This is an optimization exercise on Yosys and OpenROAD, whose aim is small area and a short achievable clock period, not a production implementation.
Function was checked by simulation only, so behaviour that the tests miss may differ from the original.
Some runs may be left out. An edit can pass the tests and still lose a function that they never use.
No driver is modelled on the clock port, so clock power and skew are understated where the tree is cut down; a real chip needs a root buffer or a tree.

run_1/power_grid.png
Bar = 100 um. Pins as bars on the die edge. Tap cells in gray.
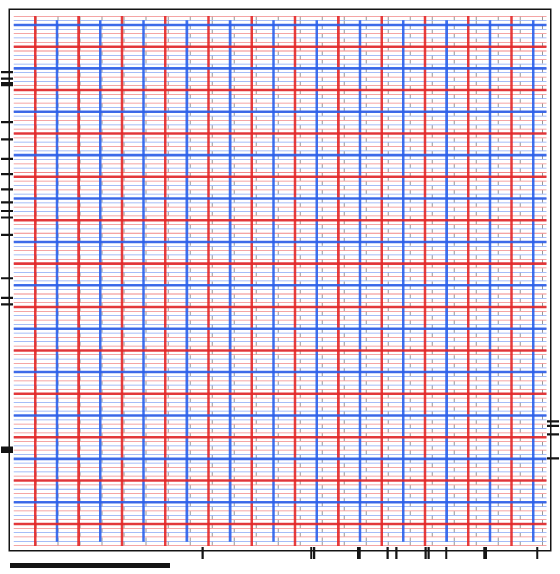
run_1/cell_density.png
Bar = 100 um. The die is cut into 34 by 34 equal tiles; white is low, dark blue is high, 0 to 100% covered.
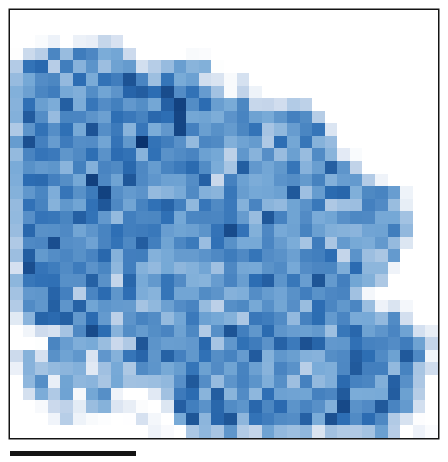
run_1/io_fan.png
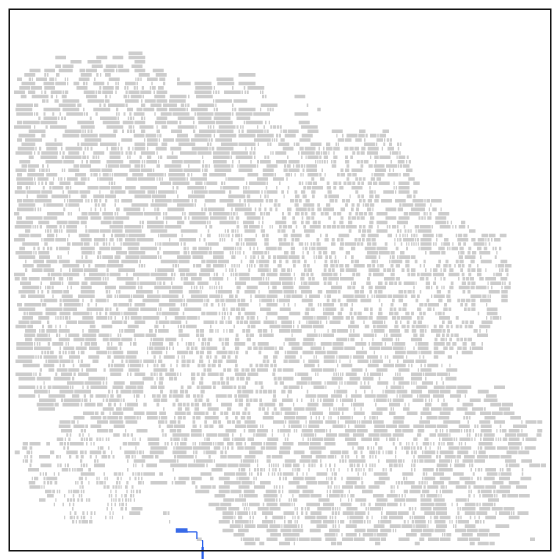
run_1/metal_density.png
Bar = 100 um. The die is cut into 34 by 34 equal tiles; white is low, dark blue is high, scaled to the fullest tile. Values are wire area over tile area, all layers added.
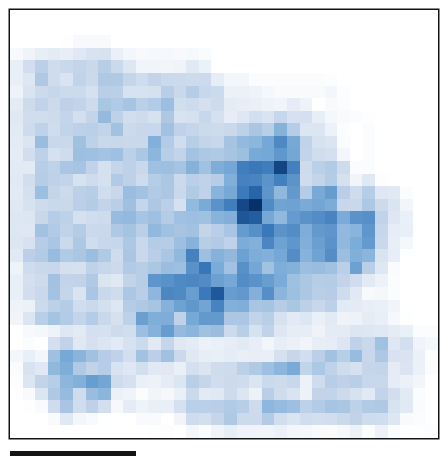
--- flow/design.v: outline only ---
// module rdp_core: 1165 lines
// module booth_rec: 9 lines
// module ctl_rom: 105 lines
// module conv_top: 106 lines
module conv_top (
    input clk, rst, en,
    input    [15:0] din,
    output   [15:0] DATA_OUT,
    output          VALID
);
  // ...
==> flow/run.sh <==
#!/bin/bash
# synth_recipe.tcl (not shown) runs the flow's synth.tcl, then flattens the netlist and writes it again
# the make line also repeats each setting of config.mk as NAME=value (left out here)
make -C /OpenROAD-flow-scripts/flow DESIGN_CONFIG=/design/flow/config.mk WORK_HOME=/design/flow/orfs CLKGATE_MAP_FILE= SYNTH_SCRIPT=/design/flow/synth_recipe.tcl finish
==> flow/config.mk <==
export PLATFORM = sky130hd
export DESIGN_NAME = conv_top
export DESIGN_NICKNAME = conv_top
export VERILOG_FILES = /design/flow/design.v
export SDC_FILE = /design/flow/constraint.sdc
export NUM_CORES = 8
export LEC_CHECK = 0
export ABC_AREA = 1
export CAP_MARGIN = 20
export CORE_MARGIN = 2
export CORE_UTILIZATION = 40
export SLEW_MARGIN = 20
==> flow/constraint.sdc <==
create_clock -name core_clock -period 18.0 [get_ports {clk}]
set_input_delay 3.6000 -clock core_clock [delete_from_list [all_inputs] [get_ports {clk}]]
set_output_delay 3.6000 -clock core_clock [all_outputs]
set_load 0.01 [all_outputs]
==> impl_metrics.py, run 1 <==
metrics = {
    "critical_path": {
        "setup.worst_path.class": "register to register",
        "slowest_stage": "dfxtp_1",
        "cp_common_cell": "fa_1",
        "cp_max_fo": 13,
        "worstPathRequired_ns": 18.54,
        "slowest_delay_ns": 0.87,
        "cp.arrival_ns": 6.05,
        "crit_buf_inv": 4,
        "critPathLaunchType": "register",
        "path_depth": 13,
    },
    "synthesis": {
        "synth.largest_area_cell": "dfxtp_1",
        "synth-compound-area-share": 0.0981,
        "yosys-top-cells-count": "nand2_1, dfxtp_1, inv_1",
        "synth_ff_type": "dfxtp_1",
        "synth.area.top_cells": "dfxtp_1, edfxtp_1, fa_1, xor2_1, nand2_1",
        "synth_seq_area_share": 0.468,
        "ys_warn_count": 2,
        "syn_inst": 4381,
        "synth.most_common_cell": "nand2_1",
        "ys_ff_latch": 927,
        "synth_top_area_share": 0.307,
    },
    "clock_network": {
        "clk_pin_slew_ns": 0.07,
        "cts_tree": "done",
        "clk_path_buf_depth": 3,
        "root_buffer": "clkbuf_16",
        "numCtsBuffers": 92,
        "htree_levels": 3,
        "postCtsHoldBufs": 0,
        "cts_setup_buffers": 0,
        "cts_sinks": 927,
    },
    "final_layout": {
        "layout_common_cells": "nand2_1, dfxtp_1, inv_1",
        "multi_input_area_share": 0.419,
        "regArea_um2": 21000,
        "diodes": 0,
        "inv_count": 584,
        "largestClassByArea": "registers",
        "multi_input_area_um2": 20600,
        "fillerInstances": 10600,
        "post-route-util": 0.444,
        "syn_to_final_growth_pct": 10.0,
        "stdcell_count": 5872,
        "layout.nets": 4755,
        "largest_reg_flops": 31,
    },
    "flow_run": {
        "cap_viol_max_count": 0,
    },
    "timing": {
        "setup_tns_ns": 0,
        "tightest_slew_ns": 1.17,
        "hold_viol": 0,
        "slew_violations": 0,
        "worst_slack_ns": 12.49,
        "period_needed_ns": 5.51,
        "slew_headroom": 0.220,
        "setup_viol": 0,
        "fmax_ghz": 0.181,
    },
    "global_routing": {
        "grt_max_degree": 65,
        "grt_pass1_wl_mm": 186,
        "use_met1": 0.304,
        "grtUsageMet2": 0.329,
    },
    "status": {
        "outcome": "finished clean",
    },
    "routing": {
        "postRouteAntennaNets": 0,
        "drt_iter0_drc": 3014,
        "drt-met1-wl_mm": 54.6,
        "drtPass1Iterations": 8,
        "dr_wl_met2_mm": 55.2,
        "drcViolationCount": 0,
    },
    "placed_design": {
        "numPortBuffers": 35,
        "dp_hpwl_mm": 89.9,
        "gp_congestion": 0.966,
        "placed_cell_area_um2": 46200,
    },
    "worst_hold_path": {
        "min_path_type": "register to register",
        "min_path_cells": 0,
    },
    "floorplan": {
        "die-area_um2": 115000,
        "placementRows": 122,
    },
}
Notes on power_grid.png above:
| net | color |
|---|---|
| VDD | blue |
| VSS | red |
met5 straps: 24
met4 straps: 24
tap cells: 1,488

Notes on cell_density.png above:
mean over tiles: 41%
nearly empty tiles: 25%
emptiest ninth of the die: top right
fullest tile: 99%
tiles over 75% full: 8.4%
core footprint: 111,000 um^2
Initial Util: 0.404

Notes on io_fan.png above:
| port | color | direction | edge | end cells | buffers | wire |
|---|---|---|---|---|---|---|
| VALID | blue | output | bottom | 1 | 1 | 16.5 um |

Notes on metal_density.png above:
emptiest ninth of the die: top right
mean over tiles: 0.18
nearly empty tiles: 25%
tiles over half the peak: 8.3%
fullest tile: 0.84
densest ninth of the die: middle

--- run 2: outline of the changes from run 1 ---
flow/design.v: 1385 -> 1346 lines; modules unchanged: 2
  rdp_core: edited, 1165 -> 1124 lines
  conv_top: edited, 106 -> 108 lines
==> module conv_top as of run 2 <==
module conv_top (
    input clk, rst, en,
    input    [15:0] din,
    output   [15:0] DATA_OUT,
    output          VALID
);
reg  [6:0] cnt;                        
wire [6:0] cnt_n = rst ? 7'd127 : en ? 7'd1 : (cnt == 7'd127) ? cnt : cnt + 7'd1;
always @(posedge clk) cnt <= cnt_n;
localparam NC = 31;
wire [NC-1:0] ctl_n;
ctl_rom u_ctl (.k(cnt), .c(ctl_n));
reg [NC-1:0] ctl;
always @(posedge clk) ctl <= ctl_n;    
wire wy = ctl[0], wy5 = ctl[1], wy6 = ctl[2];
wire wx1 = ctl[3], wx2 = ctl[4], wx0 = ctl[5], wx5 = ctl[6], wx6 = ctl[7];
wire wz = ctl[8], wz5 = ctl[9], wz6 = ctl[10];
wire lf2 = ctl[11], lf1 = ctl[12], lf0 = ctl[13];
wire sx = ctl[14], sy = ctl[15], sz = ctl[16];
wire sf0 = ctl[17], sf1 = ctl[18], sf2 = ctl[19];
wire [2:0] tq2 = ctl[22:20];
wire first2 = ctl[23];
wire x3 = ctl[24], x4 = ctl[25];
wire [4:0] osel = ctl[30:26];
reg [15:0] X0, X1, X2, X3, X4, Xe5, Xe6;
reg [15:0] Y0, Y1, Y2, Y3, Y4, Ye5, Ye6;
reg [15:0] Z0, Z1, Z2, Z3, Z4, Ze5, Ze6;
always @(posedge clk) begin
    X0 <= wx0 ? din : X1;
    X1 <= wx1 ? din : X2;
    X2 <= wx2 ? din : X3;
    X3 <= X4;
    X4 <= X0;
    Y0 <= Y1;
    Y1 <= Y2;
    Y2 <= Y3;
    Y3 <= wy ? din : Y4;
    Y4 <= Y0;
    Z0 <= Z1;
    Z1 <= Z2;
    Z2 <= Z3;
    Z3 <= Z4;
    Z4 <= wz ? din : Z0;
    if (wx5) Xe5 <= din;
    if (wx6) Xe6 <= din;
    if (wy5) Ye5 <= din;
    if (wy6) Ye6 <= din;
    if (wz5) Ze5 <= din;
    if (wz6) Ze6 <= din;
end
reg [15:0] F00, F01, F02, F10, F11, F12, F20, F21, F22;
always @(posedge clk) begin
    if (lf0) begin F00 <= F01; F01 <= F02; F02 <= din; end
    if (lf1) begin F10 <= F11; F11 <= F12; F12 <= din; end
    if (lf2) begin F20 <= F21; F21 <= F22; F22 <= din; end
end
wire [15:0] r0 = ({16{sx}} & X0)  | ({16{sy}} & Y0)  | ({16{sz}} & Z0);
wire [15:0] r1 = ({16{sx}} & X1)  | ({16{sy}} & Y1)  | ({16{sz}} & Z1);
wire [15:0] r2 = ({16{sx}} & X2)  | ({16{sy}} & Y2)  | ({16{sz}} & Z2);
wire [15:0] r5 = ({16{sx}} & Xe5) | ({16{sy}} & Ye5) | ({16{sz}} & Ze5);
wire [15:0] r6 = ({16{sx}} & Xe6) | ({16{sy}} & Ye6) | ({16{sz}} & Ze6);
wire [15:0] f0 = ({16{sf0}} & F00) | ({16{sf1}} & F10) | ({16{sf2}} & F20);
wire [15:0] f1 = ({16{sf0}} & F01) | ({16{sf1}} & F11) | ({16{sf2}} & F21);
wire [15:0] f2 = ({16{sf0}} & F02) | ({16{sf1}} & F12) | ({16{sf2}} & F22);
wire [23:0] fe0, fe1, fe2;
booth_rec u_rec0 (.f(f0), .e(fe0));
booth_rec u_rec1 (.f(f1), .e(fe1));
booth_rec u_rec2 (.f(f2), .e(fe2));
reg [15:0] a0, a1, a2;
reg [23:0] e0, e1, e2;
always @(posedge clk) begin
    a0 <= r0;
    a1 <= x4 ? r5 : r1;
    a2 <= x3 ? r5 : x4 ? r6 : r2;
    e0 <= fe0;
    e1 <= fe1;
    e2 <= fe2;
end
wire [47:0] ts;
wire [2:0]  tl;
rdp_core u_rdp (.e0(e0), .e1(e1), .e2(e2), .a0(a0), .a1(a1), .a2(a2), .s(ts), .lc(tl));
reg [47:0] ps;
reg [2:0]  pl;
always @(posedge clk) begin
    ps <= ts;
    pl <= tl;
end
reg [15:0] Qa0, Qa1, Qa2, Qa3, Qa4;
reg [15:0] Qb0, Qb1, Qb2, Qb3, Qb4;
reg [15:0] Qc0, Qc1, Qc2, Qc3, Qc4;
wire [15:0] head = ({16{tq2[0]}} & Qa0) | ({16{tq2[1]}} & Qb0) | ({16{tq2[2]}} & Qc0);
wire [15:0] pin = first2 ? 16'h0060 : head;
wire [15:0] res = pin + ps[15:0] + ps[31:16] + ps[47:32] + pl[0] + pl[1] + pl[2];
always @(posedge clk) begin
    Qa0 <= Qa1; Qa1 <= Qa2; Qa2 <= Qa3; Qa3 <= Qa4; Qa4 <= tq2[0] ? res : Qa0;
    Qb0 <= Qb1; Qb1 <= Qb2; Qb2 <= Qb3; Qb3 <= Qb4; Qb4 <= tq2[1] ? res : Qb0;
    Qc0 <= Qc1; Qc1 <= Qc2; Qc2 <= Qc3; Qc3 <= Qc4; Qc4 <= tq2[2] ? res : Qc0;
end
reg [15:0] data_out;
reg        valid;
always @(posedge clk) begin
    data_out <= ({16{osel[0]}} & Qa1) | ({16{osel[1]}} & Qb4) | ({16{osel[2]}} & Qc0) |
                ({16{osel[3]}} & Qa3) | ({16{osel[4]}} & Qb1);
    valid <= ~rst & (cnt != 7'd127) & (|osel);
end
assign DATA_OUT = data_out;
assign VALID = valid;
endmodule
==> flow/flow/run.sh (new file) <==
#!/bin/bash
set -euo pipefail
bash standard.sh SETUP_SLACK_MARGIN=13.3 finish > flow_orfs.log 2>&1
==> flow/standard.sh (new file) <==
#!/bin/bash
# synth_recipe.tcl (not shown) runs the flow's synth.tcl, then flattens the netlist and writes it again
# the make line also repeats each setting of config.mk as NAME=value (left out here)
make -C /OpenROAD-flow-scripts/flow DESIGN_CONFIG=/design/flow/config.mk WORK_HOME=/design/flow/orfs CLKGATE_MAP_FILE= SYNTH_SCRIPT=/design/flow/synth_recipe.tcl "${@:-finish}"
--- a/flow/config.mk
+++ b/flow/config.mk
@@ -10,3 +10,5 @@
 export CORE_MARGIN = 2
 export CORE_UTILIZATION = 40
+export CTS_CLUSTER_DIAMETER = 100
+export CTS_CLUSTER_SIZE = 30
 export SLEW_MARGIN = 20
removed: flow/run.sh
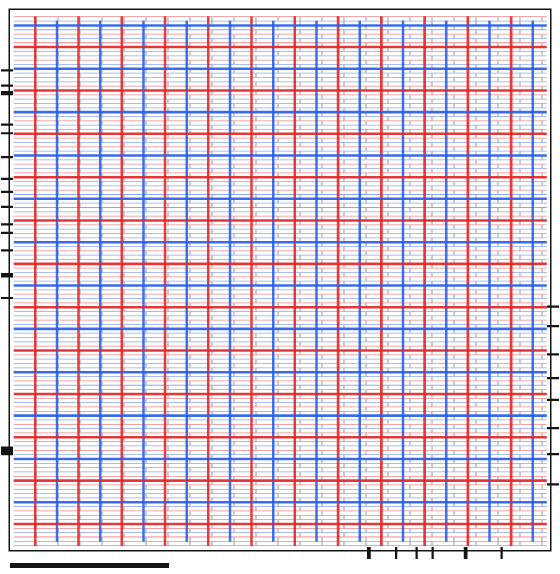
run_2/power_grid.png
Bar = 100 um. Pins as bars on the die edge. Tap cells in gray.
| net | color |
|---|---|
| VDD | blue |
| VSS | red |
met1 rails: 123
met4 straps: 24
tap cells: 1,488
met5 straps: 24
Die Y: 339 um
core footprint: 111,000 um^2
Die X: 339 um

==> impl_metrics.py, run 2 <==
metrics = {
    "critical_path": {
        "setup.worst_path.class": "register to output port",
        "critPathLaunchType": "register",
        "path_depth": 1,
        "cp.arrival_ns": 1.10,
        "slowest_delay_ns": 0.33,
        "slowest_stage": "dfxtp_2",
        "cp_max_fo": 1,
        "r2r_slack_ns": 13.45,
        "worstPathRequired_ns": 14.40,
    },
    "synthesis": {
        "synth.largest_area_cell": "dfxtp_1",
        "synth-compound-area-share": 0.0971,
        "synth.most_common_cell": "nand2_1",
        "synth_seq_area_share": 0.476,
        "synth_area_um2": 44800,
        "ys_warn_count": 2,
        "yosys-top-cells-count": "nand2_1, dfxtp_1, inv_1",
        "ys_ff_latch": 946,
        "syn_inst": 4337,
        "synth_ff_type": "dfxtp_1",
    },
    "timing": {
        "setup_viol": 0,
        "hold_viol": 0,
        "setup_tns_ns": 0,
        "tightest_slew_ns": 0.999,
        "fmax_ghz": 0.213,
        "slew_headroom": 0.333,
    },
    "placed_design": {
        "gp_congestion": 0.995,
        "dp.cells": 5669,
        "dp_hpwl_mm": 90.6,
        "numPortBuffers": 35,
        "placed_cell_area_um2": 46300,
        "place_ws_ns": 13.21,
    },
    "final_layout": {
        "layout.nets": 4665,
        "layout_common_cells": "nand2_1, dfxtp_1, inv_1",
        "post-route-util": 0.429,
        "stdcell_count": 5738,
        "syn_to_final_growth_pct": 6.18,
        "largestClassByArea": "registers",
        "multi_input_area_um2": 20500,
        "multi_input_area_share": 0.431,
        "clkbuf_count": 57,
        "diodes": 0,
        "fillerInstances": 10700,
        "largest_reg_flops": 48,
    },
    "flow_run": {
        "cap_viol_max_count": 0,
    },
    "global_routing": {
        "grtUsageMet2": 0.342,
        "grt_max_degree": 66,
        "grt_pass1_wl_mm": 188,
    },
    "routing": {
        "dr_wl_met2_mm": 57.2,
        "drt_iter0_drc": 2974,
        "wl_met3_mm": 8.61,
        "drt-met1-wl_mm": 54.1,
        "postRouteAntennaNets": 0,
        "drcViolationCount": 0,
        "drtPass1Iterations": 6,
    },
    "status": {
        "outcome": "finished clean",
    },
    "worst_hold_path": {
        "min_path_type": "register to register",
    },
    "clock_network": {
        "clk_path_buf_depth": 3,
        "htree_levels": 2,
        "cts_sinks": 946,
        "cts_tree": "done",
        "cts_setup_buffers": 0,
        "postCtsHoldBufs": 0,
        "clk_pin_slew_ns": 0.11,
    },
    "floorplan": {
        "die-area_um2": 115000,
        "start_util": 0.404,
        "placementRows": 122,
    },
}
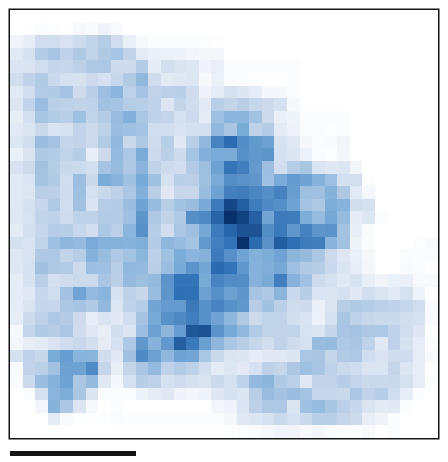
run_2/metal_density.png
Bar = 100 um. The die is cut into 34 by 34 equal tiles; white is low, dark blue is high, scaled to the fullest tile. Values are wire area over tile area, all layers added.
tiles over half the peak: 11%
mean over tiles: 0.18
nearly empty tiles: 26%
Routed WL per cell: 21.8 um
vias: 30,400
Post-Route WL: 125 mm

run_2/io_fan.png
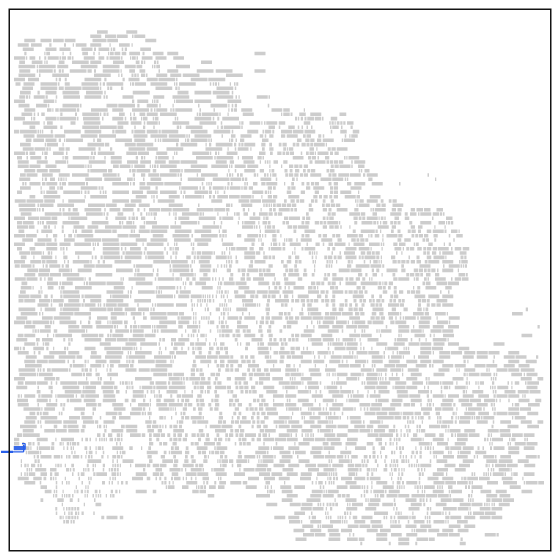

==> inputs of run 3 (changes only) <==
--- a/flow/design.v
+++ b/flow/design.v
@@ -1132,106 +1132,180 @@
   end endgenerate
 endmodule
-module ctl_rom (input [6:0] k, output reg [30:0] c);
+module ctl_rom (input [6:0] k, output reg [18:0] now, output reg [11:0] next);
 always @(*) begin
     case (k)
-    7'd1: c = 31'b0000000000000000000000000000001;
-    7'd2: c = 31'b0000000000000000000000000000001;
-    7'd3: c = 31'b0000001000000000000000000000001;
-    7'd4: c = 31'b0000010000000000000000000000001;
-    7'd5: c = 31'b0000000000000000000000000000001;
-    7'd6: c = 31'b0000000000000000000000000000010;
-    7'd7: c = 31'b0000000000000000000000000000100;
-    7'd8: c = 31'b0000001000000000000100000000000;
-    7'd9: c = 31'b0000010000000000000100000000000;
-    7'd10: c = 31'b0000000000000000000100000000000;
-    7'd13: c = 31'b0000001000000000000000000001000;
-    7'd14: c = 31'b0000010000000000000000000001000;
-    7'd15: c = 31'b0000000000010001000000000001000;
-    7'd16: c = 31'b0000000000010001000000000001000;
-    7'd17: c = 31'b0000000100110001000000000001000;
-    7'd18: c = 31'b0000001100110001000000001000000;
-    7'd19: c = 31'b0000010100110001000000010000000;
-    7'd20: c = 31'b0000000100100000001000000000000;
-    7'd21: c = 31'b0000000100100000001000000000000;
-    7'd22: c = 31'b0000000000000000001000000000000;
-    7'd23: c = 31'b0000001000000000000000000000000;
-    7'd24: c = 31'b0000010000000000000000000000000;
-    7'd25: c = 31'b0000000000001000100000100000000;
-    7'd26: c = 31'b0000000000001000100000100000000;
-    7'd27: c = 31'b0000000000101000100000100000000;
-    7'd28: c = 31'b0000001000101000100000100000000;
-    7'd29: c = 31'b0000010000101000100000100000000;
-    7'd30: c = 31'b0000000000101001000001000000000;
-    7'd31: c = 31'b0000000000101001000010000000000;
-    7'd32: c = 31'b0000000101001001010000000000000;
-    7'd33: c = 31'b0000001101001001010000000000000;
-    7'd34: c = 31'b0000010101001001010000000000000;
-    7'd35: c = 31'b0000000101000100100000000000000;
-    7'd36: c = 31'b0000000101000100100000000000000;
-    7'd37: c = 31'b0000000001000100100000000010000;
-    7'd38: c = 31'b0000001001000100100000000010000;
-    7'd39: c = 31'b0000010001000100100000000010000;
-    7'd40: c = 31'b0000000001000110000000000010000;
-    7'd41: c = 31'b0000000001000110000000000010000;
-    7'd42: c = 31'b0000000000100110000000001000000;
-    7'd43: c = 31'b0000001000100110000000010000000;
-    7'd44: c = 31'b0000010000100110000000000000000;
-    7'd45: c = 31'b0000000000100101000000000000000;
-    7'd46: c = 31'b0000100000100101000000000000001;
-    7'd47: c = 31'b0000100110000101000000000000001;
-    7'd48: c = 31'b0000101110000101000000000000001;
-    7'd49: c = 31'b0000110110000101000000000000001;
-    7'd50: c = 31'b0000100110010000100000000000001;
-    7'd51: c = 31'b0000000110010000100000000000010;
-    7'd52: c = 31'b0000000001010000100000000000100;
-    7'd53: c = 31'b0000001001010000100000000000000;
-    7'd54: c = 31'b0000010001010000100000000000000;
-    7'd55: c = 31'b0000000001001000100000100000000;
-    7'd56: c = 31'b0000000001001000100000100000000;
-    7'd57: c = 31'b0000000010001000100000100000000;
-    7'd58: c = 31'b0000001010001000100000100000000;
-    7'd59: c = 31'b0000010010001000100000100000000;
-    7'd60: c = 31'b0000000010000100100001000000000;
-    7'd61: c = 31'b0000000010000100100010000000000;
-    7'd62: c = 31'b0000000100100100100000000000000;
-    7'd63: c = 31'b0000001100100100100000000000000;
-    7'd64: c = 31'b0000010100100100100000000100000;
-    7'd65: c = 31'b0000000100110001000000000100000;
-    7'd66: c = 31'b0000000100110001000000000100000;
-    7'd67: c = 31'b0000000010010001000000000100000;
-    7'd68: c = 31'b0000001010010001000000000100000;
-    7'd69: c = 31'b0000010010010001000000001000000;
-    7'd70: c = 31'b0000000010001001000000010000000;
-    7'd71: c = 31'b0000000010001001000000000000000;
-    7'd72: c = 31'b0000000000101001000000000000000;
-    7'd73: c = 31'b0001001000101001000000000000000;
-    7'd74: c = 31'b0001010000101001000000000000000;
-    7'd75: c = 31'b0001000000100101000000000000000;
-    7'd76: c = 31'b0001000000100101000000000000000;
-    7'd77: c = 31'b0001000101000101000000000000000;
-    7'd78: c = 31'b0000001101000101000000000000000;
-    7'd79: c = 31'b0000010101000101000000000000000;
-    7'd80: c = 31'b0000000101010010000000000000000;
-    7'd81: c = 31'b0000000101010010000000000000000;
-    7'd82: c = 31'b0010000000110010000000000000000;
-    7'd83: c = 31'b0010001000110010000000000000000;
-    7'd84: c = 31'b0010010000110010000000000000000;
-    7'd85: c = 31'b0010000000110000100000000000000;
-    7'd86: c = 31'b0010000000110000100000000000000;
-    7'd87: c = 31'b0000000001010000100000000000000;
-    7'd88: c = 31'b0000001001010000100000000000000;
-    7'd89: c = 31'b0100010001010000100000000000000;
-    7'd90: c = 31'b0100000001001010000000000000000;
-    7'd91: c = 31'b0100000001001010000000000000000;
-    7'd92: c = 31'b0100000001001010000000000000000;
-    7'd93: c = 31'b0100001001001010000000000000000;
-    7'd94: c = 31'b0000010001001010000000000000000;
-    7'd95: c = 31'b0000000001000000000000000000000;
-    7'd96: c = 31'b1000000001000000000000000000000;
-    7'd97: c = 31'b1000000000000000000000000000000;
-    7'd98: c = 31'b1000001000000000000000000000000;
-    7'd99: c = 31'b1000010000000000000000000000000;
-    7'd100: c = 31'b1000000000000000000000000000000;
-    default: c = 31'b0;
+    7'd2: now = 19'b0000000000000000001;
+    7'd3: now = 19'b0000000000000000001;
+    7'd4: now = 19'b0000000000000000001;
+    7'd5: now = 19'b0000000000000000001;
+    7'd6: now = 19'b0000000000000000001;
+    7'd7: now = 19'b0000000000000000010;
+    7'd8: now = 19'b0000000000000000100;
+    7'd9: now = 19'b0000000100000000000;
+    7'd10: now = 19'b0000000100000000000;
+    7'd11: now = 19'b0000000100000000000;
+    7'd14: now = 19'b0000000000000001000;
+    7'd15: now = 19'b0000000000000001000;
+    7'd16: now = 19'b0000000000000001000;
+    7'd17: now = 19'b0000000000000001000;
+    7'd18: now = 19'b0000000000000001000;
+    7'd19: now = 19'b0000000000001000000;
+    7'd20: now = 19'b0000000000010000000;
+    7'd21: now = 19'b0000001000000000000;
+    7'd22: now = 19'b0000001000000000000;
+    7'd23: now = 19'b0000001000000000000;
+    7'd26: now = 19'b0000000000100000000;
+    7'd27: now = 19'b0000000000100000000;
+    7'd28: now = 19'b0000000000100000000;
+    7'd29: now = 19'b0000000000100000000;
+    7'd30: now = 19'b0000000000100000000;
+    7'd31: now = 19'b0000000001000000000;
+    7'd32: now = 19'b0000000010000000000;
+    7'd33: now = 19'b0000010000000000000;
+    7'd34: now = 19'b0000010000000000000;
+    7'd35: now = 19'b0000010000000000000;
+    7'd38: now = 19'b0000000000000010000;
+    7'd39: now = 19'b0000000000000010000;
+    7'd40: now = 19'b0000000000000010000;
+    7'd41: now = 19'b0000000000000010000;
+    7'd42: now = 19'b0000000000000010000;
+    7'd43: now = 19'b0000000000001000000;
+    7'd44: now = 19'b0000000000010000000;
+    7'd47: now = 19'b0000100000000000001;
+    7'd48: now = 19'b0000100000000000001;
+    7'd49: now = 19'b0000100000000000001;
+    7'd50: now = 19'b0000100000000000001;
+    7'd51: now = 19'b0000100000000000001;
+    7'd52: now = 19'b0000000000000000010;
+    7'd53: now = 19'b0000000000000000100;
+    7'd56: now = 19'b0000000000100000000;
+    7'd57: now = 19'b0000000000100000000;
+    7'd58: now = 19'b0000000000100000000;
+    7'd59: now = 19'b0000000000100000000;
+    7'd60: now = 19'b0000000000100000000;
+    7'd61: now = 19'b0000000001000000000;
+    7'd62: now = 19'b0000000010000000000;
+    7'd65: now = 19'b0000000000000100000;
+    7'd66: now = 19'b0000000000000100000;
+    7'd67: now = 19'b0000000000000100000;
+    7'd68: now = 19'b0000000000000100000;
+    7'd69: now = 19'b0000000000000100000;
+    7'd70: now = 19'b0000000000001000000;
+    7'd71: now = 19'b0000000000010000000;
+    7'd74: now = 19'b0001000000000000000;
+    7'd75: now = 19'b0001000000000000000;
+    7'd76: now = 19'b0001000000000000000;
+    7'd77: now = 19'b0001000000000000000;
+    7'd78: now = 19'b0001000000000000000;
+    7'd83: now = 19'b0010000000000000000;
+    7'd84: now = 19'b0010000000000000000;
+    7'd85: now = 19'b0010000000000000000;
+    7'd86: now = 19'b0010000000000000000;
+    7'd87: now = 19'b0010000000000000000;
+    7'd90: now = 19'b0100000000000000000;
+    7'd91: now = 19'b0100000000000000000;
+    7'd92: now = 19'b0100000000000000000;
+    7'd93: now = 19'b0100000000000000000;
+    7'd94: now = 19'b0100000000000000000;
+    7'd97: now = 19'b1000000000000000000;
+    7'd98: now = 19'b1000000000000000000;
+    7'd99: now = 19'b1000000000000000000;
+    7'd100: now = 19'b1000000000000000000;
+    7'd101: now = 19'b1000000000000000000;
+    default: now = 19'b0;
+    endcase
+end
+always @(*) begin
+    case (k)
+    7'd3: next = 12'b010000000000;
+    7'd4: next = 12'b100000000000;
+    7'd8: next = 12'b010000000000;
+    7'd9: next = 12'b100000000000;
+    7'd13: next = 12'b010000000000;
+    7'd14: next = 12'b100000000000;
+    7'd15: next = 12'b000000100010;
+    7'd16: next = 12'b000000100010;
+    7'd17: next = 12'b001001100010;
+    7'd18: next = 12'b011001100010;
+    7'd19: next = 12'b101001100010;
+    7'd20: next = 12'b001001000000;
+    7'd21: next = 12'b001001000000;
+    7'd23: next = 12'b010000000000;
+    7'd24: next = 12'b100000000000;
+    7'd25: next = 12'b000000010001;
+    7'd26: next = 12'b000000010001;
+    7'd27: next = 12'b000001010001;
+    7'd28: next = 12'b010001010001;
+    7'd29: next = 12'b100001010001;
+    7'd30: next = 12'b000001010010;
+    7'd31: next = 12'b000001010010;
+    7'd32: next = 12'b001010010010;
+    7'd33: next = 12'b011010010010;
+    7'd34: next = 12'b101010010010;
+    7'd35: next = 12'b001010001001;
+    7'd36: next = 12'b001010001001;
+    7'd37: next = 12'b000010001001;
+    7'd38: next = 12'b010010001001;
+    7'd39: next = 12'b100010001001;
+    7'd40: next = 12'b000010001100;
+    7'd41: next = 12'b000010001100;
+    7'd42: next = 12'b000001001100;
+    7'd43: next = 12'b010001001100;
+    7'd44: next = 12'b100001001100;
+    7'd45: next = 12'b000001001010;
+    7'd46: next = 12'b000001001010;
+    7'd47: next = 12'b001100001010;
+    7'd48: next = 12'b011100001010;
+    7'd49: next = 12'b101100001010;
+    7'd50: next = 12'b001100100001;
+    7'd51: next = 12'b001100100001;
+    7'd52: next = 12'b000010100001;
+    7'd53: next = 12'b010010100001;
+    7'd54: next = 12'b100010100001;
+    7'd55: next = 12'b000010010001;
+    7'd56: next = 12'b000010010001;
+    7'd57: next = 12'b000100010001;
+    7'd58: next = 12'b010100010001;
+    7'd59: next = 12'b100100010001;
+    7'd60: next = 12'b000100001001;
+    7'd61: next = 12'b000100001001;
+    7'd62: next = 12'b001001001001;
+    7'd63: next = 12'b011001001001;
+    7'd64: next = 12'b101001001001;
+    7'd65: next = 12'b001001100010;
+    7'd66: next = 12'b001001100010;
+    7'd67: next = 12'b000100100010;
+    7'd68: next = 12'b010100100010;
+    7'd69: next = 12'b100100100010;
+    7'd70: next = 12'b000100010010;
+    7'd71: next = 12'b000100010010;
+    7'd72: next = 12'b000001010010;
+    7'd73: next = 12'b010001010010;
+    7'd74: next = 12'b100001010010;
+    7'd75: next = 12'b000001001010;
+    7'd76: next = 12'b000001001010;
+    7'd77: next = 12'b001010001010;
+    7'd78: next = 12'b011010001010;
+    7'd79: next = 12'b101010001010;
+    7'd80: next = 12'b001010100100;
+    7'd81: next = 12'b001010100100;
+    7'd82: next = 12'b000001100100;
+    7'd83: next = 12'b010001100100;
+    7'd84: next = 12'b100001100100;
+    7'd85: next = 12'b000001100001;
+    7'd86: next = 12'b000001100001;
+    7'd87: next = 12'b000010100001;
+    7'd88: next = 12'b010010100001;
+    7'd89: next = 12'b100010100001;
+    7'd90: next = 12'b000010010100;
+    7'd91: next = 12'b000010010100;
+    7'd92: next = 12'b000010010100;
+    7'd93: next = 12'b010010010100;
+    7'd94: next = 12'b100010010100;
+    7'd95: next = 12'b000010000000;
+    7'd96: next = 12'b000010000000;
+    7'd98: next = 12'b010000000000;
+    7'd99: next = 12'b100000000000;
+    default: next = 12'b0;
     endcase
 end
@@ -1244,21 +1318,23 @@
 );
 reg  [6:0] cnt;                        
-wire [6:0] cnt_n = rst ? 7'd127 : en ? 7'd1 : (cnt == 7'd127) ? cnt : cnt + 7'd1;
-always @(posedge clk) cnt <= cnt_n;
-localparam NC = 31;
-wire [NC-1:0] ctl_n;
-ctl_rom u_ctl (.k(cnt), .c(ctl_n));
-reg [NC-1:0] ctl;
-always @(posedge clk) ctl <= ctl_n;    
-wire wy = ctl[0], wy5 = ctl[1], wy6 = ctl[2];
-wire wx1 = ctl[3], wx2 = ctl[4], wx0 = ctl[5], wx5 = ctl[6], wx6 = ctl[7];
-wire wz = ctl[8], wz5 = ctl[9], wz6 = ctl[10];
-wire lf2 = ctl[11], lf1 = ctl[12], lf0 = ctl[13];
-wire sx = ctl[14], sy = ctl[15], sz = ctl[16];
-wire sf0 = ctl[17], sf1 = ctl[18], sf2 = ctl[19];
-wire [2:0] tq2 = ctl[22:20];
-wire first2 = ctl[23];
-wire x3 = ctl[24], x4 = ctl[25];
-wire [4:0] osel = ctl[30:26];
+always @(posedge clk)
+    if (rst)     cnt <= 7'd127;
+    else if (en) cnt <= 7'd1;
+    else         cnt <= cnt + {6'd0, ~&cnt};
+wire [18:0] now;
+wire [11:0] ctl_n;
+ctl_rom u_ctl (.k(cnt), .now(now), .next(ctl_n));
+reg [11:0] ctl;
+always @(posedge clk) ctl <= ctl_n;
+wire wy = now[0], wy5 = now[1], wy6 = now[2];
+wire wx1 = now[3], wx2 = now[4], wx0 = now[5], wx5 = now[6], wx6 = now[7];
+wire wz = now[8], wz5 = now[9], wz6 = now[10];
+wire lf2 = now[11], lf1 = now[12], lf0 = now[13];
+wire [4:0] osel = now[18:14];
+wire sx = ctl[0], sy = ctl[1], sz = ctl[2];
+wire sf0 = ctl[3], sf1 = ctl[4], sf2 = ctl[5];
+wire [2:0] tq2 = ctl[8:6];
+wire first2 = ctl[9];
+wire x3 = ctl[10], x4 = ctl[11];
 reg [15:0] X0, X1, X2, X3, X4, Xe5, Xe6;
 reg [15:0] Y0, Y1, Y2, Y3, Y4, Ye5, Ye6;
@@ -1340,5 +1416,5 @@
     data_out <= ({16{osel[0]}} & Qa1) | ({16{osel[1]}} & Qb4) | ({16{osel[2]}} & Qc0) |
                 ({16{osel[3]}} & Qa3) | ({16{osel[4]}} & Qb1);
-    valid <= ~rst & (cnt != 7'd127) & (|osel);
+    valid <= ~rst & (|osel);
 end
 assign DATA_OUT = data_out;
==> flow/flow/run.sh (replaced) <==
#!/bin/bash
set -euo pipefail
W=$(cd "$(dirname "$0")/.." && pwd)
cd "$W"
SYN=synth_recipe.tcl
sed '1s/yosys synth -nofsm -noshare /yosys synth -nofsm -noshare -noabc /' synth_recipe.tcl > synth_recipe_noabc.tcl
if head -1 synth_recipe_noabc.tcl | grep -q -- '-noabc'; then SYN=synth_recipe_noabc.tcl; fi
echo "synthesis script: $SYN" > flow_info.log
bash standard.sh SYNTH_SCRIPT="$W/$SYN" SETUP_SLACK_MARGIN=13.3 finish > flow_orfs.log 2>&1
--- a/flow/config.mk
+++ b/flow/config.mk
@@ -9,5 +9,5 @@
 export CAP_MARGIN = 20
 export CORE_MARGIN = 2
-export CORE_UTILIZATION = 40
+export CORE_UTILIZATION = 65
 export CTS_CLUSTER_DIAMETER = 100
 export CTS_CLUSTER_SIZE = 30
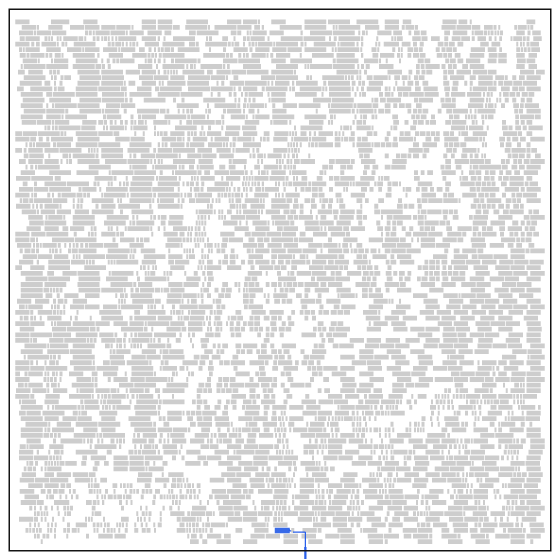
run_3/io_fan.png
I/O Buffers: 35
Ports: 36

==> impl_metrics.py, run 3 <==
metrics = {
    "final_layout": {
        "syn_to_final_growth_pct": 4.56,
        "inv_count": 269,
        "largestClassByArea": "registers",
        "fillerInstances": 4898,
        "clkbuf_count": 59,
        "layout_common_cells": "nand2_1, dfxtp_1, xor2_1",
        "multi_input_area_um2": 20600,
        "diodes": 0,
        "largest_reg_flops": 48,
        "stdcell_count": 4867,
        "multi_input_area_share": 0.453,
        "n_all_buffers": 64,
        "multi_input_gates": 2676,
        "final-clk-cell-share": 0.0283,
        "layout.nets": 4416,
    },
    "global_routing": {
        "grt_max_degree": 67,
        "grtUsageMet2": 0.545,
        "grt_pass1_wl_mm": 184,
        "grt_pass1_vias": 30200,
    },
    "timing": {
        "setup_tns_ns": 0,
        "setup_viol": 0,
        "period_needed_ns": 4.76,
        "fin_crit_sh": 0.264,
        "slew_headroom": 0.213,
        "rsz0062_at_grt": "yes",
        "tightest_slew_ns": 1.18,
    },
    "placed_design": {
        "dp_hpwl_mm": 89.5,
        "place_ws_ns": 13.17,
        "gp_congestion": 1.05,
        "placed_cell_area_um2": 44300,
        "dp.cells": 4800,
    },
    "routing": {
        "wl_mm": 122,
        "postRouteAntennaNets": 0,
        "drt-met1-wl_mm": 49.3,
        "dr_wl_met2_mm": 55.3,
        "drcViolationCount": 0,
        "drt_iter0_drc": 3867,
        "wl_met3_mm": 12.6,
        "drtPass1Iterations": 8,
    },
    "floorplan": {
        "die-area_um2": 69000,
        "die_y_um": 263,
        "start_util": 0.660,
        "coreArea_um2": 66000,
        "die_w_um": 263,
        "placementRows": 94,
    },
    "synthesis": {
        "ys_warn_count": 2,
        "synth_area_um2": 43500,
        "synth.most_common_cell": "nand2_1",
        "syn_inst": 4110,
        "synth.largest_area_cell": "dfxtp_1",
        "synth-compound-area-share": 0.104,
        "synth_ff_type": "dfxtp_1",
        "synth_seq_area_share": 0.482,
        "ys_ff_latch": 927,
    },
    "clock_network": {
        "cts_tree": "done",
        "postCtsHoldBufs": 0,
        "cts_sinks": 927,
        "clk_pin_slew_ns": 0.11,
        "cts_setup_buffers": 0,
        "clk_path_buf_depth": 3,
        "htree_levels": 2,
    },
    "critical_path": {
        "slowest_stage": "dfxtp_1",
        "worstPathRequired_ns": 18.51,
        "slowest_delay_ns": 1.01,
        "cp-end-kind": "register",
        "cp_max_fo": 15,
        "r2r_slack_ns": 13.24,
        "path_depth": 8,
        "cp.arrival_ns": 5.26,
        "critPathLaunchType": "register",
    },
    "flow_run": {
        "cap_viol_max_count": 0,
    },
    "status": {
        "outcome": "finished clean",
    },
    "worst_hold_path": {
        "min_path_type": "register to register",
    },
}
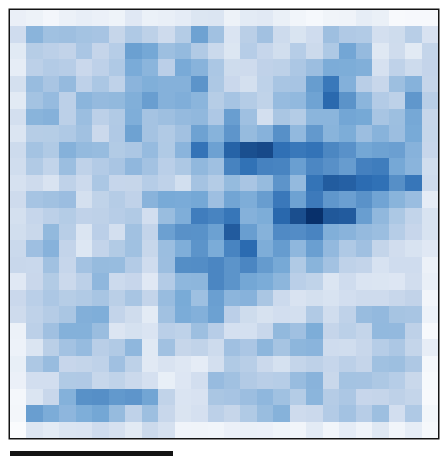
run_3/metal_density.png
Bar = 100 um. The die is cut into 26 by 26 equal tiles; white is low, dark blue is high, scaled to the fullest tile. Values are wire area over tile area, all layers added.
Routed WL per cell: 25.2 um
Total GRT Usage: 0.352
vias: 30,800

run_3/cell_density.png
Bar = 100 um. The die is cut into 26 by 26 equal tiles; white is low, dark blue is high, 0 to 100% covered.
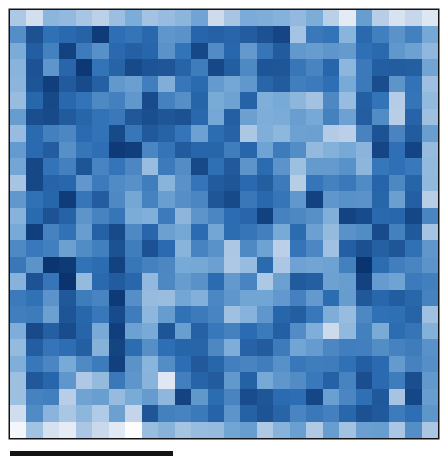

--- run 4: outline of the changes from run 3 ---
flow/design.v: 1422 -> 1422 lines; modules unchanged: 1
  rdp_core: edited, 1124 -> 1124 lines
  booth_rec: edited, 9 -> 9 lines
  conv_top: edited, 110 -> 110 lines
==> module conv_top as of run 4 <==
module conv_top (
    input clk, rst, en,
    input    [15:0] din,
    output   [15:0] DATA_OUT,
    output          VALID
);
reg  [6:0] cnt;                        
always @(posedge clk)
    if (rst)     cnt <= 7'd127;
    else if (en) cnt <= 7'd1;
    else         cnt <= cnt + {6'd0, ~&cnt};
wire [18:0] now;
wire [11:0] ctl_n;
ctl_rom u_ctl (.k(cnt), .now(now), .next(ctl_n));
reg [11:0] ctl;
always @(posedge clk) ctl <= ctl_n;
wire wy = now[0], wy5 = now[1], wy6 = now[2];
wire wx1 = now[3], wx2 = now[4], wx0 = now[5], wx5 = now[6], wx6 = now[7];
wire wz = now[8], wz5 = now[9], wz6 = now[10];
wire lf2 = now[11], lf1 = now[12], lf0 = now[13];
wire [4:0] osel = now[18:14];
wire sx = ctl[0], sy = ctl[1], sz = ctl[2];
wire sf0 = ctl[3], sf1 = ctl[4], sf2 = ctl[5];
wire [2:0] tq2 = ctl[8:6];
wire first2 = ctl[9];
wire x3 = ctl[10], x4 = ctl[11];
reg [15:0] X0, X1, X2, X3, X4, Xe5, Xe6;
reg [15:0] Y0, Y1, Y2, Y3, Y4, Ye5, Ye6;
reg [15:0] Z0, Z1, Z2, Z3, Z4, Ze5, Ze6;
always @(posedge clk) begin
    X0 <= wx0 ? din : X1;
    X1 <= wx1 ? din : X2;
    X2 <= wx2 ? din : X3;
    X3 <= X4;
    X4 <= X0;
    Y0 <= Y1;
    Y1 <= Y2;
    Y2 <= Y3;
    Y3 <= wy ? din : Y4;
    Y4 <= Y0;
    Z0 <= Z1;
    Z1 <= Z2;
    Z2 <= Z3;
    Z3 <= Z4;
    Z4 <= wz ? din : Z0;
    if (wx5) Xe5 <= din;
    if (wx6) Xe6 <= din;
    if (wy5) Ye5 <= din;
    if (wy6) Ye6 <= din;
    if (wz5) Ze5 <= din;
    if (wz6) Ze6 <= din;
end
reg [15:0] F00, F01, F02, F10, F11, F12, F20, F21, F22;
always @(posedge clk) begin
    if (lf0) begin F00 <= F01; F01 <= F02; F02 <= din; end
    if (lf1) begin F10 <= F11; F11 <= F12; F12 <= din; end
    if (lf2) begin F20 <= F21; F21 <= F22; F22 <= din; end
end
wire [15:0] r0 = ({16{sx}} & X0)  | ({16{sy}} & Y0)  | ({16{sz}} & Z0);
wire [15:0] r1 = ({16{sx}} & X1)  | ({16{sy}} & Y1)  | ({16{sz}} & Z1);
wire [15:0] r2 = ({16{sx}} & X2)  | ({16{sy}} & Y2)  | ({16{sz}} & Z2);
wire [15:0] r5 = ({16{sx}} & Xe5) | ({16{sy}} & Ye5) | ({16{sz}} & Ze5);
wire [15:0] r6 = ({16{sx}} & Xe6) | ({16{sy}} & Ye6) | ({16{sz}} & Ze6);
wire [15:0] f0 = ({16{sf0}} & F00) | ({16{sf1}} & F10) | ({16{sf2}} & F20);
wire [15:0] f1 = ({16{sf0}} & F01) | ({16{sf1}} & F11) | ({16{sf2}} & F21);
wire [15:0] f2 = ({16{sf0}} & F02) | ({16{sf1}} & F12) | ({16{sf2}} & F22);
wire [23:0] fe0, fe1, fe2;
booth_rec u_rec0 (.f(f0), .e(fe0));
booth_rec u_rec1 (.f(f1), .e(fe1));
booth_rec u_rec2 (.f(f2), .e(fe2));
reg [15:0] na0, na1, na2;
reg [23:0] e0, e1, e2;
always @(posedge clk) begin
    na0 <= ~r0;
    na1 <= ~(x4 ? r5 : r1);
    na2 <= ~(x3 ? r5 : x4 ? r6 : r2);
    e0 <= fe0;
    e1 <= fe1;
    e2 <= fe2;
end
wire [47:0] ts;
wire [2:0]  tl;
rdp_core u_rdp (.e0(e0), .e1(e1), .e2(e2), .na0(na0), .na1(na1), .na2(na2), .s(ts), .lc(tl));
reg [47:0] ps;
reg [2:0]  pl;
always @(posedge clk) begin
    ps <= ts;
    pl <= tl;
end
reg [15:0] Qa0, Qa1, Qa2, Qa3, Qa4;
reg [15:0] Qb0, Qb1, Qb2, Qb3, Qb4;
reg [15:0] Qc0, Qc1, Qc2, Qc3, Qc4;
wire [15:0] head = ({16{tq2[0]}} & Qa0) | ({16{tq2[1]}} & Qb0) | ({16{tq2[2]}} & Qc0);
wire [15:0] pin = first2 ? 16'h0060 : head;
wire [15:0] res = pin + ps[15:0] + ps[31:16] + ps[47:32] + pl[0] + pl[1] + pl[2];
always @(posedge clk) begin
    Qa0 <= Qa1; Qa1 <= Qa2; Qa2 <= Qa3; Qa3 <= Qa4; Qa4 <= tq2[0] ? res : Qa0;
    Qb0 <= Qb1; Qb1 <= Qb2; Qb2 <= Qb3; Qb3 <= Qb4; Qb4 <= tq2[1] ? res : Qb0;
    Qc0 <= Qc1; Qc1 <= Qc2; Qc2 <= Qc3; Qc3 <= Qc4; Qc4 <= tq2[2] ? res : Qc0;
end
reg [15:0] data_out;
reg        valid;
always @(posedge clk) begin
    data_out <= ({16{osel[0]}} & Qa1) | ({16{osel[1]}} & Qb4) | ({16{osel[2]}} & Qc0) |
                ({16{osel[3]}} & Qa3) | ({16{osel[4]}} & Qb1);
    valid <= ~rst & (|osel);
end
assign DATA_OUT = data_out;
assign VALID = valid;
endmodule
==> module booth_rec as of run 4 <==
module booth_rec (input [15:0] f, output [23:0] e);    
  wire [16:0] fx = {f, 1'b0};
  genvar j;
  generate for (j = 0; j < 8; j = j + 1) begin : g_d
    assign e[3*j]   = ~(fx[2*j+1] ^ fx[2*j]);
    assign e[3*j+1] = ~((fx[2*j+2] & ~fx[2*j+1] & ~fx[2*j]) | (~fx[2*j+2] & fx[2*j+1] & fx[2*j]));
    assign e[3*j+2] = fx[2*j+2];
  end endgenerate
endmodule
==> flow/flow/run.sh (replaced) <==
#!/bin/bash
# Layout flow: the standard ORFS flow (standard.sh) with these changes:
#  * synthesis is synth_recipe.tcl with Yosys's early "abc -fast" mapping
#    skipped (synth -noabc), so the adder cells written in the RTL reach
#    extract_fa intact; the final ABC mapping, the flip-flop mapping and the
#    register names are unchanged;
set -euo pipefail
W=$(cd "$(dirname "$0")/.." && pwd)
cd "$W"
MARGIN=13.6
SYN=synth_recipe.tcl
sed '1s/yosys synth -nofsm -noshare /yosys synth -nofsm -noshare -noabc /' synth_recipe.tcl > synth_recipe_noabc.tcl
if head -1 synth_recipe_noabc.tcl | grep -q -- '-noabc'; then SYN=synth_recipe_noabc.tcl; fi
echo "synthesis script: $SYN, setup margin: $MARGIN" > flow_info.log
bash standard.sh SYNTH_SCRIPT="$W/$SYN" SETUP_SLACK_MARGIN=$MARGIN cts > flow_orfs_cts.log 2>&1
R=orfs/results/sky130hd/conv_top/base
if ODB_IN=$R/4_cts.odb ODB_OUT=$R/4_cts_top.odb openroad -no_init -exit flow/clock_top.tcl > flow_clock_top.log 2>&1 \
   && [[ -s $R/4_cts_top.odb ]]; then
  mv -f $R/4_cts_top.odb $R/4_cts.odb
else
  echo "clock_top.tcl failed: keeping ORFS's clock tree" >> flow_info.log
fi
bash standard.sh SYNTH_SCRIPT="$W/$SYN" SETUP_SLACK_MARGIN=$MARGIN finish > flow_orfs_finish.log 2>&1
==> flow/flow/clock_top.tcl (new file) <==
read_db $::env(ODB_IN)
set block [ord::get_db_block]
set maxl1 [expr {[info exists ::env(MAXL1)] ? $::env(MAXL1) : 4}]
set clknet [$block findNet clk]
set portloads [$clknet getITerms]
if {[llength $portloads] != 1} { puts "FLATTEN: port drives [llength $portloads] pins, leaving tree"; write_db $::env(ODB_OUT); exit 0 }
set root [[lindex $portloads 0] getInst]
set rootout [[$root findITerm X] getNet]
set l1 {}
foreach it [$rootout getITerms] {
  if {[$it isOutputSignal]} continue
  lappend l1 [$it getInst]
}
puts "FLATTEN: root [$root getName] drives [llength $l1] buffers"
proc loc {inst} { set b [$inst getBBox]; return [list [expr {([$b xMin]+[$b xMax])/2.0}] [expr {([$b yMin]+[$b yMax])/2.0}]] }
# greedy: repeatedly merge the closest pair until <= maxl1 groups
set groups {}
foreach i $l1 { lappend groups [list $i] }
proc gcen {g} { set x 0; set y 0; foreach i $g { lassign [loc $i] a b; set x [expr {$x+$a}]; set y [expr {$y+$b}] }; return [list [expr {$x/[llength $g]}] [expr {$y/[llength $g]}]] }
while {[llength $groups] > $maxl1} {
  set best 1e18; set bi -1; set bj -1
  for {set i 0} {$i < [llength $groups]} {incr i} {
    for {set j [expr {$i+1}]} {$j < [llength $groups]} {incr j} {
      lassign [gcen [lindex $groups $i]] x1 y1
      lassign [gcen [lindex $groups $j]] x2 y2
      set d [expr {abs($x1-$x2)+abs($y1-$y2)}]
      if {$d < $best} { set best $d; set bi $i; set bj $j }
    }
  }
  set merged [concat [lindex $groups $bi] [lindex $groups $bj]]
  set groups [lreplace $groups $bj $bj]
  set groups [lreplace $groups $bi $bi $merged]
}
foreach g $groups {
  set keep [lindex $g 0]
  set keepnet [[$keep findITerm X] getNet]
  foreach other [lrange $g 1 end] {
    set onet [[$other findITerm X] getNet]
    foreach it [$onet getITerms] {
      if {[$it getInst] eq $other} continue
      $it disconnect
      $it connect $keepnet
    }
    [$other findITerm A] disconnect
    [$other findITerm X] disconnect
    odb::dbInst_destroy $other
    odb::dbNet_destroy $onet
  }
  # move the kept buffer to the centre of its loads
  set x 0; set y 0; set n 0
  foreach it [$keepnet getITerms] {
    if {[$it getInst] eq $keep} continue
    lassign [loc [$it getInst]] a b; set x [expr {$x+$a}]; set y [expr {$y+$b}]; incr n
  }
  set b [$keep getBBox]
  set w [expr {[$b xMax]-[$b xMin]}]; set h [expr {[$b yMax]-[$b yMin]}]
  $keep setLocation [expr {int($x/$n - $w/2)}] [expr {int($y/$n - $h/2)}]
  [$keep findITerm A] disconnect
  [$keep findITerm A] connect $clknet
  puts "FLATTEN: [$keep getName] drives $n leaf buffers"
}
[$root findITerm A] disconnect
[$root findITerm X] disconnect
odb::dbInst_destroy $root
odb::dbNet_destroy $rootout
detailed_placement
check_placement
write_db $::env(ODB_OUT)
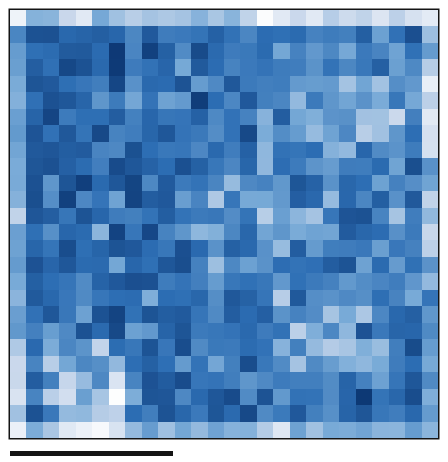
run_4/cell_density.png
Bar = 100 um. The die is cut into 26 by 26 equal tiles; white is low, dark blue is high, 0 to 100% covered.
mean over tiles: 64%
nearly empty tiles: 0.30%
tiles over 75% full: 31%
fullest tile: 97%

==> impl_metrics.py, run 4 <==
metrics = {
    "status": {
        "outcome": "finished clean",
    },
    "synthesis": {
        "ys_ff_latch": 927,
        "synth.most_common_cell": "nand2_1",
        "synth_ff_type": "dfxtp_1",
        "synth_seq_area_share": 0.481,
        "syn_inst": 4148,
        "synth-compound-area-share": 0.105,
        "ys_warn_count": 2,
        "synth.largest_area_cell": "dfxtp_1",
    },
    "global_routing": {
        "grt_pass1_vias": 30000,
        "grtUsageMet2": 0.533,
    },
    "critical_path": {
        "cp_max_fo": 1,
        "cp.arrival_ns": 0.90,
        "critPathLaunchType": "register",
        "r2r_slack_ns": 13.62,
        "worstPathRequired_ns": 14.40,
    },
    "final_layout": {
        "clkbuf_count": 56,
        "inv_count": 213,
        "largestClassByArea": "registers",
        "syn_to_final_growth_pct": 4.10,
        "layout_common_cells": "nand2_1, dfxtp_1, xor2_1",
        "multi_input_gates": 2686,
        "n_all_buffers": 74,
        "fillerInstances": 4934,
        "layout.nets": 4379,
        "multi_input_area_share": 0.453,
    },
    "clock_network": {
        "postCtsHoldBufs": 0,
        "cts_sinks": 927,
        "cts_setup_buffers": 0,
        "clk_pin_slew_ns": 0.11,
        "cts_tree": "done",
    },
    "floorplan": {
        "num_io_pins": 36,
        "coreArea_um2": 66100,
        "start_util": 0.660,
        "die-area_um2": 69200,
    },
    "routing": {
        "wl_mm": 122,
        "avgRoutedWirePerCell_um": 25.3,
        "wl_met3_mm": 12.5,
        "drtPass1Iterations": 6,
        "drt-met1-wl_mm": 49.5,
        "drcViolationCount": 0,
        "vias": 30800,
        "postRouteAntennaNets": 0,
    },
    "timing": {
        "setup_tns_ns": 0,
        "period_needed_ns": 4.50,
        "slew_headroom": 0.248,
        "rsz0062_at_grt": "yes",
        "setup_viol": 0,
    },
    "placed_design": {
        "dp.cells": 4764,
        "dp_hpwl_mm": 86.4,
        "place_ws_ns": 13.26,
    },
    "worst_hold_path": {
        "min_path_type": "register to register",
    },
}
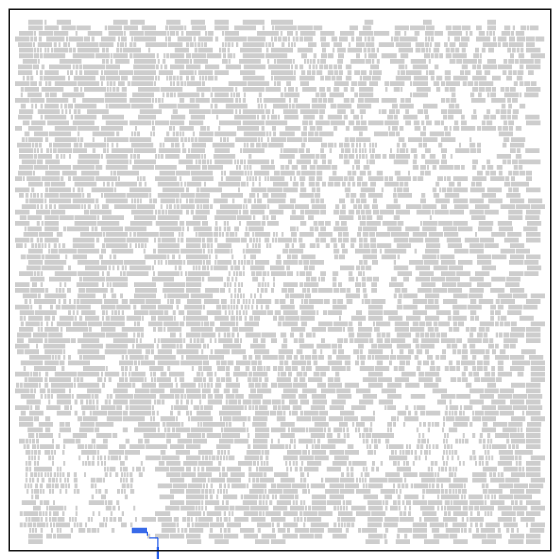
run_4/io_fan.png
| port | color | direction | edge | end cells | buffers | wire |
|---|---|---|---|---|---|---|
| VALID | blue | output | bottom | 1 | 1 | 11.9 um |

run_4/metal_density.png
Bar = 100 um. The die is cut into 26 by 26 equal tiles; white is low, dark blue is high, scaled to the fullest tile. Values are wire area over tile area, all layers added.
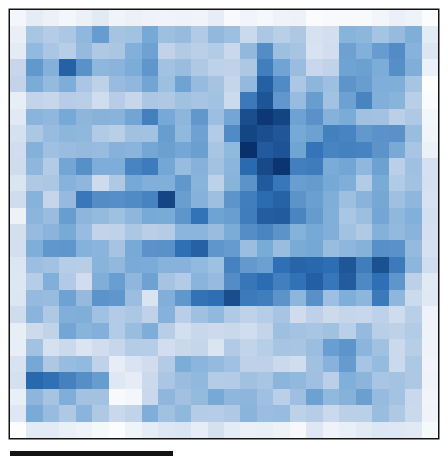

==> inputs of run 5 (changes only) <==
--- a/flow/flow/run.sh
+++ b/flow/flow/run.sh
@@ -5,13 +5,15 @@
 #    extract_fa intact; the final ABC mapping, the flip-flop mapping and the
 #    register names are unchanged;
+#  * CTS adds no dummy loads (they only pad leaf nets for balance);
 set -euo pipefail
 W=$(cd "$(dirname "$0")/.." && pwd)
 cd "$W"
 MARGIN=13.6
+CTSARGS="-sink_clustering_enable -repair_clock_nets -sink_clustering_size 30 -sink_clustering_max_diameter 100 -dont_use_dummy_load"
 SYN=synth_recipe.tcl
 sed '1s/yosys synth -nofsm -noshare /yosys synth -nofsm -noshare -noabc /' synth_recipe.tcl > synth_recipe_noabc.tcl
 if head -1 synth_recipe_noabc.tcl | grep -q -- '-noabc'; then SYN=synth_recipe_noabc.tcl; fi
 echo "synthesis script: $SYN, setup margin: $MARGIN" > flow_info.log
-bash standard.sh SYNTH_SCRIPT="$W/$SYN" SETUP_SLACK_MARGIN=$MARGIN cts > flow_orfs_cts.log 2>&1
+bash standard.sh SYNTH_SCRIPT="$W/$SYN" SETUP_SLACK_MARGIN=$MARGIN "CTS_ARGS=$CTSARGS" cts > flow_orfs_cts.log 2>&1
 R=orfs/results/sky130hd/conv_top/base
 if ODB_IN=$R/4_cts.odb ODB_OUT=$R/4_cts_top.odb openroad -no_init -exit flow/clock_top.tcl > flow_clock_top.log 2>&1 \
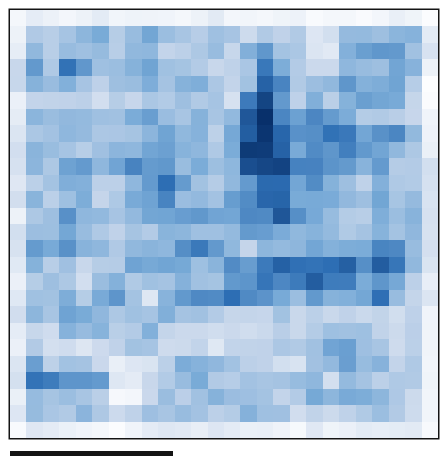
run_5/metal_density.png
Bar = 100 um. The die is cut into 26 by 26 equal tiles; white is low, dark blue is high, scaled to the fullest tile. Values are wire area over tile area, all layers added.
Post-Route WL: 122 mm
vias: 30,600
Routed WL per cell: 25.5 um
Total GRT Usage: 0.350

==> impl_metrics.py, run 5 <==
metrics = {
    "final_layout": {
        "multi_input_area_share": 0.456,
        "fillerInstances": 4962,
        "drive_above_1_share": 0.0574,
        "seq_share": 0.467,
        "layout.nets": 4379,
        "inv_count": 213,
        "multi_input_gates": 2686,
        "n_all_buffers": 74,
        "syn_to_final_growth_pct": 3.52,
        "clkbuf_count": 39,
        "layout_common_cells": "nand2_1, dfxtp_1, xor2_1",
        "stdcell_count": 4805,
        "final-clk-cell-share": 0.0216,
        "largestClassByArea": "registers",
    },
    "synthesis": {
        "synth.most_common_cell": "nand2_1",
        "synth_ff_type": "dfxtp_1",
        "yosys-top-cells-count": "nand2_1, dfxtp_1, xor2_1",
        "synth-compound-area-share": 0.105,
        "synth_top_family_by_area": "adder cells",
        "synth_edf_count": 240,
        "syn_inst": 4148,
        "syn_nets": 4586,
        "synth.largest_area_cell": "dfxtp_1",
        "synth_seq_area_share": 0.481,
        "ys_ff_latch": 927,
        "ys_warn_count": 2,
    },
    "routing": {
        "wl_met3_mm": 12.1,
        "drcViolationCount": 0,
        "postRouteAntennaNets": 0,
        "drtPass1Iterations": 8,
        "drt-met1-wl_mm": 49.9,
    },
    "placed_design": {
        "dp.cells": 4764,
        "place_ws_ns": 13.26,
        "dp_hpwl_mm": 86.4,
    },
    "floorplan": {
        "die-area_um2": 69200,
        "coreArea_um2": 66100,
        "start_util": 0.660,
        "tap_cells": 864,
        "num_io_pins": 36,
    },
    "clock_network": {
        "clkLatencyLatePin_ns": 0.47,
        "postCtsHoldBufs": 0,
        "cts_sinks": 927,
        "clk_pin_slew_ns": 0.10,
        "post_cts_resized": 104,
        "cts_setup_buffers": 0,
    },
    "timing": {
        "setup_tns_ns": 0,
        "slew_headroom": 0.227,
        "hold_viol": 0,
        "tightest_slew_ns": 1.16,
        "period_needed_ns": 4.45,
        "slew_violations": 0,
        "rsz0062_at_grt": "yes",
        "setup_viol": 0,
        "worst_slack_ns": 13.55,
    },
    "critical_path": {
        "worstPathRequired_ns": 14.40,
        "r2r_cells": 9,
        "cp.arrival_ns": 0.85,
        "r2r_slack_ns": 13.69,
        "critPathLaunchType": "register",
        "setup.worst_path.class": "register to output port",
        "path_cells": "buf_6",
        "cp_max_fo": 1,
    },
    "global_routing": {
        "grt_pass1_vias": 30000,
        "grtUsageMet2": 0.538,
    },
    "status": {
        "outcome": "finished clean",
    },
    "worst_hold_path": {
        "min_path_type": "register to register",
    },
}
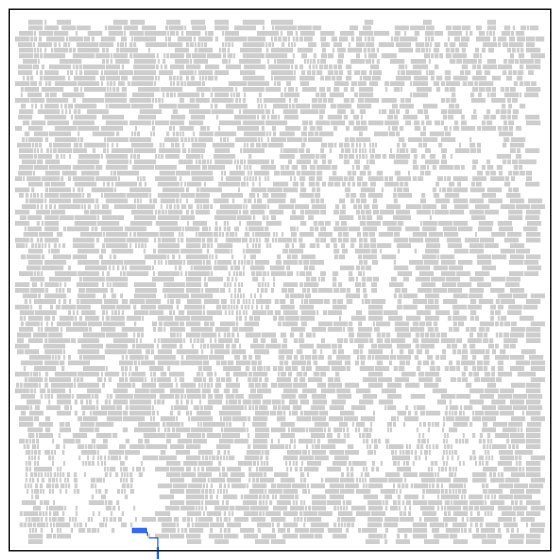
run_5/io_fan.png
| port | color | direction | edge | end cells | buffers | wire |
|---|---|---|---|---|---|---|
| VALID | blue | output | bottom | 1 | 1 | 11.9 um |

run_5/power_grid.png
Bar = 100 um. Pins as bars on the die edge. Tap cells in gray.
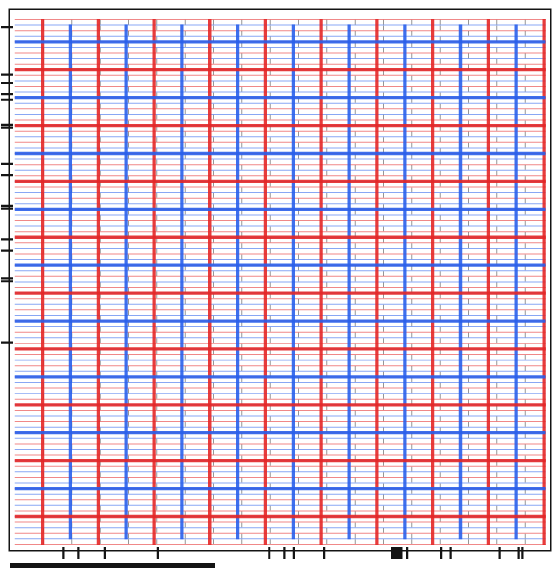

==> inputs of run 6 (changes only) <==
--- a/flow/flow/run.sh
+++ b/flow/flow/run.sh
@@ -3,6 +3,7 @@
 #  * synthesis is synth_recipe.tcl with Yosys's early "abc -fast" mapping
 #    skipped (synth -noabc), so the adder cells written in the RTL reach
-#    extract_fa intact; the final ABC mapping, the flip-flop mapping and the
-#    register names are unchanged;
+#    extract_fa intact, and with the final ABC mapping run by
+#    flow/abc_map.script (area-oriented mapping, amap); the flip-flop mapping
+#    and the register names and cells are unchanged;
 #  * CTS adds no dummy loads (they only pad leaf nets for balance);
 set -euo pipefail
@@ -12,6 +13,21 @@
 CTSARGS="-sink_clustering_enable -repair_clock_nets -sink_clustering_size 30 -sink_clustering_max_diameter 100 -dont_use_dummy_load"
 SYN=synth_recipe.tcl
-sed '1s/yosys synth -nofsm -noshare /yosys synth -nofsm -noshare -noabc /' synth_recipe.tcl > synth_recipe_noabc.tcl
-if head -1 synth_recipe_noabc.tcl | grep -q -- '-noabc'; then SYN=synth_recipe_noabc.tcl; fi
+# synth_recipe.tcl with synth -noabc, and the final ABC mapping run with flow/abc_map.script
+{
+  sed -n '1s/yosys synth -nofsm -noshare /yosys synth -nofsm -noshare -noabc /p' synth_recipe.tcl
+  cat <<'TCL'
+proc _abc_map_script {name1 name2 op} {
+  upvar #0 abc_args a
+  set i [lsearch -exact $a -script]
+  if {$i >= 0 && [lindex $a [expr {$i+1}]] ne $::env(FLOW_ABC_MAP)} {
+    set a [lreplace $a [expr {$i+1}] [expr {$i+1}] $::env(FLOW_ABC_MAP)]
+  }
+}
+trace add variable ::abc_args write _abc_map_script
+TCL
+  tail -n +2 synth_recipe.tcl
+} > synth_recipe_own.tcl
+if head -1 synth_recipe_own.tcl | grep -q -- '-noabc'; then SYN=synth_recipe_own.tcl; fi
+export FLOW_ABC_MAP="$W/flow/abc_map.script"
 echo "synthesis script: $SYN, setup margin: $MARGIN" > flow_info.log
 bash standard.sh SYNTH_SCRIPT="$W/$SYN" SETUP_SLACK_MARGIN=$MARGIN "CTS_ARGS=$CTSARGS" cts > flow_orfs_cts.log 2>&1
==> flow/flow/abc_map.script (new file) <==
strash
dch
amap
topo
stime -c
buffer -c
upsize -c
dnsize -c
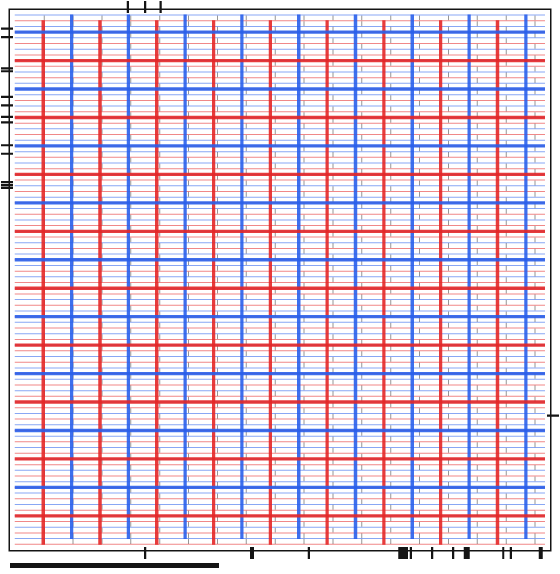
run_6/power_grid.png
Bar = 100 um. Pins as bars on the die edge. Tap cells in gray.
Die Y: 258 um
core footprint: 64,100 um^2
Die X: 258 um

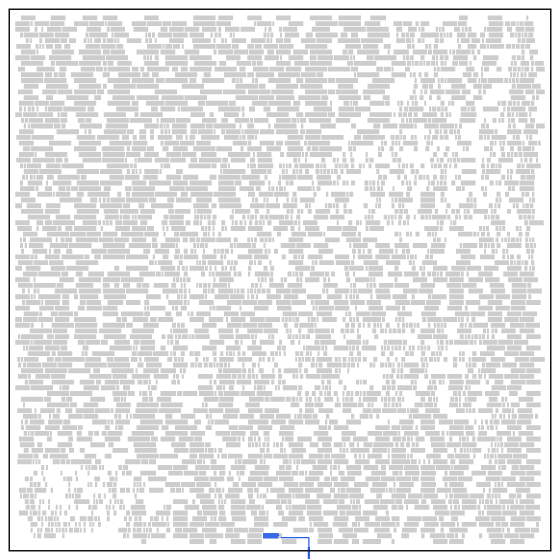
run_6/io_fan.png
| port | color | direction | edge | end cells | buffers | wire |
|---|---|---|---|---|---|---|
| VALID | blue | output | bottom | 1 | 1 | 20.1 um |

==> impl_metrics.py, run 6 <==
metrics = {
    "status": {
        "outcome": "finished clean",
    },
    "critical_path": {
        "r2r_slack_ns": 13.67,
        "path_cells": "buf_2",
        "path_depth": 1,
        "cp_max_fo": 1,
        "cp.arrival_ns": 0.86,
        "setup.worst_path.class": "register to output port",
        "critPathLaunchType": "register",
        "r2r_cells": 10,
        "worstPathRequired_ns": 14.40,
    },
    "final_layout": {
        "layout.nets": 4097,
        "drive_above_1_share": 0.0659,
        "multi_input_area_share": 0.443,
        "clkbuf_count": 37,
        "final-clk-cell-share": 0.0212,
        "multi_input_gates": 2473,
        "n_all_buffers": 96,
        "fillerInstances": 4785,
        "largestClassByArea": "registers",
        "syn_to_final_growth_pct": 3.92,
        "stdcell_count": 4512,
        "seq_share": 0.483,
        "inv_count": 124,
    },
    "synthesis": {
        "synth-compound-area-share": 0.196,
        "yosys-top-cells-count": "dfxtp_1, nor2_1, a21oi_1",
        "synth.most_common_cell": "dfxtp_1",
        "ys_warn_count": 2,
        "syn_inst": 3885,
        "ys_ff_latch": 927,
        "synth_ff_type": "dfxtp_1",
        "synth_edf_count": 240,
        "synth_top_family_by_area": "compound AO/OA/AOI/OAI gates",
        "syn_nets": 4323,
    },
    "clock_network": {
        "postCtsHoldBufs": 0,
        "clk_pin_slew_ns": 0.10,
        "cts_sinks": 927,
        "cts_setup_buffers": 0,
    },
    "routing": {
        "vias": 30700,
        "postRouteAntennaNets": 0,
        "avgRoutedWirePerCell_um": 25.9,
        "drtPass1Iterations": 14,
        "drcViolationCount": 0,
        "drt-met1-wl_mm": 46.5,
        "wl_met3_mm": 12.7,
    },
    "floorplan": {
        "die-area_um2": 66600,
        "tap_cells": 855,
        "num_io_pins": 36,
        "start_util": 0.655,
    },
    "global_routing": {
        "grt_pass1_vias": 29400,
        "met3_usage": 0.0706,
        "grtUsageMet2": 0.523,
        "globalRoute.busiestLayer": "met2",
    },
    "timing": {
        "period_needed_ns": 4.46,
        "setup_tns_ns": 0,
        "tightest_slew_ns": 1.20,
        "setup_viol": 0,
        "worst_slack_ns": 13.54,
        "rsz0062_at_grt": "yes",
        "slew_headroom": 0.200,
    },
    "placed_design": {
        "place_ws_ns": 13.20,
        "dp_hpwl_mm": 82.3,
    },
    "worst_hold_path": {
        "min_path_type": "register to register",
    },
}
run_6/metal_density.png
Bar = 100 um. The die is cut into 26 by 26 equal tiles; white is low, dark blue is high, scaled to the fullest tile. Values are wire area over tile area, all layers added.
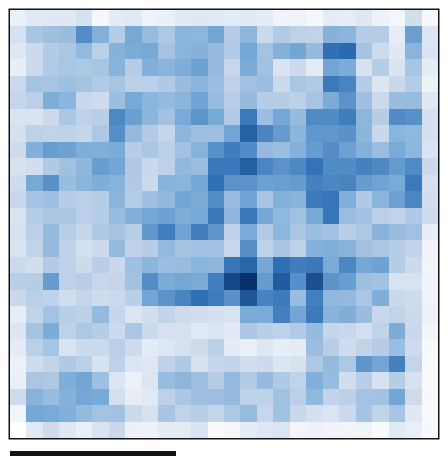

==> inputs of run 7 (changes only) <==
--- a/flow/flow/clock_top.tcl
+++ b/flow/flow/clock_top.tcl
@@ -32,4 +32,6 @@
   set groups [lreplace $groups $bi $bi $merged]
 }
+# the kept buffer of each group, after the merge
+set kept {}
 foreach g $groups {
   set keep [lindex $g 0]
@@ -59,4 +61,46 @@
   [$keep findITerm A] connect $clknet
   puts "FLATTEN: [$keep getName] drives $n leaf buffers"
+  lappend kept $keep
+}
+# rebalance: split all leaf buffers into equal halves by x, then each half into
+# equal halves by y, and give each quarter to the nearest remaining buffer
+if {[llength $kept] == 4} {
+  set leaves {}
+  foreach k $kept {
+    foreach it [[[$k findITerm X] getNet] getITerms] {
+      if {[$it getInst] eq $k} continue
+      lassign [loc [$it getInst]] x y
+      lappend leaves [list $x $y $it]
+    }
+  }
+  set leaves [lsort -real -index 0 $leaves]
+  set h [expr {[llength $leaves] / 2}]
+  set quarters {}
+  foreach half [list [lrange $leaves 0 [expr {$h-1}]] [lrange $leaves $h end]] {
+    set half [lsort -real -index 1 $half]
+    set q [expr {[llength $half] / 2}]
+    lappend quarters [lrange $half 0 [expr {$q-1}]] [lrange $half $q end]
+  }
+  set free $kept
+  foreach qt $quarters {
+    set cx 0; set cy 0
+    foreach l $qt { set cx [expr {$cx + [lindex $l 0]}]; set cy [expr {$cy + [lindex $l 1]}] }
+    set cx [expr {$cx / [llength $qt]}]; set cy [expr {$cy / [llength $qt]}]
+    set best 1e18; set bk ""
+    foreach k $free {
+      lassign [loc $k] kx ky
+      set d [expr {abs($kx-$cx)+abs($ky-$cy)}]
+      if {$d < $best} { set best $d; set bk $k }
+    }
+    set free [lsearch -all -inline -not -exact $free $bk]
+    set knet [[$bk findITerm X] getNet]
+    foreach l $qt {
+      set it [lindex $l 2]
+      if {[$it getNet] ne $knet} { $it disconnect; $it connect $knet }
+    }
+    set b [$bk getBBox]
+    $bk setLocation [expr {int($cx - ([$b xMax]-[$b xMin])/2)}] [expr {int($cy - ([$b yMax]-[$b yMin])/2)}]
+    puts "FLATTEN: [$bk getName] drives [llength $qt] leaf buffers after rebalancing"
+  }
 }
 [$root findITerm A] disconnect
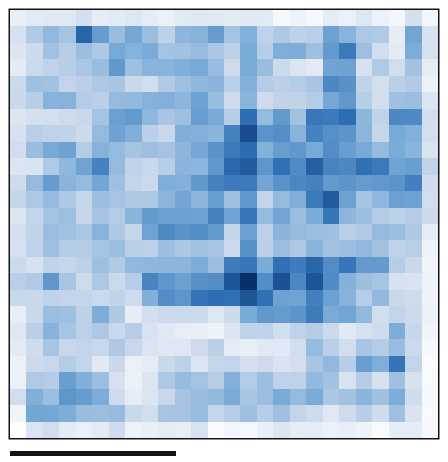
run_7/metal_density.png
Bar = 100 um. The die is cut into 26 by 26 equal tiles; white is low, dark blue is high, scaled to the fullest tile. Values are wire area over tile area, all layers added.
densest ninth of the die: middle
mean over tiles: 0.30
fullest tile: 0.84
tiles over half the peak: 22%
nearly empty tiles: 0.10%

==> impl_metrics.py, run 7 <==
metrics = {
    "final_layout": {
        "stdcell_count": 4512,
        "largestClassByArea": "registers",
        "seq_share": 0.483,
        "fillerInstances": 4796,
        "layout.nets": 4097,
        "multi_input_gates": 2473,
        "n_all_buffers": 96,
        "syn_to_final_growth_pct": 3.94,
    },
    "synthesis": {
        "synth-compound-area-share": 0.196,
        "ys_ff_latch": 927,
        "synth_top_family_by_area": "compound AO/OA/AOI/OAI gates",
        "synth_ff_type": "dfxtp_1",
        "syn_nets": 4323,
        "yosys-top-cells-count": "dfxtp_1, nor2_1, a21oi_1",
        "synth_edf_count": 240,
        "synth.most_common_cell": "dfxtp_1",
        "syn_inst": 3885,
    },
    "floorplan": {
        "coreArea_um2": 64100,
        "die_w_um": 258,
        "num_io_pins": 36,
        "tap_cells": 855,
    },
    "routing": {
        "drcViolationCount": 0,
        "postRouteAntennaNets": 0,
        "drt-met1-wl_mm": 46.4,
        "avgRoutedWirePerCell_um": 26.0,
        "drtPass1Iterations": 11,
        "wl_met3_mm": 13.1,
    },
    "clock_network": {
        "clk_pin_slew_ns": 0.11,
        "cts_setup_buffers": 0,
        "cts_sinks": 927,
    },
    "status": {
        "outcome": "finished clean",
    },
    "global_routing": {
        "globalRoute.busiestLayer": "met2",
        "grt_pass1_vias": 29400,
    },
    "critical_path": {
        "worstPathRequired_ns": 14.40,
        "setup.worst_path.class": "register to output port",
        "r2r_slack_ns": 13.74,
        "path_cells": "buf_2",
        "path_depth": 1,
    },
    "timing": {
        "slew_headroom": 0.233,
        "worst_slack_ns": 13.56,
        "tightest_slew_ns": 1.15,
        "period_needed_ns": 4.44,
        "rsz0062_at_grt": "yes",
    },
    "placed_design": {
        "place_ws_ns": 13.20,
    },
}
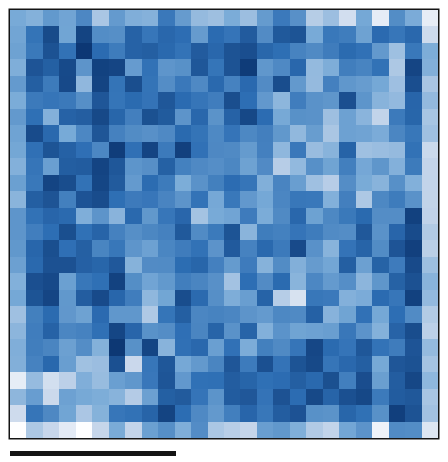
run_7/cell_density.png
Bar = 100 um. The die is cut into 26 by 26 equal tiles; white is low, dark blue is high, 0 to 100% covered.
mean over tiles: 64%
fullest tile: 97%
nearly empty tiles: 0.30%
Initial Util: 0.655
final core utilization: 0.680


## Gallery

Cell area per tile.
(a)
Bar = 100 um. The die is cut into 26 by 26 equal tiles; white is low, dark blue is high, 0 to 100% covered.
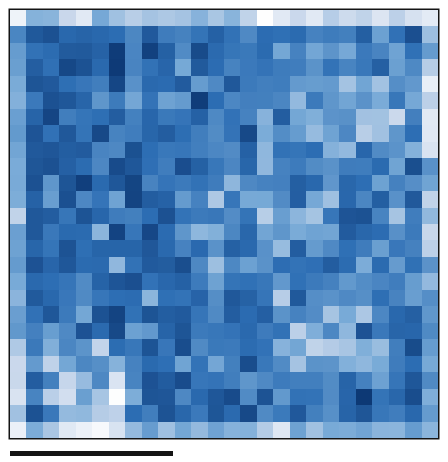
(b)
Bar = 100 um. The die is cut into 34 by 34 equal tiles; white is low, dark blue is high, 0 to 100% covered.
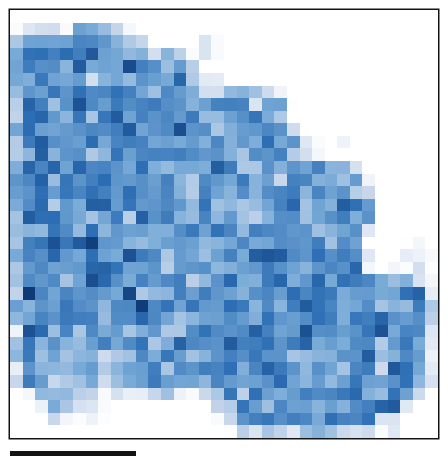
(c)
Bar = 100 um. The die is cut into 26 by 26 equal tiles; white is low, dark blue is high, 0 to 100% covered.
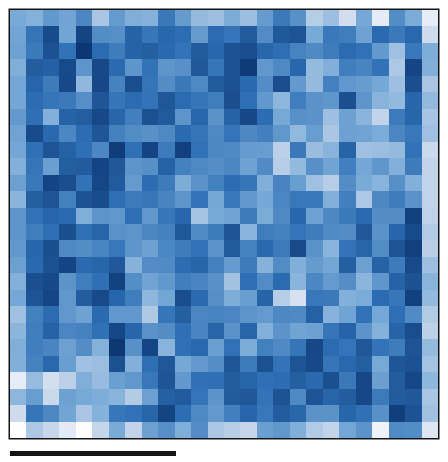
(a) comes from run 5.
(b) comes from run 2.
(c) comes from run 6.
The one with the largest die is (b).

Key to (c):
tiles over 75% full: 29%
mean over tiles: 64%
fullest tile: 97%
nearly empty tiles: 0.30%

[what the ideal ports hide]
The results above use ideal ports. As a check the final layouts listed here were re-extracted and re-timed, cells and wires unchanged.
Step 1 (the two cells are an assumption about what drives the block):
set clk [get_ports {clk}]
set_driving_cell -lib_cell sky130_fd_sc_hd__clkbuf_16 $clk
set_driving_cell -lib_cell sky130_fd_sc_hd__buf_2 [delete_from_list [all_inputs] $clk]
Step 2 also shifts input and output timing later by t, the mid clock arrival at the registers, as if the neighbouring blocks saw the same clock.
a / b / c = ideal / step 1 / step 2; a / b = the first two.
run | shift t [ns] | slack for setup (ns) | latest minus earliest clock arrival (ns) | cell pins on the clock port's net
run 1 | 0.722 | 12.488 / 12.488 / 12.294 | 0.086 / 0.086 | 1
run 2 | 0.711 | 13.302 / 13.232 / 13.216 | 0.061 / 0.061 | 1
run 3 | 0.686 | 13.243 / 13.243 / 13.152 | 0.050 / 0.050 | 1
run 4 | 0.572 | 13.498 / 13.364 / 13.220 | 0.068 / 0.069 | 4
run 5 | 0.536 | 13.553 / 13.419 / 13.234 | 0.143 / 0.143 | 4
run 6 | 0.524 | 13.545 / 13.411 / 13.257 | 0.053 / 0.053 | 4
run 7 | 0.543 | 13.557 / 13.420 / 13.207 | 0.078 / 0.078 | 4
After both steps every run listed still meets setup and hold. The setup slack of run 7, which loses most, moves by -0.137 ns with the drivers and by -0.350 ns with both steps.
